Context: an optimization exercise on an open-source flow, tuned for small area, a short achievable clock period and few clock cycles. The choices shown serve that exercise and are no tape-out recipe.
RTL that was checked went through simulation tests only; none was proved equivalent to the original.
The series may have gaps, and a smaller design here may also do less where the tests do not look.
The RTL of runs 5, 6 and 8 was laid out without a check of its function.

Run 1, M1 wires:
Scale: 1 px per um. Supply wires on this layer in gray.
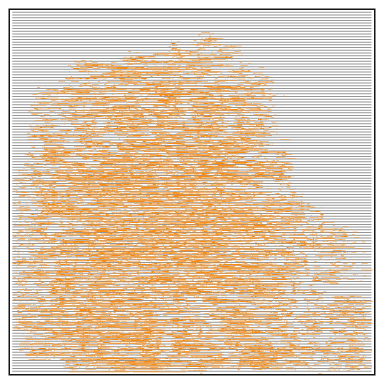
Run 1, met4 routing:
Scale: 1 px per um. Supply wires on this layer in gray.
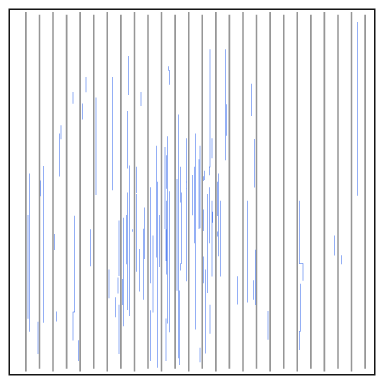
Run 1, met2 routing:
Scale: 1 px per um. Cells faint in the background.
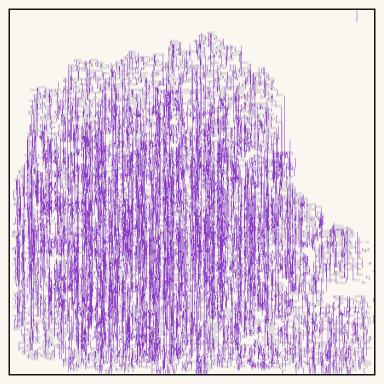
--- flow/design.v: outline only ---
// module fa: 5 lines
// module ha: 5 lines
// module hn: 6 lines
// module nd: 5 lines
// module an: 5 lines
// module top: 5444 lines
module top(clk, rst, start, x, y, z, mem_rdata, mem_addr, mem_wdata, mem_wen, done);
  // ...
==> flow/run.sh <==
#!/bin/bash
# synth_recipe.tcl (not shown) runs the flow's synth.tcl, then flattens the netlist and writes it again
# the make line also repeats each setting of config.mk as NAME=value (left out here)
make -C /OpenROAD-flow-scripts/flow DESIGN_CONFIG=/design/flow/config.mk WORK_HOME=/design/flow/orfs CLKGATE_MAP_FILE= SYNTH_SCRIPT=/design/flow/synth_recipe.tcl finish
==> flow/config.mk <==
export PLATFORM = sky130hd
export DESIGN_NAME = top
export DESIGN_NICKNAME = top
export VERILOG_FILES = /design/flow/design.v
export SDC_FILE = /design/flow/constraint.sdc
export NUM_CORES = 4
export LEC_CHECK = 0
export CAP_MARGIN = 20
export CORE_MARGIN = 2
export CORE_UTILIZATION = 40
export CTS_CLUSTER_DIAMETER = 60
export CTS_CLUSTER_SIZE = 30
export SLEW_MARGIN = 20
export SYNTH_HIERARCHICAL = 1
==> flow/constraint.sdc <==
create_clock -name core_clock -period 10.0 [get_ports {clk}]
set_input_delay 2.0000 -clock core_clock [delete_from_list [all_inputs] [get_ports {clk}]]
set_output_delay 2.0000 -clock core_clock [all_outputs]
set_load 0.01 [all_outputs]
==> flow_metrics.env, run 1 <==
export IMPL_syn_to_final_growth_pct=11.5
export IMPL_wl_met1_um=63100
export IMPL_seq_area_share_pct=34.3
export IMPL_dp_worst_setup_slack_ns=6.35
export IMPL_seq_area_frac_synth_pct=38.2
export IMPL_setup_slack_ns=6.39
export IMPL_drt_pass1_iterations=5
export IMPL_cts_hold_buffers=0
export IMPL_reg2regPathDepth=6
export IMPL_ys_flop_type="dfxtp_1"
export IMPL_synthAdderAreaFrac_pct=34.3
export IMPL_crit_required_ns=10.56
export IMPL_synth_edf_count=202
export IMPL_synthMuxAreaShare_pct=10.0
export IMPL_end_kind="flip-flop"
export IMPL_antenna_found_initial=13
export IMPL_finalHoldViolCount=0
export IMPL_placed_area_um2=54700
export IMPL_hold_depth=0
export IMPL_grt_most_used_layer="met2"
export IMPL_seq_cells=889
export IMPL_ys_types=57
export IMPL_multi_input_area_share_pct=54.8
export IMPL_grt_pass1_vias=31900
export IMPL_setup_tns_ns=0
export IMPL_path_depth=6
export IMPL_core_region_area_um2=129000
export IMPL_drt_initial_drc_count=2578
export IMPL_cts_path_max_buffers=3
export IMPL_grt_start_max_net_pins=163
export IMPL_tap_cells=1742
export IMPL_initial_utilization_pct=40.2
export IMPL_worstSetupPathType="flip-flop to flip-flop"
export IMPL_fmax_ghz=0.277
export IMPL_cts_htree_levels=3
export IMPL_clkLatencyLatePin_ns=0.71
export IMPL_synth_compound_area_share_pct=2.30
export IMPL_cts_setup_buffers=0
export IMPL_stdcell_count=5736
export IMPL_synth_ff_latch_count=889
export IMPL_synthSimpleGateAreaFrac_pct=13.8
export IMPL_drv_cap=0
export IMPL_start_kind="flip-flop"
export IMPL_dr_wl_met3_um=10600
export IMPL_async_reset_ff_share_pct=0
export IMPL_drive_gt1_share_pct=15.6
export IMPL_utilization_pct=44.8
export IMPL_final_cell_mix="and2_1 (973), fa_1 (778), dfxtp_1 (686), mux2_2 (435), edfxtp_1 (202)"
export IMPL_cts_root_buffer="clkbuf_16"
export IMPL_synth_top_cell_by_area="fa_1"
export IMPL_path_common_cell="fa_1"
export IMPL_dp_cells=5578
export IMPL_multi_input_cells=2832
export IMPL_nets=4912
export IMPL_largest_reg_flops=440
export IMPL_nClkBuffers=84
export IMPL_clock_sinks=889
export IMPL_die_area_um2=132000
export IMPL_inv_count=23
export IMPL_syn_nets=4809
export IMPL_syn_area_per_cell_um2=13.6
export IMPL_cts_resized=0
export IMPL_slowest_delay_ns=0.61
export IMPL_dr_wl_met2_um=68200
export IMPL_final_area_um2=57800
export IMPL_status="finished clean"
export IMPL_via_per_inst=5.23
export IMPL_period_minus_slack_ns=3.61
export IMPL_worst_path_buf_inv=0
export IMPL_netlist_top_cells_count="and2_1 (973), fa_1 (778), dfxtp_1 (687), mux2_2 (435), edfxtp_1 (202)"
export IMPL_synth_area_top_cells="fa_1 (30%), dfxtp_1 (27%), and2_1 (12%), edfxtp_1 (12%), mux2_2 (9.4%)"
export IMPL_finalCritPeriodShare_pct=36.1
export IMPL_max_slew_worst_pin_slew_ns=1.07
export IMPL_crit_fanout=8
export IMPL_largest_class="multi-input combinational cells"
export IMPL_yosys_warnings=9
export IMPL_synth_xor_area_share_pct=0.727
export IMPL_place_gp_congestion=0.998
export IMPL_synth_most_common_cell="and2_1"
export IMPL_clk_share_pct=5.42
export IMPL_die_h_um=364
export IMPL_syn_inst=3816
export IMPL_fillers=11700
export IMPL_layout_commonest_cell="and2_1"
export IMPL_buffers=92
Testbench counts for the RTL of run 1, summed over its fixed seeds: cycles 5,832.
Notes on 'M1 wires' above:
The longest straight run is 118 um. 4,586 nets have wire on it.
GRT met1 Usage: 31.0%
final wirelength: 148,000 um
via count: 30,000

Notes on 'met4 routing' above:
The wires run mostly vertical. The layer holds 4.0% of the routed length.

Notes on 'met2 routing' above:
The layer holds 46% of the routed length. The layer carries 68.2 mm of wire. The wires run mostly vertical. 4,339 nets have wire on it. The longest straight run is 207 um.

==> run 2, diff against run 1 <==
==> flow/flow/run.sh (new file) <==
#!/bin/bash
set -euo pipefail
export BUFFER_PORTS_ARGS="-buffer_cell sky130_fd_sc_hd__buf_4"
bash standard.sh > standard.log 2>&1
==> flow/standard.sh (new file) <==
#!/bin/bash
# synth_recipe.tcl (not shown) runs the flow's synth.tcl, then flattens the netlist and writes it again
# the make line also repeats each setting of config.mk as NAME=value (left out here)
make -C /OpenROAD-flow-scripts/flow DESIGN_CONFIG=/design/flow/config.mk WORK_HOME=/design/flow/orfs CLKGATE_MAP_FILE= SYNTH_SCRIPT=/design/flow/synth_recipe.tcl "${@:-finish}"
removed: flow/run.sh
Run 2, metal 3:
Scale: 2 px per um. Cells faint in the background.
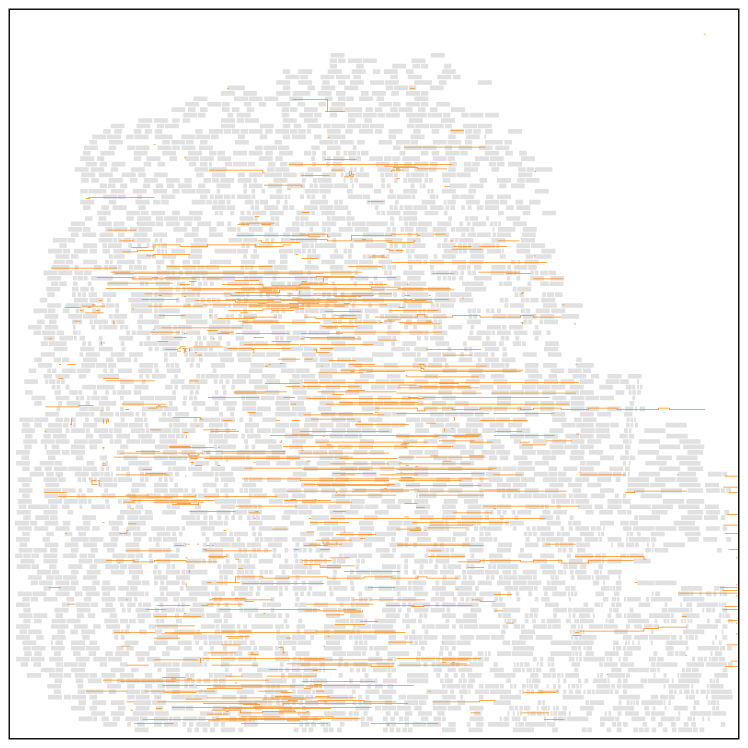
The layer holds 7.7% of the routed length. The layer carries 11,500 um of wire.
final wirelength: 149,000 um
GRT met3 Usage: 5.29%
via count: 30,000

Run 2, met2 routing:
Scale: 1 px per um. Cells faint in the background.
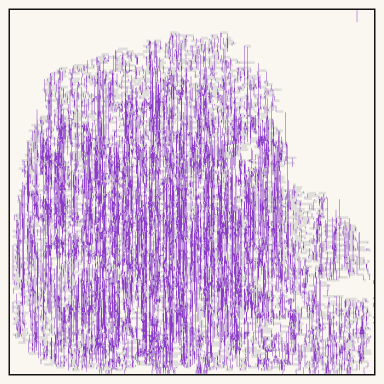
The wires run mostly vertical. The layer holds 46% of the routed length.
met2 usage: 36.3%

Run 2, routing congestion map:
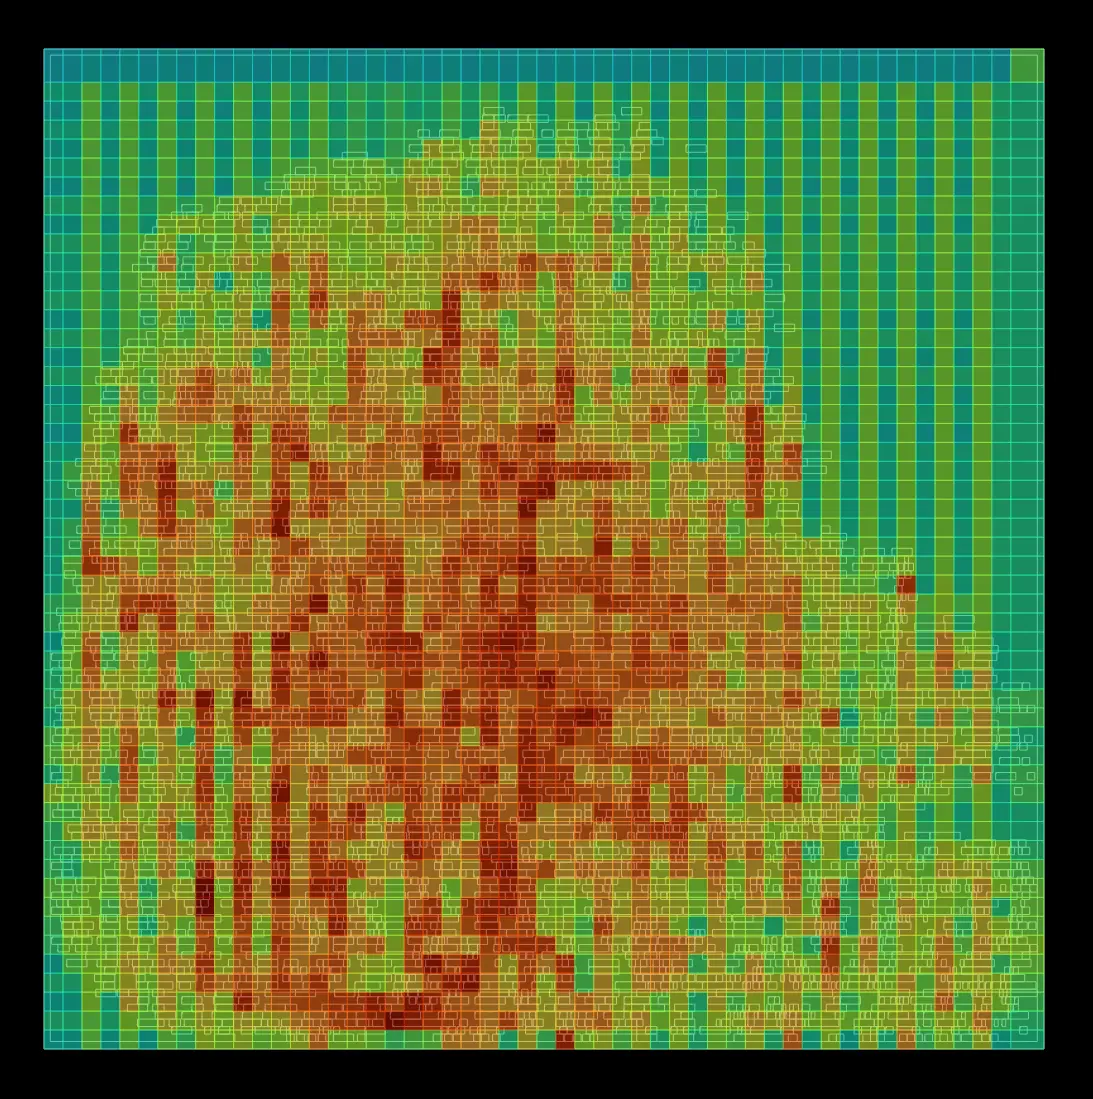
gr usage total: 23.0%
GRT met1 Usage: 30.5%
Routed wire per std cell: 25.9 um

==> run 2 against run 1 <==
Against the previous run:
- still clean
- critical path depth stayed put
- count of clock-buffer cells in the layout is 11 higher
- final cell count is 0.42% higher
- critical path type unchanged
- highest routed layer is now met5
==> flow_metrics.env, run 2 <==
export IMPL_status="finished clean"
export IMPL_nClkBuffers=95
export IMPL_die_h_um=364
export IMPL_dp_cells=5577
export IMPL_period_minus_slack_ns=3.64
export IMPL_clkLatencyLatePin_ns=0.72
export IMPL_dr_wl_met2_um=68700
export IMPL_buffers=91
export IMPL_start_kind="flip-flop"
export IMPL_synth_most_common_cell="and2_1"
export IMPL_place_gp_congestion=0.984
export IMPL_worst_path_buf_inv=0
export IMPL_crit_required_ns=10.58
export IMPL_final_area_um2=57700
export IMPL_setup_tns_ns=0
export IMPL_dr_wl_met3_um=11500
export IMPL_pin_count=81
export IMPL_drt_initial_drc_count=2366
export IMPL_via_per_inst=5.20
export IMPL_grt_most_used_layer="met2"
export IMPL_crit_fanout=8
export IMPL_stdcell_count=5760
export IMPL_finalCritPeriodShare_pct=36.4
export IMPL_ys_types=57
export IMPL_initial_utilization_pct=40.2
export IMPL_cts_resized=0
export IMPL_synth_ff_latch_count=889
export IMPL_synth_compound_area_share_pct=2.30
export IMPL_reg2regPathDepth=6
export IMPL_fmax_ghz=0.274
export IMPL_ys_flop_type="dfxtp_1"
export IMPL_grt_start_max_net_pins=165
export IMPL_seq_area_share_pct=34.3
export IMPL_syn_inst=3816
export IMPL_wl_met1_um=62600
export IMPL_dp_worst_setup_slack_ns=6.39
export IMPL_syn_area_per_cell_um2=13.6
export IMPL_multi_input_area_share_pct=54.9
export IMPL_cts_htree_levels=3
export IMPL_drt_pass1_iterations=5
export IMPL_clock_sinks=889
export IMPL_path_depth=6
export IMPL_path_common_cell="fa_1"
export IMPL_fillers=11600
export IMPL_slowest_delay_ns=0.67
export IMPL_drive_gt1_share_pct=18.0
export IMPL_clk_share_pct=5.60
export IMPL_tap_cells=1742
export IMPL_setup_slack_ns=6.36
export IMPL_nets=4920
export IMPL_cts_path_max_buffers=3
export IMPL_synthMuxAreaShare_pct=10.0
export IMPL_synthAdderAreaFrac_pct=34.3
export IMPL_max_slew_worst_pin_slew_ns=0.972
export IMPL_seq_area_frac_synth_pct=38.2
export IMPL_largest_reg_flops=440
export IMPL_yosys_warnings=9
export IMPL_syn_nets=4809
export IMPL_layout_commonest_cell="and2_1"
export IMPL_drv_cap=0
export IMPL_cts_root_buffer="clkbuf_16"
export IMPL_finalHoldViolCount=0
export IMPL_synth_edf_count=202
export IMPL_cts_hold_buffers=0
export IMPL_netlist_top_cells_count="and2_1 (973), fa_1 (778), dfxtp_1 (687), mux2_2 (435), edfxtp_1 (202)"
export IMPL_worstSetupPathType="flip-flop to flip-flop"
export IMPL_hold_depth=0
export IMPL_end_kind="flip-flop"
export IMPL_utilization_pct=44.8
export IMPL_placed_area_um2=54500
export IMPL_synthSimpleGateAreaFrac_pct=13.8
export IMPL_antenna_found_initial=22
==> run 3, diff against run 2 <==
--- a/flow/design.v
+++ b/flow/design.v
@@ -33,7 +33,6 @@
 output reg mem_wen;
 output reg done;
 reg running;
-reg go;              
 reg fill;            
 reg [3:0] fc;        
 reg [4:0] s;         
@@ -42,13 +41,14 @@
 reg [7:0] wcnt;      
 reg lastw;
 wire idle = !running && !lastw;
+wire st = idle && start;    
 wire s_end = (s == 5'd16);
 wire fill_end = (fc == 4'd13);
-wire nfill = go || (fill && !fill_end);
-wire [3:0] nfc = go ? 4'd0 : fc + 4'd1;
+wire nfill = st || (fill && !fill_end);
+wire [3:0] nfc = st ? 4'd0 : fc + 4'd1;
 wire [4:0] ns = (fill || s_end) ? 5'd0 : s + 5'd1;
 wire [4:0] nrho = fill ? 5'd3 : (s_end ? rho + 5'd1 : rho);
-wire act = go || running;
+wire act = st || running;
 reg fast, ld_now, ld_next, fl_next;
 reg [3:0] fle;       
 always @(posedge clk) begin
@@ -5437,11 +5437,10 @@
 always @(posedge clk) begin
   if (rst) begin
     running <= 1'b0; done <= 1'b0; mem_wen <= 1'b0; vp <= {2{1'b0}};
-    wp <= 2'd0; rp <= 2'd0; cnt <= 3'd0; lastw <= 1'b0; go <= 1'b0;
+    wp <= 2'd0; rp <= 2'd0; cnt <= 3'd0; lastw <= 1'b0;
   end else begin
-    go <= idle && start;
     vp <= {vp, win_v};
-    if (go) running <= 1'b1;
+    if (st) running <= 1'b1;
     if (running) mem_wen <= wr_next;
     if (wr_next && wcnt == 8'd168) lastw <= 1'b1;
     if (running && lastw) begin
@@ -5456,15 +5455,16 @@
   if (act) begin
     fill <= nfill; fc <= nfc; s <= ns; rho <= nrho;
   end
-  if (go) wcnt <= 8'd0;
+  if (st) wcnt <= 8'd0;
   else if (wr_next) wcnt <= wcnt + 8'd1;
-  if (go || ld_next) iaddr <= iaddr + 9'd4;
+  if (st) iaddr <= x + 9'd4;
+  else if (ld_next) iaddr <= iaddr + 9'd4;
   else if (idle) iaddr <= x;
   if (idle) faddr <= y;
   else if (fl_next) faddr <= faddr + 9'd4;
   if (idle) waddr <= z;
   else if (wr_next) waddr <= waddr + 9'd1;
-  mem_addr <= (go || ld_next) ? iaddr : (fl_next ? faddr : waddr);
+  mem_addr <= st ? x : (ld_next ? iaddr : (fl_next ? faddr : waddr));
   mem_wdata <= fq[rp];
 end
 endmodule
==> flow/run.sh (new file) <==
#!/bin/bash
# synth_recipe.tcl (not shown) runs the flow's synth.tcl, then flattens the netlist and writes it again
# the make line also repeats each setting of config.mk as NAME=value (left out here)
make -C /OpenROAD-flow-scripts/flow DESIGN_CONFIG=/design/flow/config.mk WORK_HOME=/design/flow/orfs CLKGATE_MAP_FILE= SYNTH_SCRIPT=/design/flow/synth_recipe.tcl finish
--- a/flow/config.mk
+++ b/flow/config.mk
@@ -8,7 +8,7 @@
 export CAP_MARGIN = 20
 export CORE_MARGIN = 2
 export CORE_UTILIZATION = 40
-export CTS_CLUSTER_DIAMETER = 60
+export CTS_CLUSTER_DIAMETER = 70
 export CTS_CLUSTER_SIZE = 30
 export SLEW_MARGIN = 20
 export SYNTH_HIERARCHICAL = 1
removed: flow/flow/run.sh
removed: flow/standard.sh
Run 3, M1 wires:
Scale: 1 px per um. Supply wires on this layer in gray.
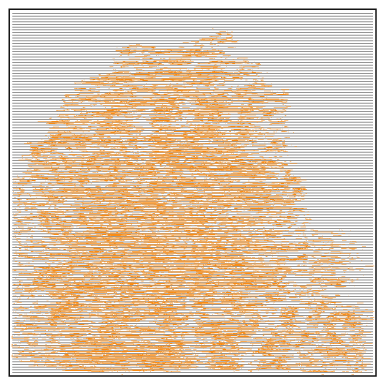
4,593 nets have wire on it. The layer holds 42% of the routed length. The longest straight run is 133 um.
GRT met1 Usage: 30.0%
via count: 29,900

Run 3, metal 3:
Scale: 2 px per um. Cells faint in the background.
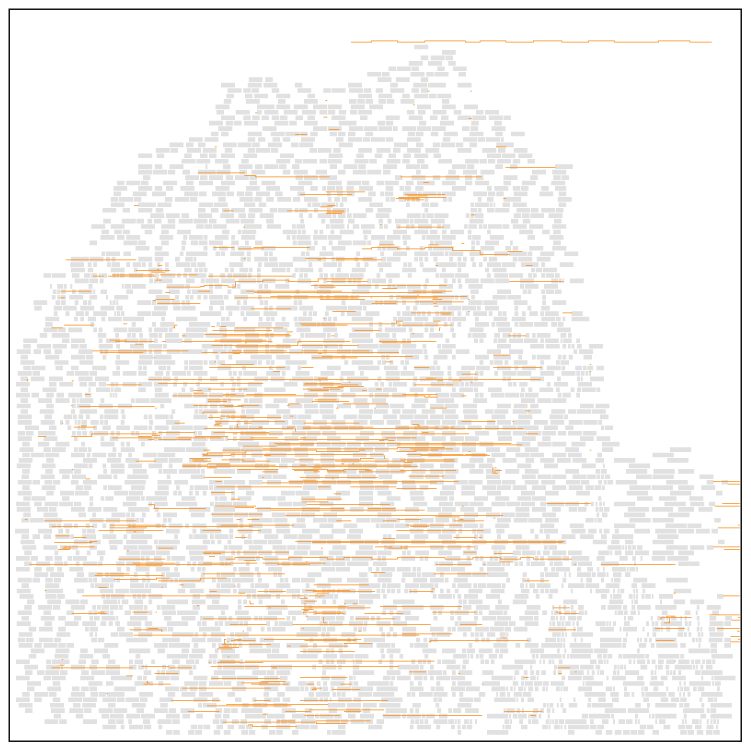
The layer carries 10,100 um of wire. The longest straight run is 196 um. The wires run mostly horizontal. 349 nets have wire on it.
final wirelength: 147,000 um
GRT met3 Usage: 4.47%

Run 3, routing congestion map:
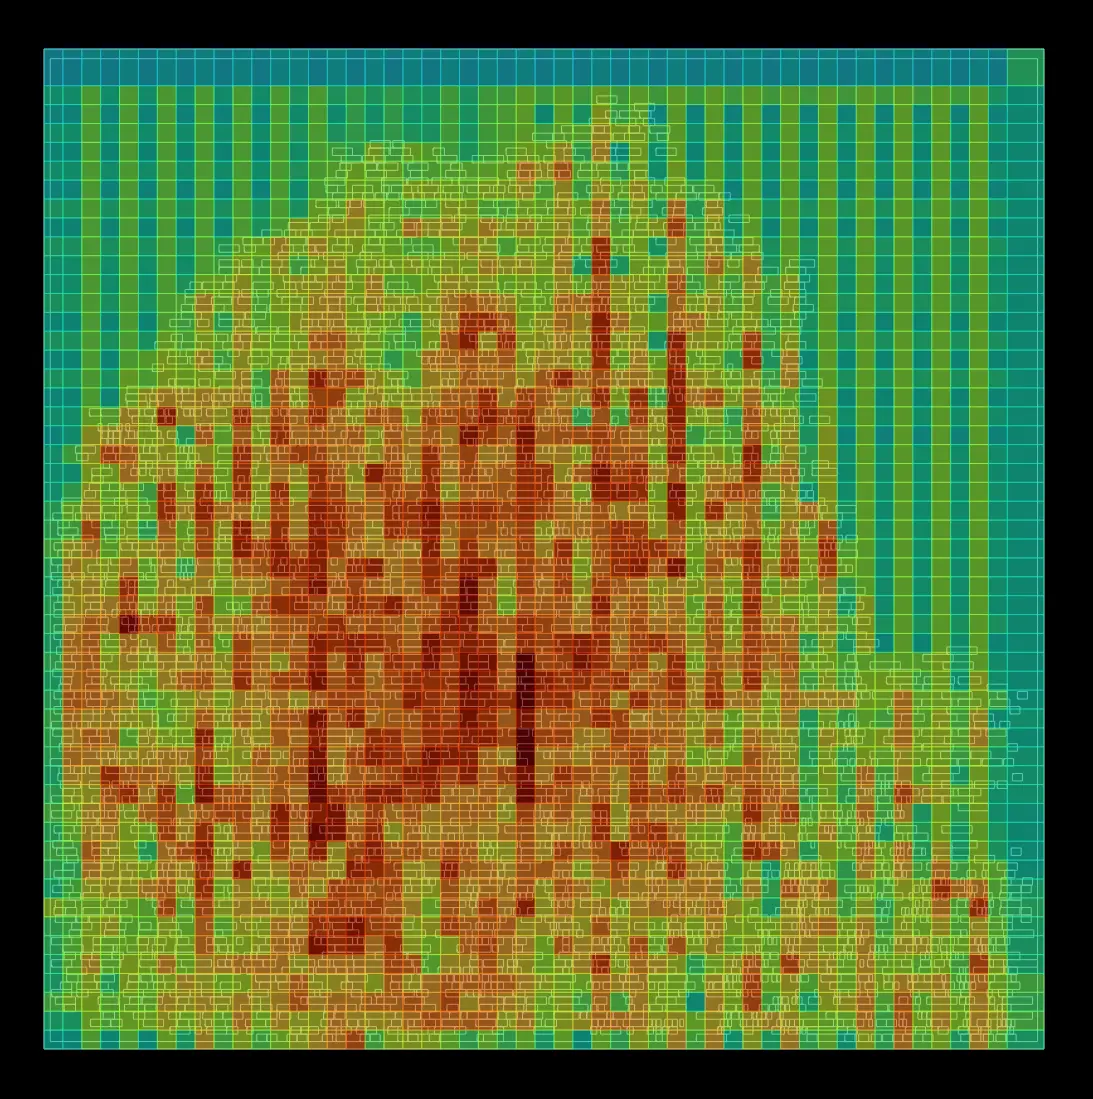
met2 usage: 35.7%
fin util: 44.6%

==> run 3 against run 2 <==
Against the previous run:
- design area is essentially flat
- final cell count about the same
- die area rose by 0.72%
- flip-flop and latch count down 1
- critical path depth rose by 4
- largest cell class unchanged
- highest routed layer unchanged
==> flow_metrics.env, run 3 <==
export IMPL_ys_flop_type="dfxtp_1"
export IMPL_synth_edf_count=202
export IMPL_grt_util_all_layers_pct=22.5
export IMPL_path_common_cell="fa_1"
export IMPL_grt_pass1_vias=32100
export IMPL_grt_most_used_layer="met2"
export IMPL_ys_types=61
export IMPL_core_region_area_um2=129000
export IMPL_wl_met1_um=61800
export IMPL_dr_wl_met3_um=10100
export IMPL_cts_root_buffer="clkbuf_16"
export IMPL_largest_class="multi-input combinational cells"
export IMPL_finalCritPeriodShare_pct=37.3
export IMPL_worstSetupPathType="flip-flop to flip-flop"
export IMPL_finalHoldViolCount=0
export IMPL_seq_area_frac_synth_pct=37.9
export IMPL_die_h_um=365
export IMPL_nClkBuffers=74
export IMPL_stdcell_count=5762
export IMPL_synth_xor_area_share_pct=0.755
export IMPL_placed_area_um2=55000
export IMPL_drt_pass1_iterations=5
export IMPL_drv_cap=0
export IMPL_fmax_ghz=0.268
export IMPL_start_kind="flip-flop"
export IMPL_clk_share_pct=4.60
export IMPL_async_reset_ff_share_pct=0
export IMPL_synth_area_top_cells="fa_1 (30%), dfxtp_1 (26%), edfxtp_1 (12%), and2_1 (11%), mux2_2 (9.3%)"
export IMPL_wl_per_cell_um=25.5
export IMPL_place_gp_congestion=0.985
export IMPL_drt_initial_drc_count=2237
export IMPL_nets=4948
export IMPL_inv_count=28
export IMPL_die_area_um2=133000
export IMPL_setup_tns_ns=0
export IMPL_crit_fanout=8
export IMPL_cts_resized=0
export IMPL_synth_ff_latch_count=888
export IMPL_via_per_inst=5.20
export IMPL_clock_sinks=888
export IMPL_final_cell_mix="and2_1 (952), fa_1 (778), dfxtp_1 (685), mux2_2 (432), edfxtp_1 (202)"
export IMPL_initial_utilization_pct=40.3
export IMPL_final_area_um2=57700
export IMPL_setup_slack_ns=6.27
export IMPL_grt_start_max_net_pins=136
export IMPL_synth_top_cell_by_area="fa_1"
export IMPL_syn_inst=3870
export IMPL_syn_nets=4864
export IMPL_synthAdderAreaFrac_pct=34.2
export IMPL_multi_input_cells=2875
export IMPL_path_depth=10
export IMPL_tap_cells=1742
export IMPL_antenna_found_initial=11
export IMPL_dp_cells=5626
export IMPL_layout_commonest_cell="and2_1"
export IMPL_synthMuxAreaShare_pct=9.91
export IMPL_reg2regPathDepth=10
export IMPL_slowest_delay_ns=0.52
export IMPL_hold_depth=0
export IMPL_end_kind="flip-flop"
export IMPL_netlist_top_cells_count="and2_1 (952), fa_1 (778), dfxtp_1 (686), mux2_2 (432), edfxtp_1 (202)"
export IMPL_seq_area_share_pct=34.3
export IMPL_status="finished clean"
Testbench counts for the RTL of run 3, summed over its fixed seeds: cycles 5,808.
==> run 4, diff against run 3 <==
--- a/flow/config.mk
+++ b/flow/config.mk
@@ -8,7 +8,7 @@
 export CAP_MARGIN = 20
 export CORE_MARGIN = 2
 export CORE_UTILIZATION = 40
-export CTS_CLUSTER_DIAMETER = 70
+export CTS_CLUSTER_DIAMETER = 80
 export CTS_CLUSTER_SIZE = 30
 export SLEW_MARGIN = 20
 export SYNTH_HIERARCHICAL = 1
Run 4, routing congestion map:
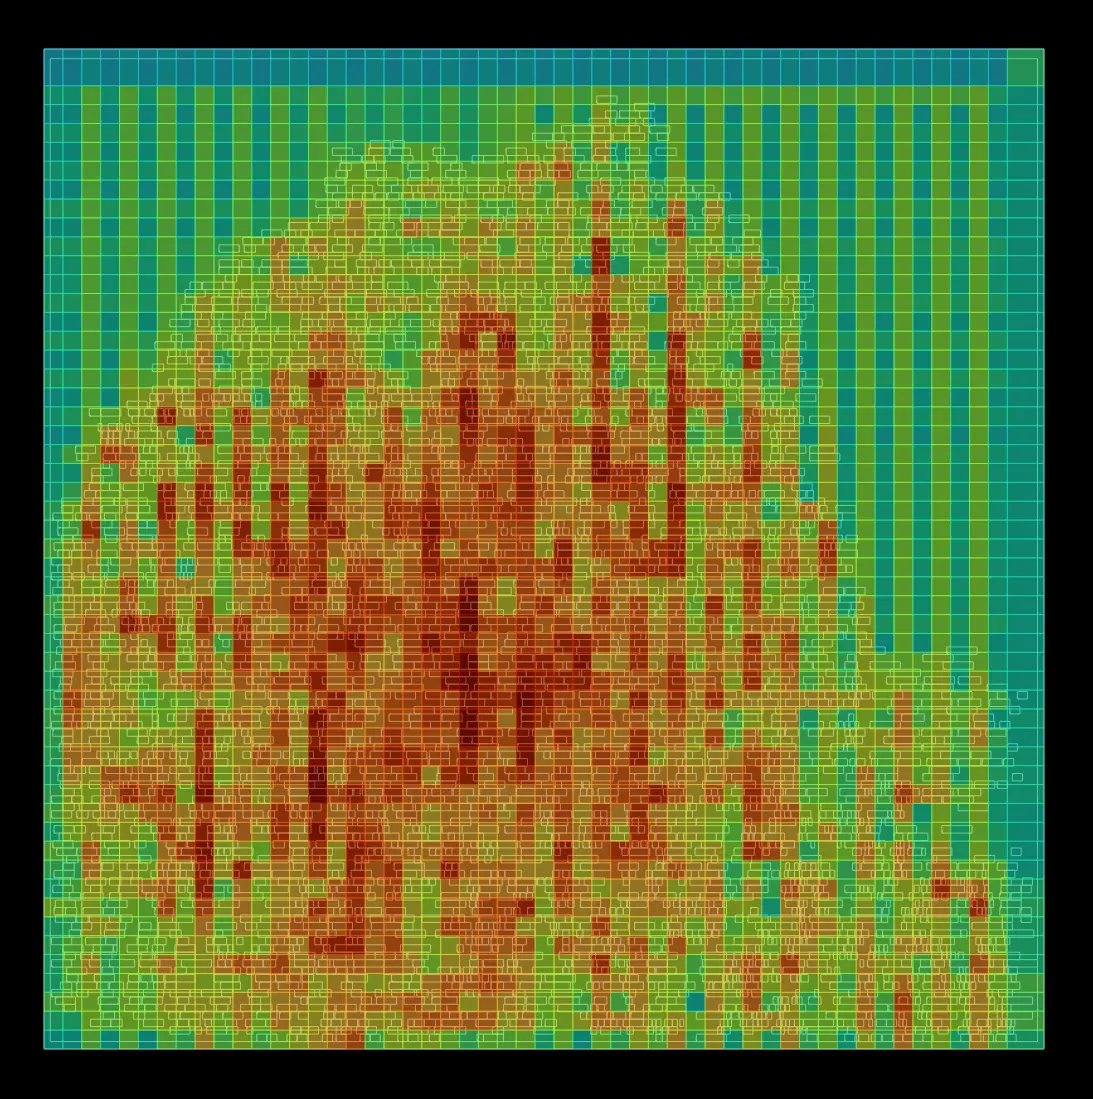
Routed wire per std cell: 25.6 um
GRT met1 Usage: 30.0%
fin util: 44.1%
met2 usage: 35.6%

Run 4, M1 wires:
Scale: 1 px per um. Supply wires on this layer in gray.
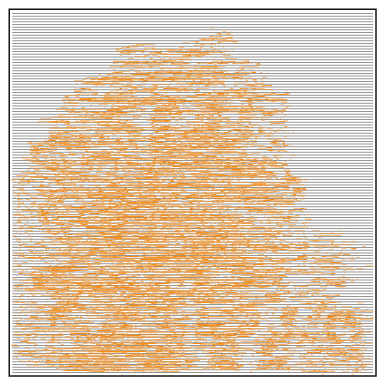
The longest straight run is 120 um. The wires run mostly horizontal. 4,581 nets have wire on it.
via count: 29,900
final wirelength: 146,000 um

Run 4, met2 routing:
Scale: 1 px per um. Cells faint in the background.
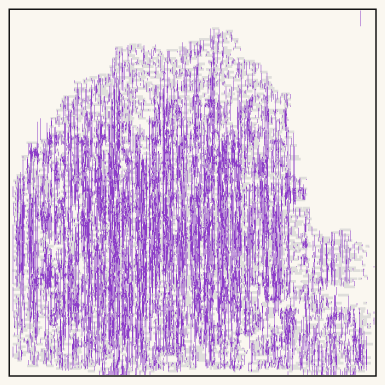
The longest straight run is 137 um. The wires run mostly vertical.

==> run 4 against run 3 <==
Against the previous run:
- clock skew up 0.052 ns
- setup slack lost 0.024 ns
- die area unchanged
- non-clock buffer count did not move
- fmax is 0.63% lower
- utilization decreased by 0.49 points
==> flow_metrics.env, run 4 <==
export IMPL_initial_utilization_pct=40.3
export IMPL_synth_top_family_by_area="adder cells"
export IMPL_die_h_um=365
export IMPL_wl_met1_um=62400
export IMPL_syn_area_per_cell_um2=13.5
export IMPL_tap_cells=1742
export IMPL_nClkBuffers=59
export IMPL_fillers=11900
export IMPL_largest_class="multi-input combinational cells"
export IMPL_setup_tns_ns=0
export IMPL_ys_flop_type="dfxtp_1"
export IMPL_rsz0062_at_grt="no"
export IMPL_synthSimpleGateAreaFrac_pct=13.9
export IMPL_synth_compound_area_share_pct=2.48
export IMPL_drt_pass1_iterations=5
export IMPL_finalCritPeriodShare_pct=37.5
export IMPL_synth_ff_latch_count=888
export IMPL_final_cell_mix="and2_1 (952), fa_1 (778), dfxtp_1 (685), mux2_2 (432), edfxtp_1 (202)"
export IMPL_antenna_found_initial=12
export IMPL_seq_cells=888
export IMPL_hold_depth=0
export IMPL_clkLatencyLatePin_ns=0.76
export IMPL_period_minus_slack_ns=3.75
export IMPL_syn_to_final_growth_pct=9.29
export IMPL_pin_count=81
export IMPL_crit_required_ns=10.55
export IMPL_drive_gt1_share_pct=15.4
export IMPL_slew_headroom_pct=29.0
export IMPL_grt_most_used_layer="met2"
export IMPL_dr_wl_met3_um=9630
export IMPL_cts_resized=0
export IMPL_synth_edf_count=202
export IMPL_dp_worst_setup_slack_ns=6.18
export IMPL_core_region_area_um2=129000
export IMPL_max_slew_worst_pin_slew_ns=1.06
export IMPL_path_depth=10
export IMPL_grt_util_all_layers_pct=22.4
export IMPL_finalHoldViolCount=0
export IMPL_start_kind="flip-flop"
export IMPL_syn_inst=3870
export IMPL_dr_wl_met2_um=67700
export IMPL_cts_setup_buffers=0
export IMPL_drt_initial_drc_count=2246
export IMPL_ys_types=61
export IMPL_status="finished clean"
export IMPL_worst_path_buf_inv=0
export IMPL_via_per_inst=5.23
export IMPL_yosys_warnings=9
export IMPL_synth_most_common_cell="and2_1"
export IMPL_cts_path_max_buffers=3
export IMPL_setup_slack_ns=6.25
export IMPL_synth_xor_area_share_pct=0.755
export IMPL_placed_area_um2=55000
export IMPL_synthAdderAreaFrac_pct=34.2
export IMPL_seq_area_frac_synth_pct=37.9
export IMPL_end_kind="flip-flop"
export IMPL_final_area_um2=57100
export IMPL_reg2regPathDepth=10
export IMPL_clock_sinks=888
export IMPL_clk_share_pct=3.55
export IMPL_grt_start_max_net_pins=136
export IMPL_multi_input_area_share_pct=56.1
export IMPL_buffers=93
export IMPL_cts_htree_levels=2
export IMPL_die_area_um2=133000
export IMPL_met3_usage_pct=4.55
export IMPL_inv_count=28
export IMPL_largest_reg_flops=440
export IMPL_fmax_ghz=0.267
export IMPL_synthMuxAreaShare_pct=9.91
export IMPL_synth_top_cell_by_area="fa_1"
export IMPL_path_common_cell="fa_1"
export IMPL_slowest_delay_ns=0.55
export IMPL_nets=4931
export IMPL_multi_input_cells=2875
export IMPL_crit_fanout=8
export IMPL_cts_root_buffer="clkbuf_16"
export IMPL_cts_hold_buffers=0
export IMPL_grt_pass1_vias=31900
export IMPL_async_reset_ff_share_pct=0
export IMPL_drv_cap=0
export IMPL_netlist_top_cells_count="and2_1 (952), fa_1 (778), dfxtp_1 (686), mux2_2 (432), edfxtp_1 (202)"
export IMPL_synth_area_top_cells="fa_1 (30%), dfxtp_1 (26%), edfxtp_1 (12%), and2_1 (11%), mux2_2 (9.3%)"
export IMPL_syn_nets=4864
export IMPL_finalSetupViolCount=0
export IMPL_seq_area_share_pct=34.7
export IMPL_dp_cells=5626
export IMPL_stdcell_count=5729
export IMPL_worstSetupPathType="flip-flop to flip-flop"
==> run 5: too many edits to list; what changed since run 4 <==
flow/design.v: 5470 -> 5518 lines; modules unchanged: 5
  gpc: new, 6 lines
  gc: new, 5 lines
  top: edited, 5444 -> 5481 lines
==> module gc as of run 5 <==
module gc(gh, ph, gl, g);
input gh, ph, gl;
output g;
assign g = gh | (ph & gl);
endmodule
==> module gpc as of run 5 <==
module gpc(gh, ph, gl, pl, g, p);
input gh, ph, gl, pl;
output g, p;
assign g = gh | (ph & gl);
assign p = ph & pl;
endmodule
==> flow/flow/run.sh (new file) <==
#!/bin/bash
set -euo pipefail
export BUFFER_PORTS_ARGS="-buffer_cell sky130_fd_sc_hd__buf_4"
bash standard.sh > standard.log 2>&1
==> flow/standard.sh (new file) <==
#!/bin/bash
# synth_recipe.tcl (not shown) runs the flow's synth.tcl, then flattens the netlist and writes it again
# the make line also repeats each setting of config.mk as NAME=value (left out here)
make -C /OpenROAD-flow-scripts/flow DESIGN_CONFIG=/design/flow/config.mk WORK_HOME=/design/flow/orfs CLKGATE_MAP_FILE= SYNTH_SCRIPT=/design/flow/synth_recipe.tcl "${@:-finish}"
--- a/flow/config.mk
+++ b/flow/config.mk
@@ -9,5 +9,5 @@
 export CORE_MARGIN = 2
 export CORE_UTILIZATION = 40
-export CTS_CLUSTER_DIAMETER = 80
+export CTS_CLUSTER_DIAMETER = 70
 export CTS_CLUSTER_SIZE = 30
 export SLEW_MARGIN = 20
removed: flow/run.sh
Run 5, M1 wires:
Scale: 1 px per um. Supply wires on this layer in gray.
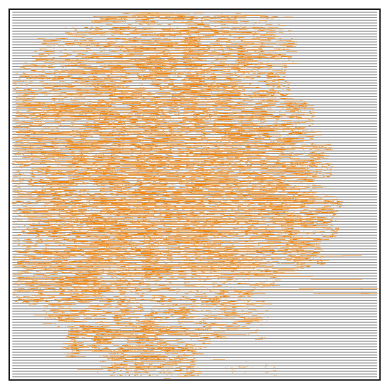
The wires run mostly horizontal. 4,759 nets have wire on it. The longest straight run is 144 um. The layer holds 43% of the routed length. The layer carries 66.5 mm of wire.
final wirelength: 154,000 um
GRT met1 Usage: 31.9%
via count: 30,900

Run 5, metal 3:
Scale: 2 px per um. Cells faint in the background.
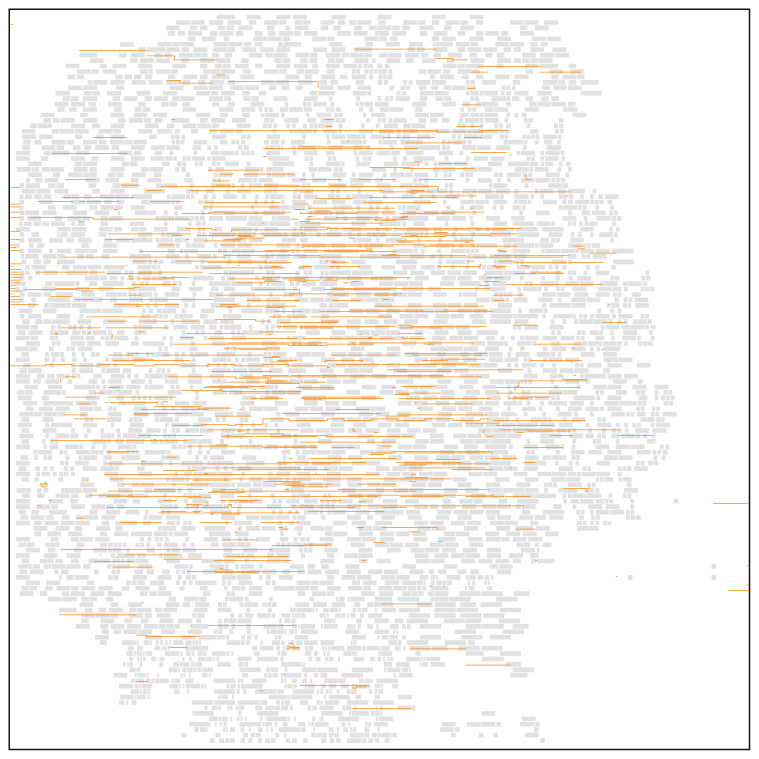
357 nets have wire on it. The layer carries 12,000 um of wire. The wires run mostly horizontal. The layer holds 7.8% of the routed length.
GRT met3 Usage: 4.14%

Run 5, met4 routing:
Scale: 1 px per um. Supply wires on this layer in gray.
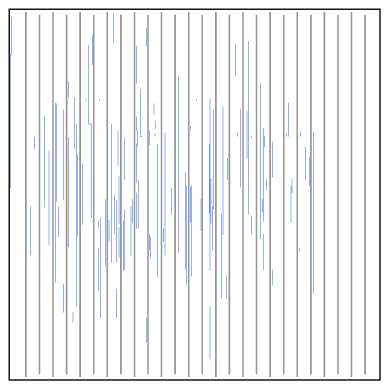
The wires run mostly vertical. The longest straight run is 182 um. 61 nets have wire on it. The layer carries 5,400 um of wire. The layer holds 3.5% of the routed length.

==> run 5 against run 4 <==
Against the previous run:
- largest cell class unchanged
- flip-flop and latch count rose by 20
- critical path depth shrank 4
- via count is 3.3% higher
- hold slack better by 0.00051 ns
- still clean on timing, DRC and antenna
- die area up 2.2%
- clock skew is 0.057 ns lower
- utilization hardly changed
- count of clock-buffer cells in the layout increased by 16
- register-to-register slack better by 0.33 ns
- non-clock buffer count up 3
- critical endpoint is now r2889
==> flow_metrics.env, run 5 <==
export IMPL_final_area_um2=58500
export IMPL_grt_most_used_layer="met2"
export IMPL_multi_input_cells=3014
export IMPL_clkLatencyLatePin_ns=0.70
export IMPL_cts_hold_buffers=0
export IMPL_cts_resized=0
export IMPL_fillers=12200
export IMPL_dp_worst_setup_slack_ns=6.62
export IMPL_grt_pass1_wl_um=223000
export IMPL_syn_to_final_growth_pct=9.64
export IMPL_path_common_cell="fa_1"
export IMPL_layout_commonest_cell="and2_1"
export IMPL_start_kind="flip-flop"
export IMPL_fmax_ghz=0.292
export IMPL_dr_wl_met2_um=69900
export IMPL_finalSetupViolCount=0
export IMPL_inv_count=24
export IMPL_grt_pass1_vias=32100
export IMPL_tap_cells=1768
export IMPL_placed_area_um2=56000
export IMPL_place_gp_congestion=0.980
export IMPL_path_depth=6
export IMPL_yosys_warnings=9
export IMPL_largest_reg_flops=440
export IMPL_syn_nets=5022
export IMPL_cts_setup_buffers=0
export IMPL_die_area_um2=136000
export IMPL_worstSetupPathType="flip-flop to flip-flop"
export IMPL_drt_pass1_iterations=5
export IMPL_die_h_um=369
export IMPL_grt_util_all_layers_pct=22.8
export IMPL_max_slew_worst_pin_slew_ns=1.19
export IMPL_drv_cap=0
export IMPL_antenna_found_initial=34
export IMPL_wl_per_cell_um=25.9
export IMPL_multi_input_area_share_pct=56.2
export IMPL_period_minus_slack_ns=3.42
export IMPL_core_region_area_um2=133000
export IMPL_dr_wl_met3_um=12000
export IMPL_pin_count=81
export IMPL_final_cell_mix="and2_1 (1,103), fa_1 (778), dfxtp_1 (720), mux2_2 (440), edfxtp_1 (187)"
export IMPL_reg2regPathDepth=6
export IMPL_largest_class="multi-input combinational cells"
export IMPL_clock_sinks=908
export IMPL_syn_area_per_cell_um2=13.3
export IMPL_slew_headroom_pct=20.9
export IMPL_initial_utilization_pct=40.2
export IMPL_hold_depth=0
export IMPL_met2_usage_pct=35.4
export IMPL_buffers=96
export IMPL_status="finished clean"
export IMPL_utilization_pct=44.0
export IMPL_end_kind="flip-flop"
export IMPL_nets=5103
export IMPL_via_per_inst=5.21
export IMPL_seq_area_share_pct=34.3
export IMPL_drive_gt1_share_pct=18.2
export IMPL_seq_cells=908
export IMPL_setup_slack_ns=6.58
export IMPL_crit_required_ns=10.60
export IMPL_wl_met1_um=66500
export IMPL_cts_path_max_buffers=3
export IMPL_nClkBuffers=75
export IMPL_cts_htree_levels=3
export IMPL_grt_start_max_net_pins=183
export IMPL_setup_tns_ns=0
export IMPL_finalCritPeriodShare_pct=34.2
export IMPL_rsz0062_at_grt="no"
export IMPL_drt_initial_drc_count=2728
export IMPL_dp_cells=5810
export IMPL_finalHoldViolCount=0
export IMPL_crit_fanout=11
==> run 6, diff against run 5 <==
--- a/flow/config.mk
+++ b/flow/config.mk
@@ -10,5 +10,5 @@
 export CORE_UTILIZATION = 40
 export CTS_CLUSTER_DIAMETER = 70
 export CTS_CLUSTER_SIZE = 30
-export SLEW_MARGIN = 20
+export SLEW_MARGIN = 50
 export SYNTH_HIERARCHICAL = 1
Run 6, routing congestion map:
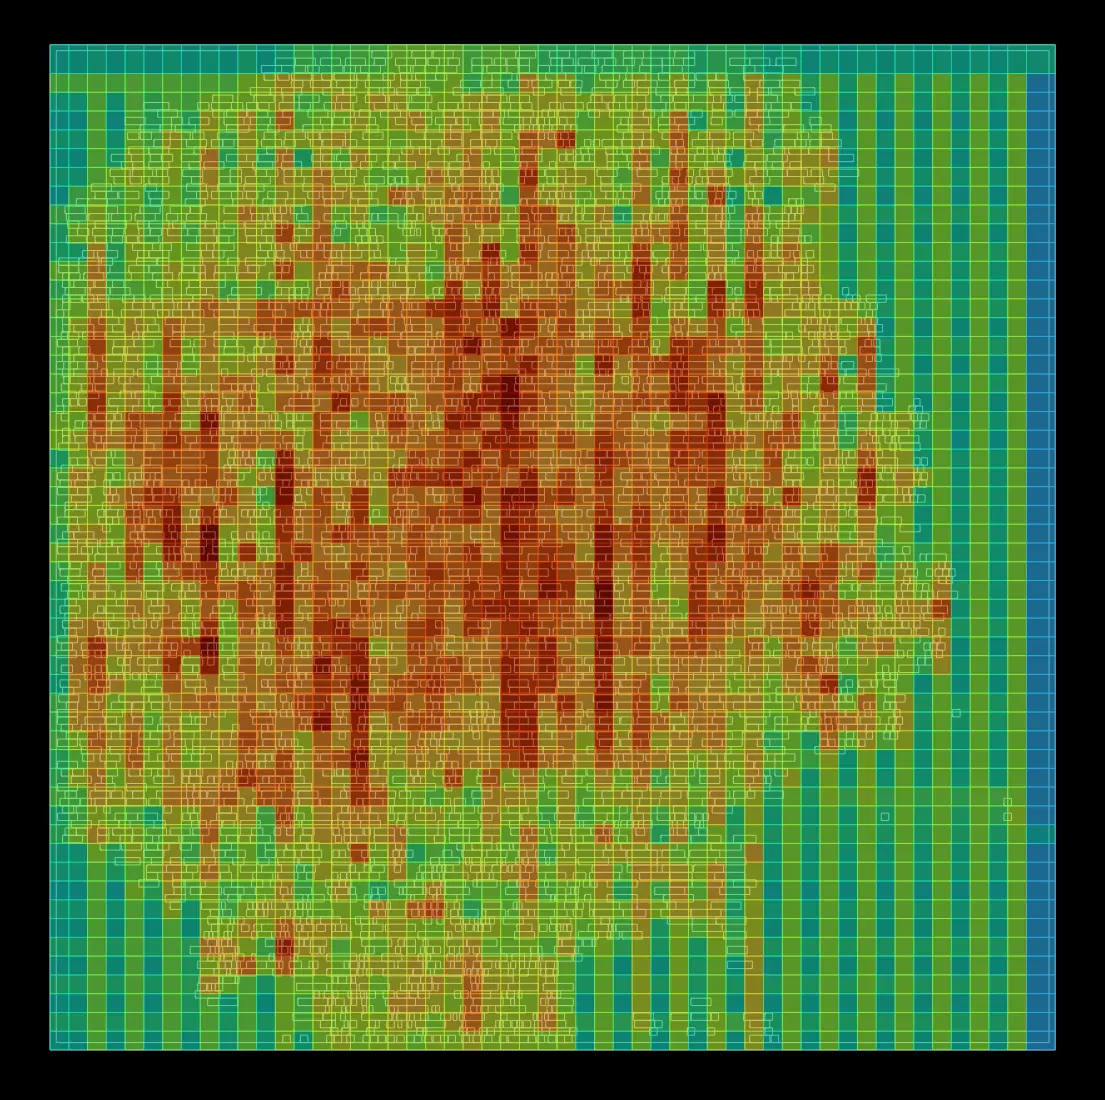
GRT met3 Usage: 4.14%
GRT met1 Usage: 32.0%
fin util: 44.0%

Run 6, M1 wires:
Scale: 1 px per um. Supply wires on this layer in gray.
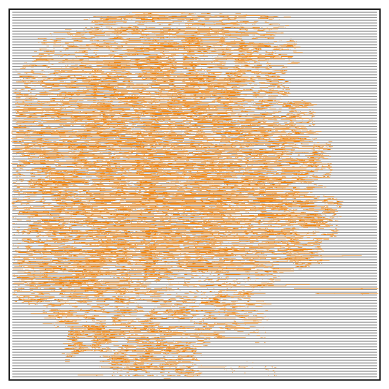
The longest straight run is 134 um. The layer holds 43% of the routed length. The layer carries 66.5 mm of wire. 4,707 nets have wire on it. The wires run mostly horizontal.
final wirelength: 153,000 um
via count: 30,900

Run 6, met2 routing:
Scale: 1 px per um. Cells faint in the background.
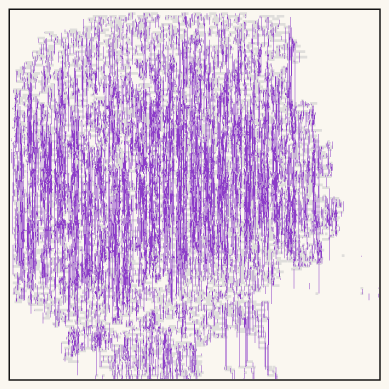
The layer carries 70.3 mm of wire. The layer holds 46% of the routed length.

==> run 6 against run 5 <==
Against the previous run:
- sequential share of layout area barely moved
- first-iteration DRC count fell by 5.8%
- setup slack got worse by 0.058 ns
- still clean
- critical path type unchanged
- fmax fell by 1.7%
- via count fell by 0.26%
- critical path depth did not move
- non-clock buffer count rose by 3
- largest cell class unchanged
==> flow_metrics.env, run 6 <==
export IMPL_dr_wl_met2_um=70300
export IMPL_core_region_area_um2=133000
export IMPL_multi_input_area_share_pct=56.3
export IMPL_clk_share_pct=4.09
export IMPL_nClkBuffers=63
export IMPL_period_minus_slack_ns=3.48
export IMPL_rsz0062_at_grt="no"
export IMPL_met2_usage_pct=35.4
export IMPL_cts_htree_levels=2
export IMPL_cts_setup_buffers=0
export IMPL_path_depth=6
export IMPL_regArea_um2=20100
export IMPL_finalHoldViolCount=0
export IMPL_cts_path_max_buffers=3
export IMPL_clock_sinks=908
export IMPL_drt_pass1_iterations=5
export IMPL_via_per_inst=5.20
export IMPL_dr_wl_met3_um=11500
export IMPL_final_cell_mix="and2_1 (1,103), fa_1 (778), dfxtp_1 (718), mux2_2 (440), edfxtp_1 (187)"
export IMPL_cts_resized=0
export IMPL_max_slew_worst_pin_slew_ns=0.766
export IMPL_multi_input_cells=3014
export IMPL_grt_start_max_net_pins=98
export IMPL_inv_count=24
export IMPL_die_area_um2=136000
export IMPL_wl_per_cell_um=25.8
export IMPL_seq_cells=908
export IMPL_finalSetupViolCount=0
export IMPL_finalCritPeriodShare_pct=34.8
export IMPL_pin_count=81
export IMPL_path_common_cell="fa_1"
export IMPL_syn_area_per_cell_um2=13.3
export IMPL_place_gp_congestion=0.980
export IMPL_grt_util_all_layers_pct=22.7
export IMPL_slowest_delay_ns=0.83
export IMPL_fillers=12200
export IMPL_setup_slack_ns=6.52
export IMPL_setup_tns_ns=0
export IMPL_stdcell_count=5936
export IMPL_syn_inst=4029
export IMPL_slew_headroom_pct=48.9
export IMPL_crit_fanout=11
export IMPL_yosys_warnings=9
export IMPL_cts_hold_buffers=0
export IMPL_dp_worst_setup_slack_ns=6.61
export IMPL_dp_cells=5813
export IMPL_drv_cap=0
export IMPL_start_kind="flip-flop"
export IMPL_grt_pass1_vias=32100
export IMPL_largest_class="multi-input combinational cells"
export IMPL_largest_reg_flops=440
export IMPL_status="finished clean"
export IMPL_worstSetupPathType="flip-flop to flip-flop"
export IMPL_initial_utilization_pct=40.2
export IMPL_antenna_found_initial=33
export IMPL_grt_pass1_wl_um=223000
export IMPL_die_w_um=369
export IMPL_fin_worst_skew_ns=0.0538
export IMPL_nets=5100
export IMPL_clkLatencyLatePin_ns=0.72
export IMPL_final_area_um2=58500
export IMPL_layout_commonest_cell="and2_1"
export IMPL_reg2regPathDepth=6
export IMPL_syn_to_final_growth_pct=9.57
export IMPL_drive_gt1_share_pct=18.1
export IMPL_crit_required_ns=10.60
export IMPL_syn_nets=5022
export IMPL_buffers=99
export IMPL_seq_area_share_pct=34.3
==> run 7, diff against run 6 <==
--- a/flow/design.v
+++ b/flow/design.v
@@ -55,29 +55,30 @@
 wire st = idle && start;    
 wire s_end = (s == 5'd16);
 wire fill_end = (fc == 4'd13);
-wire nfill = st || (fill && !fill_end);
-wire [3:0] nfc = st ? 4'd0 : fc + 4'd1;
+wire rfill = fill && !fill_end;
+wire [3:0] rfc = fc + 4'd1;
 wire [4:0] ns = (fill || s_end) ? 5'd0 : s + 5'd1;
 wire [4:0] nrho = fill ? 5'd3 : (s_end ? rho + 5'd1 : rho);
-wire act = st || running;
-reg fast, ld_now, ld_next, fl_next;
+reg fast, fast1, fast2, ld_now, ld_next, fl_next;
 reg [3:0] fle;       
 always @(posedge clk) begin
   if (rst) begin
-    fast <= 1'b0; ld_now <= 1'b0; ld_next <= 1'b0; fl_next <= 1'b0; fle <= 4'd0;
+    fast <= 1'b0; fast1 <= 1'b0; fast2 <= 1'b0; ld_now <= 1'b0; ld_next <= 1'b0; fl_next <= 1'b0; fle <= 4'd0;
   end else begin
-    fast    <= act && nfill && nfc != 4'd4 && nfc != 4'd9;
-    ld_now  <= act && !nfill && nrho <= 5'd15 &&
+    fast    <= st || (running && rfill && rfc != 4'd4 && rfc != 4'd9);
+    fast1   <= running && rfill && rfc != 4'd4 && rfc != 4'd9 && rfc >= 4'd5;
+    fast2   <= running && rfill && rfc != 4'd9 && rfc >= 4'd10;
+    ld_now  <= running && !rfill && nrho <= 5'd15 &&
                (ns == 5'd0 || ns == 5'd4 || ns == 5'd8 || ns == 5'd12);
-    ld_next <= act && (nfill ? (nfc != 4'd3 && nfc != 4'd8) :
+    ld_next <= st || (running && (rfill ? (rfc != 4'd3 && rfc != 4'd8) :
                ((ns == 5'd16 && nrho <= 5'd14) ||
-                ((ns == 5'd3 || ns == 5'd7 || ns == 5'd11) && nrho <= 5'd15)));
-    fl_next <= act && (nfill ? (nfc == 4'd3 || nfc == 4'd8) :
+                ((ns == 5'd3 || ns == 5'd7 || ns == 5'd11) && nrho <= 5'd15))));
+    fl_next <= running && (rfill ? (rfc == 4'd3 || rfc == 4'd8) :
                (nrho == 5'd3 && (ns == 5'd0 || ns == 5'd1)));
-    fle[0]  <= act && nfill && nfc == 4'd4;
-    fle[1]  <= act && nfill && nfc == 4'd9;
-    fle[2]  <= act && !nfill && nrho == 5'd3 && ns == 5'd1;
-    fle[3]  <= act && !nfill && nrho == 5'd3 && ns == 5'd2;
+    fle[0]  <= running && rfill && rfc == 4'd4;
+    fle[1]  <= running && rfill && rfc == 4'd9;
+    fle[2]  <= running && !rfill && nrho == 5'd3 && ns == 5'd1;
+    fle[3]  <= running && !rfill && nrho == 5'd3 && ns == 5'd2;
   end
 end
 wire win_v = running && !fill &&
@@ -93,11 +94,13 @@
     C[1] <= mem_rdata[15:8];
     C[2] <= mem_rdata[23:16];
     C[3] <= mem_rdata[31:24];
-    for (n = 4; n < 51; n = n + 1) C[n] <= C[n-4];
+    for (n = 4; n < 17; n = n + 1) C[n] <= C[n-4];
   end else begin
     C[0] <= P[31:24];
-    for (n = 1; n < 51; n = n + 1) C[n] <= C[n-1];
+    for (n = 1; n < 17; n = n + 1) C[n] <= C[n-1];
   end
+  for (n = 17; n < 34; n = n + 1) C[n] <= fast1 ? C[n-4] : C[n-1];
+  for (n = 34; n < 51; n = n + 1) C[n] <= fast2 ? C[n-4] : C[n-1];
   for (n = 51; n < 55; n = n + 1) C[n] <= C[n-1];
 end
 reg [31:0] F [0:3];
@@ -5503,7 +5506,7 @@
   end
 end
 always @(posedge clk) begin
-  fill <= nfill; fc <= nfc; s <= ns; rho <= nrho;
+  fill <= st || rfill; fc <= st ? 4'd0 : rfc; s <= ns; rho <= nrho;
   if (st) wcnt <= 8'd0;
   else if (wr_next) wcnt <= wcnt + 8'd1;
   if (ld_next) iaddr <= iaddr + 9'd4;
--- a/flow/config.mk
+++ b/flow/config.mk
@@ -10,5 +10,5 @@
 export CORE_UTILIZATION = 40
 export CTS_CLUSTER_DIAMETER = 70
 export CTS_CLUSTER_SIZE = 30
-export SLEW_MARGIN = 50
+export SLEW_MARGIN = 20
 export SYNTH_HIERARCHICAL = 1
Run 7, M1 wires:
Scale: 1 px per um. Supply wires on this layer in gray.
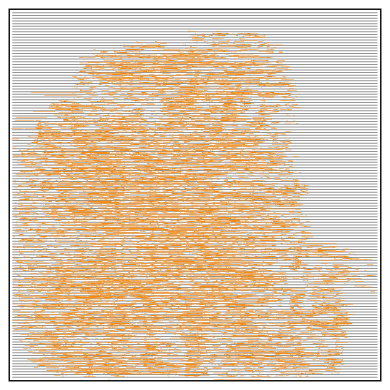
The layer holds 43% of the routed length. The longest straight run is 103 um. The layer carries 66.0 mm of wire.
via count: 30,900
GRT met1 Usage: 30.5%

Run 7, met4 routing:
Scale: 1 px per um. Supply wires on this layer in gray.
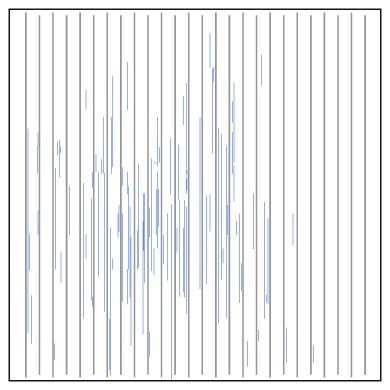
63 nets have wire on it. The longest straight run is 204 um.

Run 7, met2 routing:
Scale: 1 px per um. Cells faint in the background.
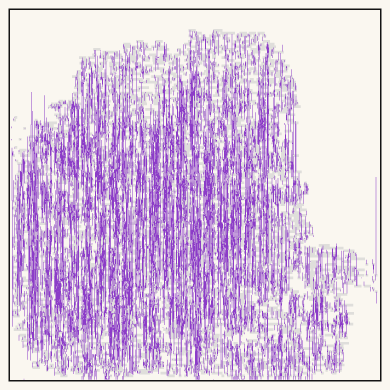
The longest straight run is 146 um. The layer carries 72.6 mm of wire. The layer holds 47% of the routed length.
final wirelength: 153,000 um
met2 usage: 36.6%

==> run 7 against run 6 <==
Against the previous run:
- still clean
- die area increased by 0.32%
- clock skew increased by 0.0025 ns
- critical path type unchanged
- critical endpoint is now r2883
- largest cell class unchanged
- highest routed layer unchanged
==> flow_metrics.env, run 7 <==
export IMPL_cts_hold_buffers=0
export IMPL_path_depth=5
export IMPL_slew_headroom_pct=20.7
export IMPL_grt_most_used_layer="met2"
export IMPL_clock_sinks=910
export IMPL_drive_gt1_share_pct=18.1
export IMPL_worst_path_buf_inv=0
export IMPL_initial_utilization_pct=40.2
export IMPL_inv_count=24
export IMPL_setup_slack_ns=6.60
export IMPL_antenna_found_initial=18
export IMPL_status="finished clean"
export IMPL_syn_inst=4062
export IMPL_fin_worst_skew_ns=0.0563
export IMPL_rsz0062_at_grt="no"
export IMPL_buffers=91
export IMPL_end_kind="flip-flop"
export IMPL_dp_worst_setup_slack_ns=6.63
export IMPL_drt_initial_drc_count=2347
export IMPL_seq_area_share_pct=34.2
export IMPL_drt_pass1_iterations=7
export IMPL_dr_wl_met2_um=72600
export IMPL_fmax_ghz=0.294
export IMPL_period_minus_slack_ns=3.40
export IMPL_layout_commonest_cell="and2_1"
export IMPL_cts_setup_buffers=0
export IMPL_cts_path_max_buffers=3
export IMPL_reg2regPathDepth=5
export IMPL_largest_class="multi-input combinational cells"
export IMPL_clkLatencyLatePin_ns=0.71
export IMPL_final_area_um2=58800
export IMPL_regArea_um2=20100
export IMPL_die_h_um=370
export IMPL_crit_required_ns=10.52
export IMPL_syn_nets=5058
export IMPL_fillers=12200
export IMPL_cts_htree_levels=3
export IMPL_core_region_area_um2=133000
export IMPL_finalHoldViolCount=0
Testbench counts for the RTL of run 7, summed over its fixed seeds: cycles 5,808.
## Run 8: large edit since run 7, in outline
flow/design.v: 5521 -> 5533 lines; modules unchanged: 7
  top: edited, 5484 -> 5496 lines
Run 8, metal 3:
Scale: 2 px per um. Cells faint in the background.
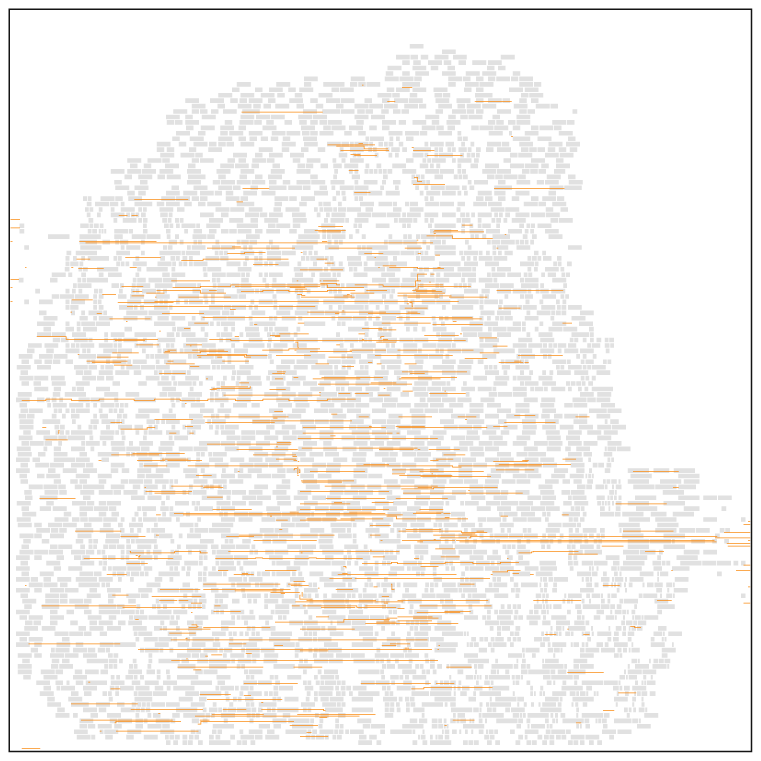
The layer holds 6.2% of the routed length. 331 nets have wire on it. The wires run mostly horizontal. The longest straight run is 173 um. The layer carries 9,440 um of wire.

Run 8, met2 routing:
Scale: 1 px per um. Cells faint in the background.
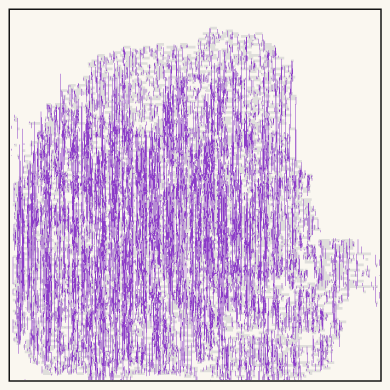
The longest straight run is 118 um. 4,507 nets have wire on it.

Run 8, met4 routing:
Scale: 1 px per um. Supply wires on this layer in gray.
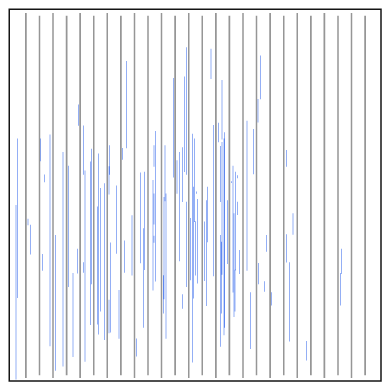
The layer holds 4.8% of the routed length. The layer carries 7,360 um of wire. 58 nets have wire on it. The wires run mostly vertical. The longest straight run is 229 um.

==> run 8 against run 7 <==
Against the previous run:
- hold slack lost 0.0079 ns
- fmax is 1.1% higher
- register-to-register slack better by 0.04 ns
- design area up 0.39%
- critical path type unchanged
- via count grew 0.13%
- non-clock buffer count up 1
- final cell count is essentially flat
- synthesized area grew 0.22%
- wire length fell by 0.81%
- synthesized cell count grew 0.15%
==> flow_metrics.env, run 8 <==
export IMPL_utilization_pct=44.3
export IMPL_clock_sinks=916
export IMPL_final_cell_mix="and2_1 (1,106), fa_1 (778), dfxtp_1 (724), mux2_2 (438), edfxtp_1 (187)"
export IMPL_period_minus_slack_ns=3.36
export IMPL_stdcell_count=5983
export IMPL_core_region_area_um2=133000
export IMPL_path_common_cell="fa_1"
export IMPL_seq_cells=916
export IMPL_crit_required_ns=10.46
export IMPL_drt_pass1_iterations=5
export IMPL_grt_most_used_layer="met2"
export IMPL_wl_per_cell_um=25.4
export IMPL_antenna_found_initial=11
export IMPL_via_per_inst=5.17
export IMPL_max_slew_worst_pin_slew_ns=1.08
export IMPL_drv_cap=0
export IMPL_syn_area_per_cell_um2=13.2
export IMPL_setup_tns_ns=0
export IMPL_syn_to_final_growth_pct=9.99
export IMPL_place_gp_congestion=1.01
export IMPL_worstSetupPathType="flip-flop to flip-flop"
export IMPL_grt_start_max_net_pins=87
export IMPL_fillers=12200
export IMPL_syn_nets=5064
export IMPL_cts_root_buffer="clkbuf_16"
export IMPL_clkLatencyLatePin_ns=0.69
export IMPL_dr_wl_met3_um=9440
export IMPL_seq_area_share_pct=34.2
export IMPL_cts_htree_levels=3
export IMPL_grt_util_all_layers_pct=22.6
export IMPL_inv_count=24
export IMPL_tap_cells=1768
export IMPL_die_w_um=370
export IMPL_grt_pass1_vias=32900
export IMPL_multi_input_area_share_pct=55.9
export IMPL_status="finished clean"
export IMPL_vias=30900
export IMPL_cts_setup_buffers=0
export IMPL_largest_reg_flops=440
export IMPL_clk_share_pct=4.72
export IMPL_grt_use_met1_pct=30.7
export IMPL_hold_depth=0
export IMPL_final_area_um2=59100
==> run 9, diff against run 8 <==
--- a/flow/design.v
+++ b/flow/design.v
@@ -5493,17 +5493,18 @@
 end
 reg [2:1] vp;     
 reg [7:0] fq [0:3];
-reg [1:0] wp, rp;
 reg [2:0] cnt;
 wire wr_next = running && !lastw && !ld_next && !fl_next && (cnt != 3'd0);
 always @(posedge clk) begin
-  if (vp[2]) fq[wp] <= res;
+  if (vp[2]) begin
+    fq[0] <= res; fq[1] <= fq[0]; fq[2] <= fq[1]; fq[3] <= fq[2];
+  end
 end
 wire push = vp[2];
 always @(posedge clk) begin
   if (rst) begin
     running <= 1'b0; done <= 1'b0; mem_wen <= 1'b0; vp <= {2{1'b0}};
-    wp <= 2'd0; rp <= 2'd0; cnt <= 3'd0; lastw <= 1'b0;
+    cnt <= 3'd0; lastw <= 1'b0;
   end else begin
     vp <= {vp, win_v};
     if (st) running <= 1'b1;
@@ -5513,8 +5514,6 @@
       running <= 1'b0; done <= 1'b1;
     end
     cnt <= cnt + {2'd0, push} - {2'd0, wr_next};
-    if (push) wp <= wp + 2'd1;
-    if (wr_next) rp <= rp + 2'd1;
   end
 end
 always @(posedge clk) begin
@@ -5528,6 +5527,6 @@
   if (idle) waddr <= z;
   else if (wr_next) waddr <= waddr + 9'd1;
   mem_addr <= st ? x : (ld_next ? iaddr + 9'd4 : (fl_next ? faddr : waddr));
-  mem_wdata <= fq[rp];
+  mem_wdata <= fq[cnt[1:0] - 2'd1];
 end
 endmodule
Run 9, metal 3:
Scale: 2 px per um. Cells faint in the background.
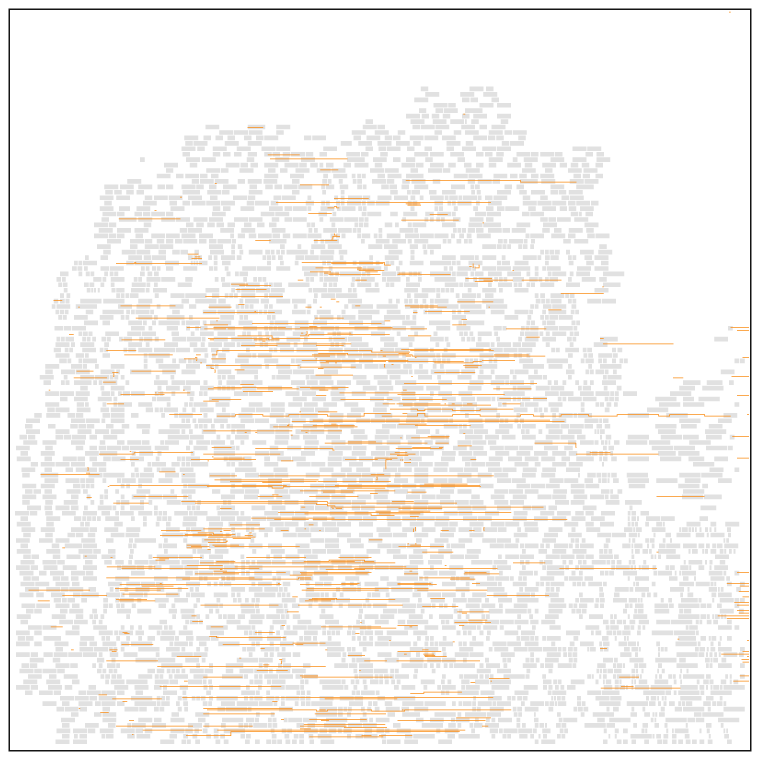
The layer carries 9,930 um of wire. The wires run mostly horizontal.
final wirelength: 151,000 um
GRT met3 Usage: 4.48%
via count: 30,500

Run 9, met2 routing:
Scale: 1 px per um. Cells faint in the background.
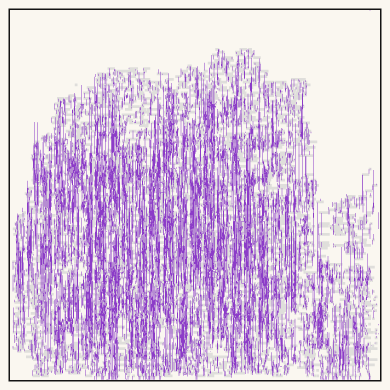
The layer carries 68.7 mm of wire. The longest straight run is 133 um. 4,416 nets have wire on it. The wires run mostly vertical.
met2 usage: 34.7%

Run 9, met4 routing:
Scale: 1 px per um. Supply wires on this layer in gray.
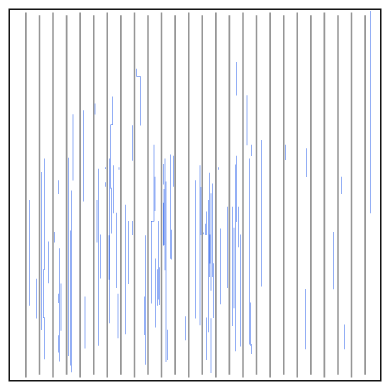
The wires run mostly vertical. 56 nets have wire on it.

==> run 9 against run 8 <==
Against the previous run:
- synthesized cell count decreased by 0.59%
- via count decreased by 1.3%
- synthesized area decreased by 0.23%
- register-to-register slack got worse by 0.02 ns
- utilization decreased by 0.38 points
- fmax decreased by 0.56%
- setup slack got worse by 0.019 ns
- final cell count decreased by 0.62%
- flip-flop and latch count decreased by 4
- global-route usage decreased by 0.18 points
- critical path type unchanged
==> flow_metrics.env, run 9 <==
export IMPL_hold_depth=0
export IMPL_finalHoldViolCount=0
export IMPL_place_gp_congestion=0.971
export IMPL_rsz0062_at_grt="no"
export IMPL_grt_util_all_layers_pct=22.4
export IMPL_drt_pass1_iterations=6
export IMPL_pin_count=81
export IMPL_clk_share_pct=3.97
export IMPL_cts_path_max_buffers=3
export IMPL_stdcell_count=5946
export IMPL_fmax_ghz=0.296
export IMPL_max_slew_worst_pin_slew_ns=1.12
export IMPL_start_kind="flip-flop"
export IMPL_syn_inst=4044
export IMPL_grt_start_max_net_pins=88
export IMPL_slew_headroom_pct=25.0
export IMPL_cts_resized=0
export IMPL_grt_most_used_layer="met2"
export IMPL_seq_cells=912
export IMPL_multi_input_cells=3029
export IMPL_core_region_area_um2=133000
export IMPL_largest_class="multi-input combinational cells"
export IMPL_buffers=92
export IMPL_period_minus_slack_ns=3.38
export IMPL_path_depth=6
export IMPL_final_cell_mix="and2_1 (1,100), fa_1 (778), dfxtp_1 (721), mux2_2 (439), edfxtp_1 (187)"
export IMPL_final_area_um2=58500
export IMPL_syn_to_final_growth_pct=9.16
export IMPL_finalSetupViolCount=0
export IMPL_fillers=12200
export IMPL_cts_htree_levels=2
export IMPL_initial_utilization_pct=40.2
export IMPL_crit_required_ns=10.62
export IMPL_drive_gt1_share_pct=18.0
export IMPL_syn_area_per_cell_um2=13.2
export IMPL_seq_area_share_pct=34.4
export IMPL_syn_nets=5036
export IMPL_end_kind="flip-flop"
export IMPL_status="finished clean"
export IMPL_die_area_um2=137000
export IMPL_largest_reg_flops=440
Testbench counts for the RTL of run 9, summed over its fixed seeds: cycles 5,808.
--- run 10: outline of the changes from run 9 ---
flow/design.v: 5532 -> 5537 lines; modules unchanged: 7
  top: edited, 5495 -> 5500 lines
Run 10, M1 wires:
Scale: 1 px per um. Supply wires on this layer in gray.
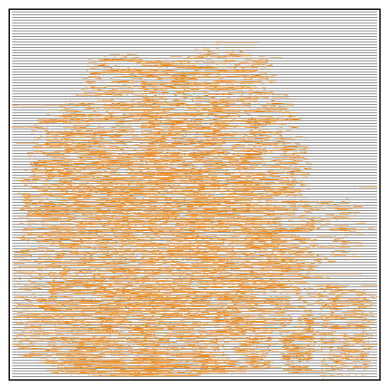
The longest straight run is 110 um. The layer holds 44% of the routed length.
GRT met1 Usage: 30.6%
final wirelength: 150,000 um

Run 10, routing congestion map:
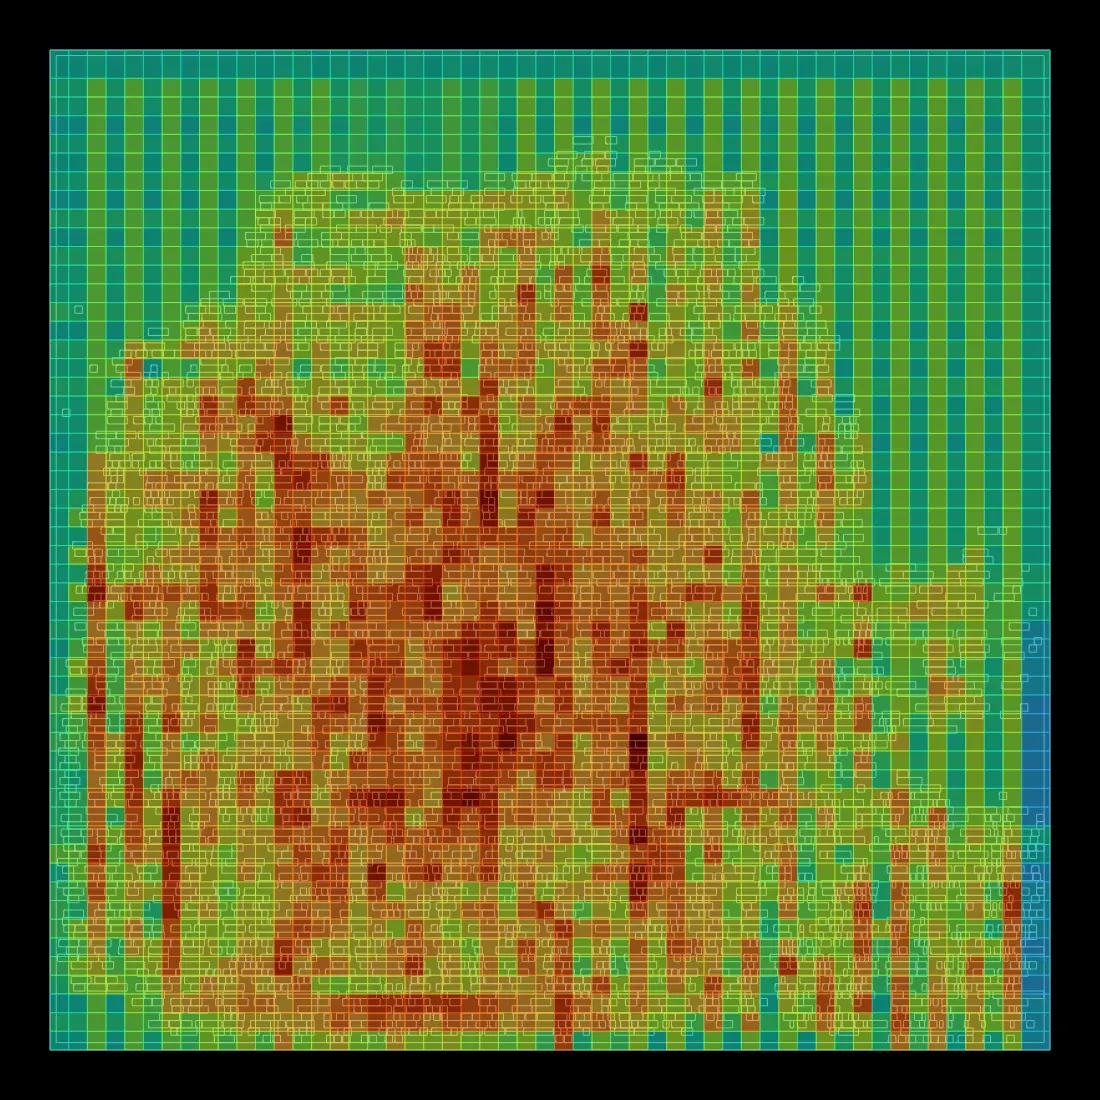
gr usage total: 22.4%
met2 usage: 34.4%
Top Usage Layer GRT: met2

Run 10, met2 routing:
Scale: 1 px per um. Cells faint in the background.
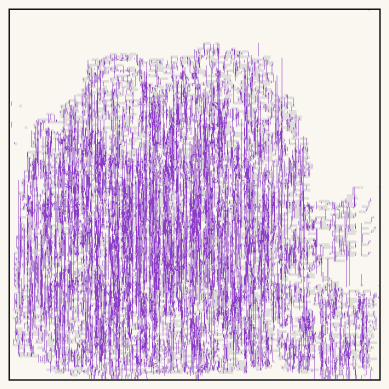
4,446 nets have wire on it. The longest straight run is 166 um. The layer carries 67.8 mm of wire.

==> run 10 against run 9 <==
Against the previous run:
- still clean on timing, DRC and antenna
- hold slack got worse by 0.0033 ns
- die area down 0.37%
- global-route usage about the same
- synthesized area down 0.37%
- register-to-register slack lost 0.03 ns
- wire length shrank 0.74%
- setup slack got worse by 0.027 ns
- count of clock-buffer cells in the layout rose by 10
- critical endpoint is now r3116
==> flow_metrics.env, run 10 <==
export IMPL_status="finished clean"
export IMPL_syn_nets=5014
export IMPL_max_slew_worst_pin_slew_ns=1.10
export IMPL_dp_cells=5799
export IMPL_slowest_delay_ns=0.66
export IMPL_tap_cells=1768
export IMPL_drt_pass1_iterations=5
export IMPL_core_region_area_um2=133000
export IMPL_cts_hold_buffers=0
export IMPL_fmax_ghz=0.294
export IMPL_wl_met1_um=65500
export IMPL_reg2regPathDepth=6
export IMPL_place_gp_congestion=0.974
export IMPL_nets=5094
export IMPL_largest_reg_flops=439
export IMPL_path_common_cell="fa_1"
export IMPL_start_kind="flip-flop"
export IMPL_seq_cells=911
export IMPL_dr_wl_met3_um=10800
export IMPL_syn_to_final_growth_pct=10.0
export IMPL_multi_input_cells=3010
export IMPL_setup_slack_ns=6.60
export IMPL_ant_nets=0
export IMPL_grt_pass1_vias=32000
export IMPL_grt_start_max_net_pins=89
export IMPL_period_minus_slack_ns=3.40
export IMPL_initial_utilization_pct=40.1
export IMPL_dp_worst_setup_slack_ns=6.63
export IMPL_final_cell_mix="and2_1 (1,101), fa_1 (778), dfxtp_1 (719), mux2_2 (439), edfxtp_1 (187)"
export IMPL_placed_area_um2=55900
export IMPL_fin_worst_skew_ns=0.0381
export IMPL_crit_fanout=11
export IMPL_cts_setup_buffers=0
export IMPL_clkTransAtPathRegs_ns=0.10
export IMPL_worst_path_buf_inv=0
export IMPL_wl_per_cell_um=25.2
export IMPL_syn_inst=4022
export IMPL_grt_pass1_wl_um=221000
export IMPL_finalSetupViolCount=0
export IMPL_path_depth=6
export IMPL_die_area_um2=136000
export IMPL_buffers=90
export IMPL_finalHoldViolCount=0
export IMPL_setup_tns_ns=0
export IMPL_end_kind="flip-flop"
export IMPL_die_w_um=369
export IMPL_multiInputGateArea_um2=32800
export IMPL_utilization_pct=44.2
export IMPL_cts_resized=0
export IMPL_slew_headroom_pct=26.3
export IMPL_drive_gt1_share_pct=18.2
export IMPL_via_per_inst=5.14
export IMPL_vias=30600
export IMPL_worstSetupPathType="flip-flop to flip-flop"
export IMPL_met3_usage_pct=5.10
export IMPL_hold_depth=0
export IMPL_finalCritPeriodShare_pct=34.0
export IMPL_fillers=12200
export IMPL_final_area_um2=58700
export IMPL_nClkBuffers=77
export IMPL_layout_commonest_cell="and2_1"
export IMPL_antenna_found_initial=17
export IMPL_inv_count=20
export IMPL_syn_area_per_cell_um2=13.3
export IMPL_crit_required_ns=10.60
export IMPL_yosys_warnings=10
export IMPL_largest_class="multi-input combinational cells"
export IMPL_dr_wl_met2_um=67800
export IMPL_pin_count=81
export IMPL_stdcell_count=5948
export IMPL_cts_path_max_buffers=3
export IMPL_multi_input_area_share_pct=55.9
export IMPL_drt_initial_drc_count=2285
export IMPL_clk_share_pct=4.65
export IMPL_cts_htree_levels=3
Testbench counts for the RTL of run 10, summed over its fixed seeds: cycles 5,808.

## afterwards: timing with drivers on the ports
How much do the figures lean on ideal ports? The routed layouts below were timed once more, with nothing changed but the port constraints. Step 1, drivers: a clkbuf_16 drives clk and a buf_2 each remaining input, both assumed. Step 2 moves the port delays by t, midway between the first and last clock arrival at a register: inputs arrive t later, outputs are due t later. That takes back most of the time a late clock gives input paths. a / b / c = ideal ports / drivers / drivers and shift; a / b = the first two.
run	t (ns)	setup slack, ns	worst setup path at the end	pins driven straight from the clock port
run 1	0.756	6.388 / 6.363 / 6.352	input to register	1
run 2	0.778	6.357 / 6.357 / 6.357	register to register	1
run 3	0.736	6.273 / 6.273 / 6.196	input to register	1
run 4	0.777	6.249 / 6.249 / 6.186	input to register	1
run 5	0.756	6.580 / 6.580 / 6.580	register to register	1
run 6	0.778	6.521 / 6.521 / 6.521	register to register	1
run 7	0.748	6.604 / 6.604 / 6.558	input to register	1
run 8	0.750	6.642 / 6.642 / 6.642	register to register	1
run 9	0.796	6.623 / 6.623 / 6.623	register to register	1
run 10	0.770	6.595 / 6.595 / 6.595	register to register	1
After both steps setup and hold are still met in every run listed. The setup slack of run 3, which loses most, moves by 0.000 ns with the drivers and by -0.077 ns with both steps.
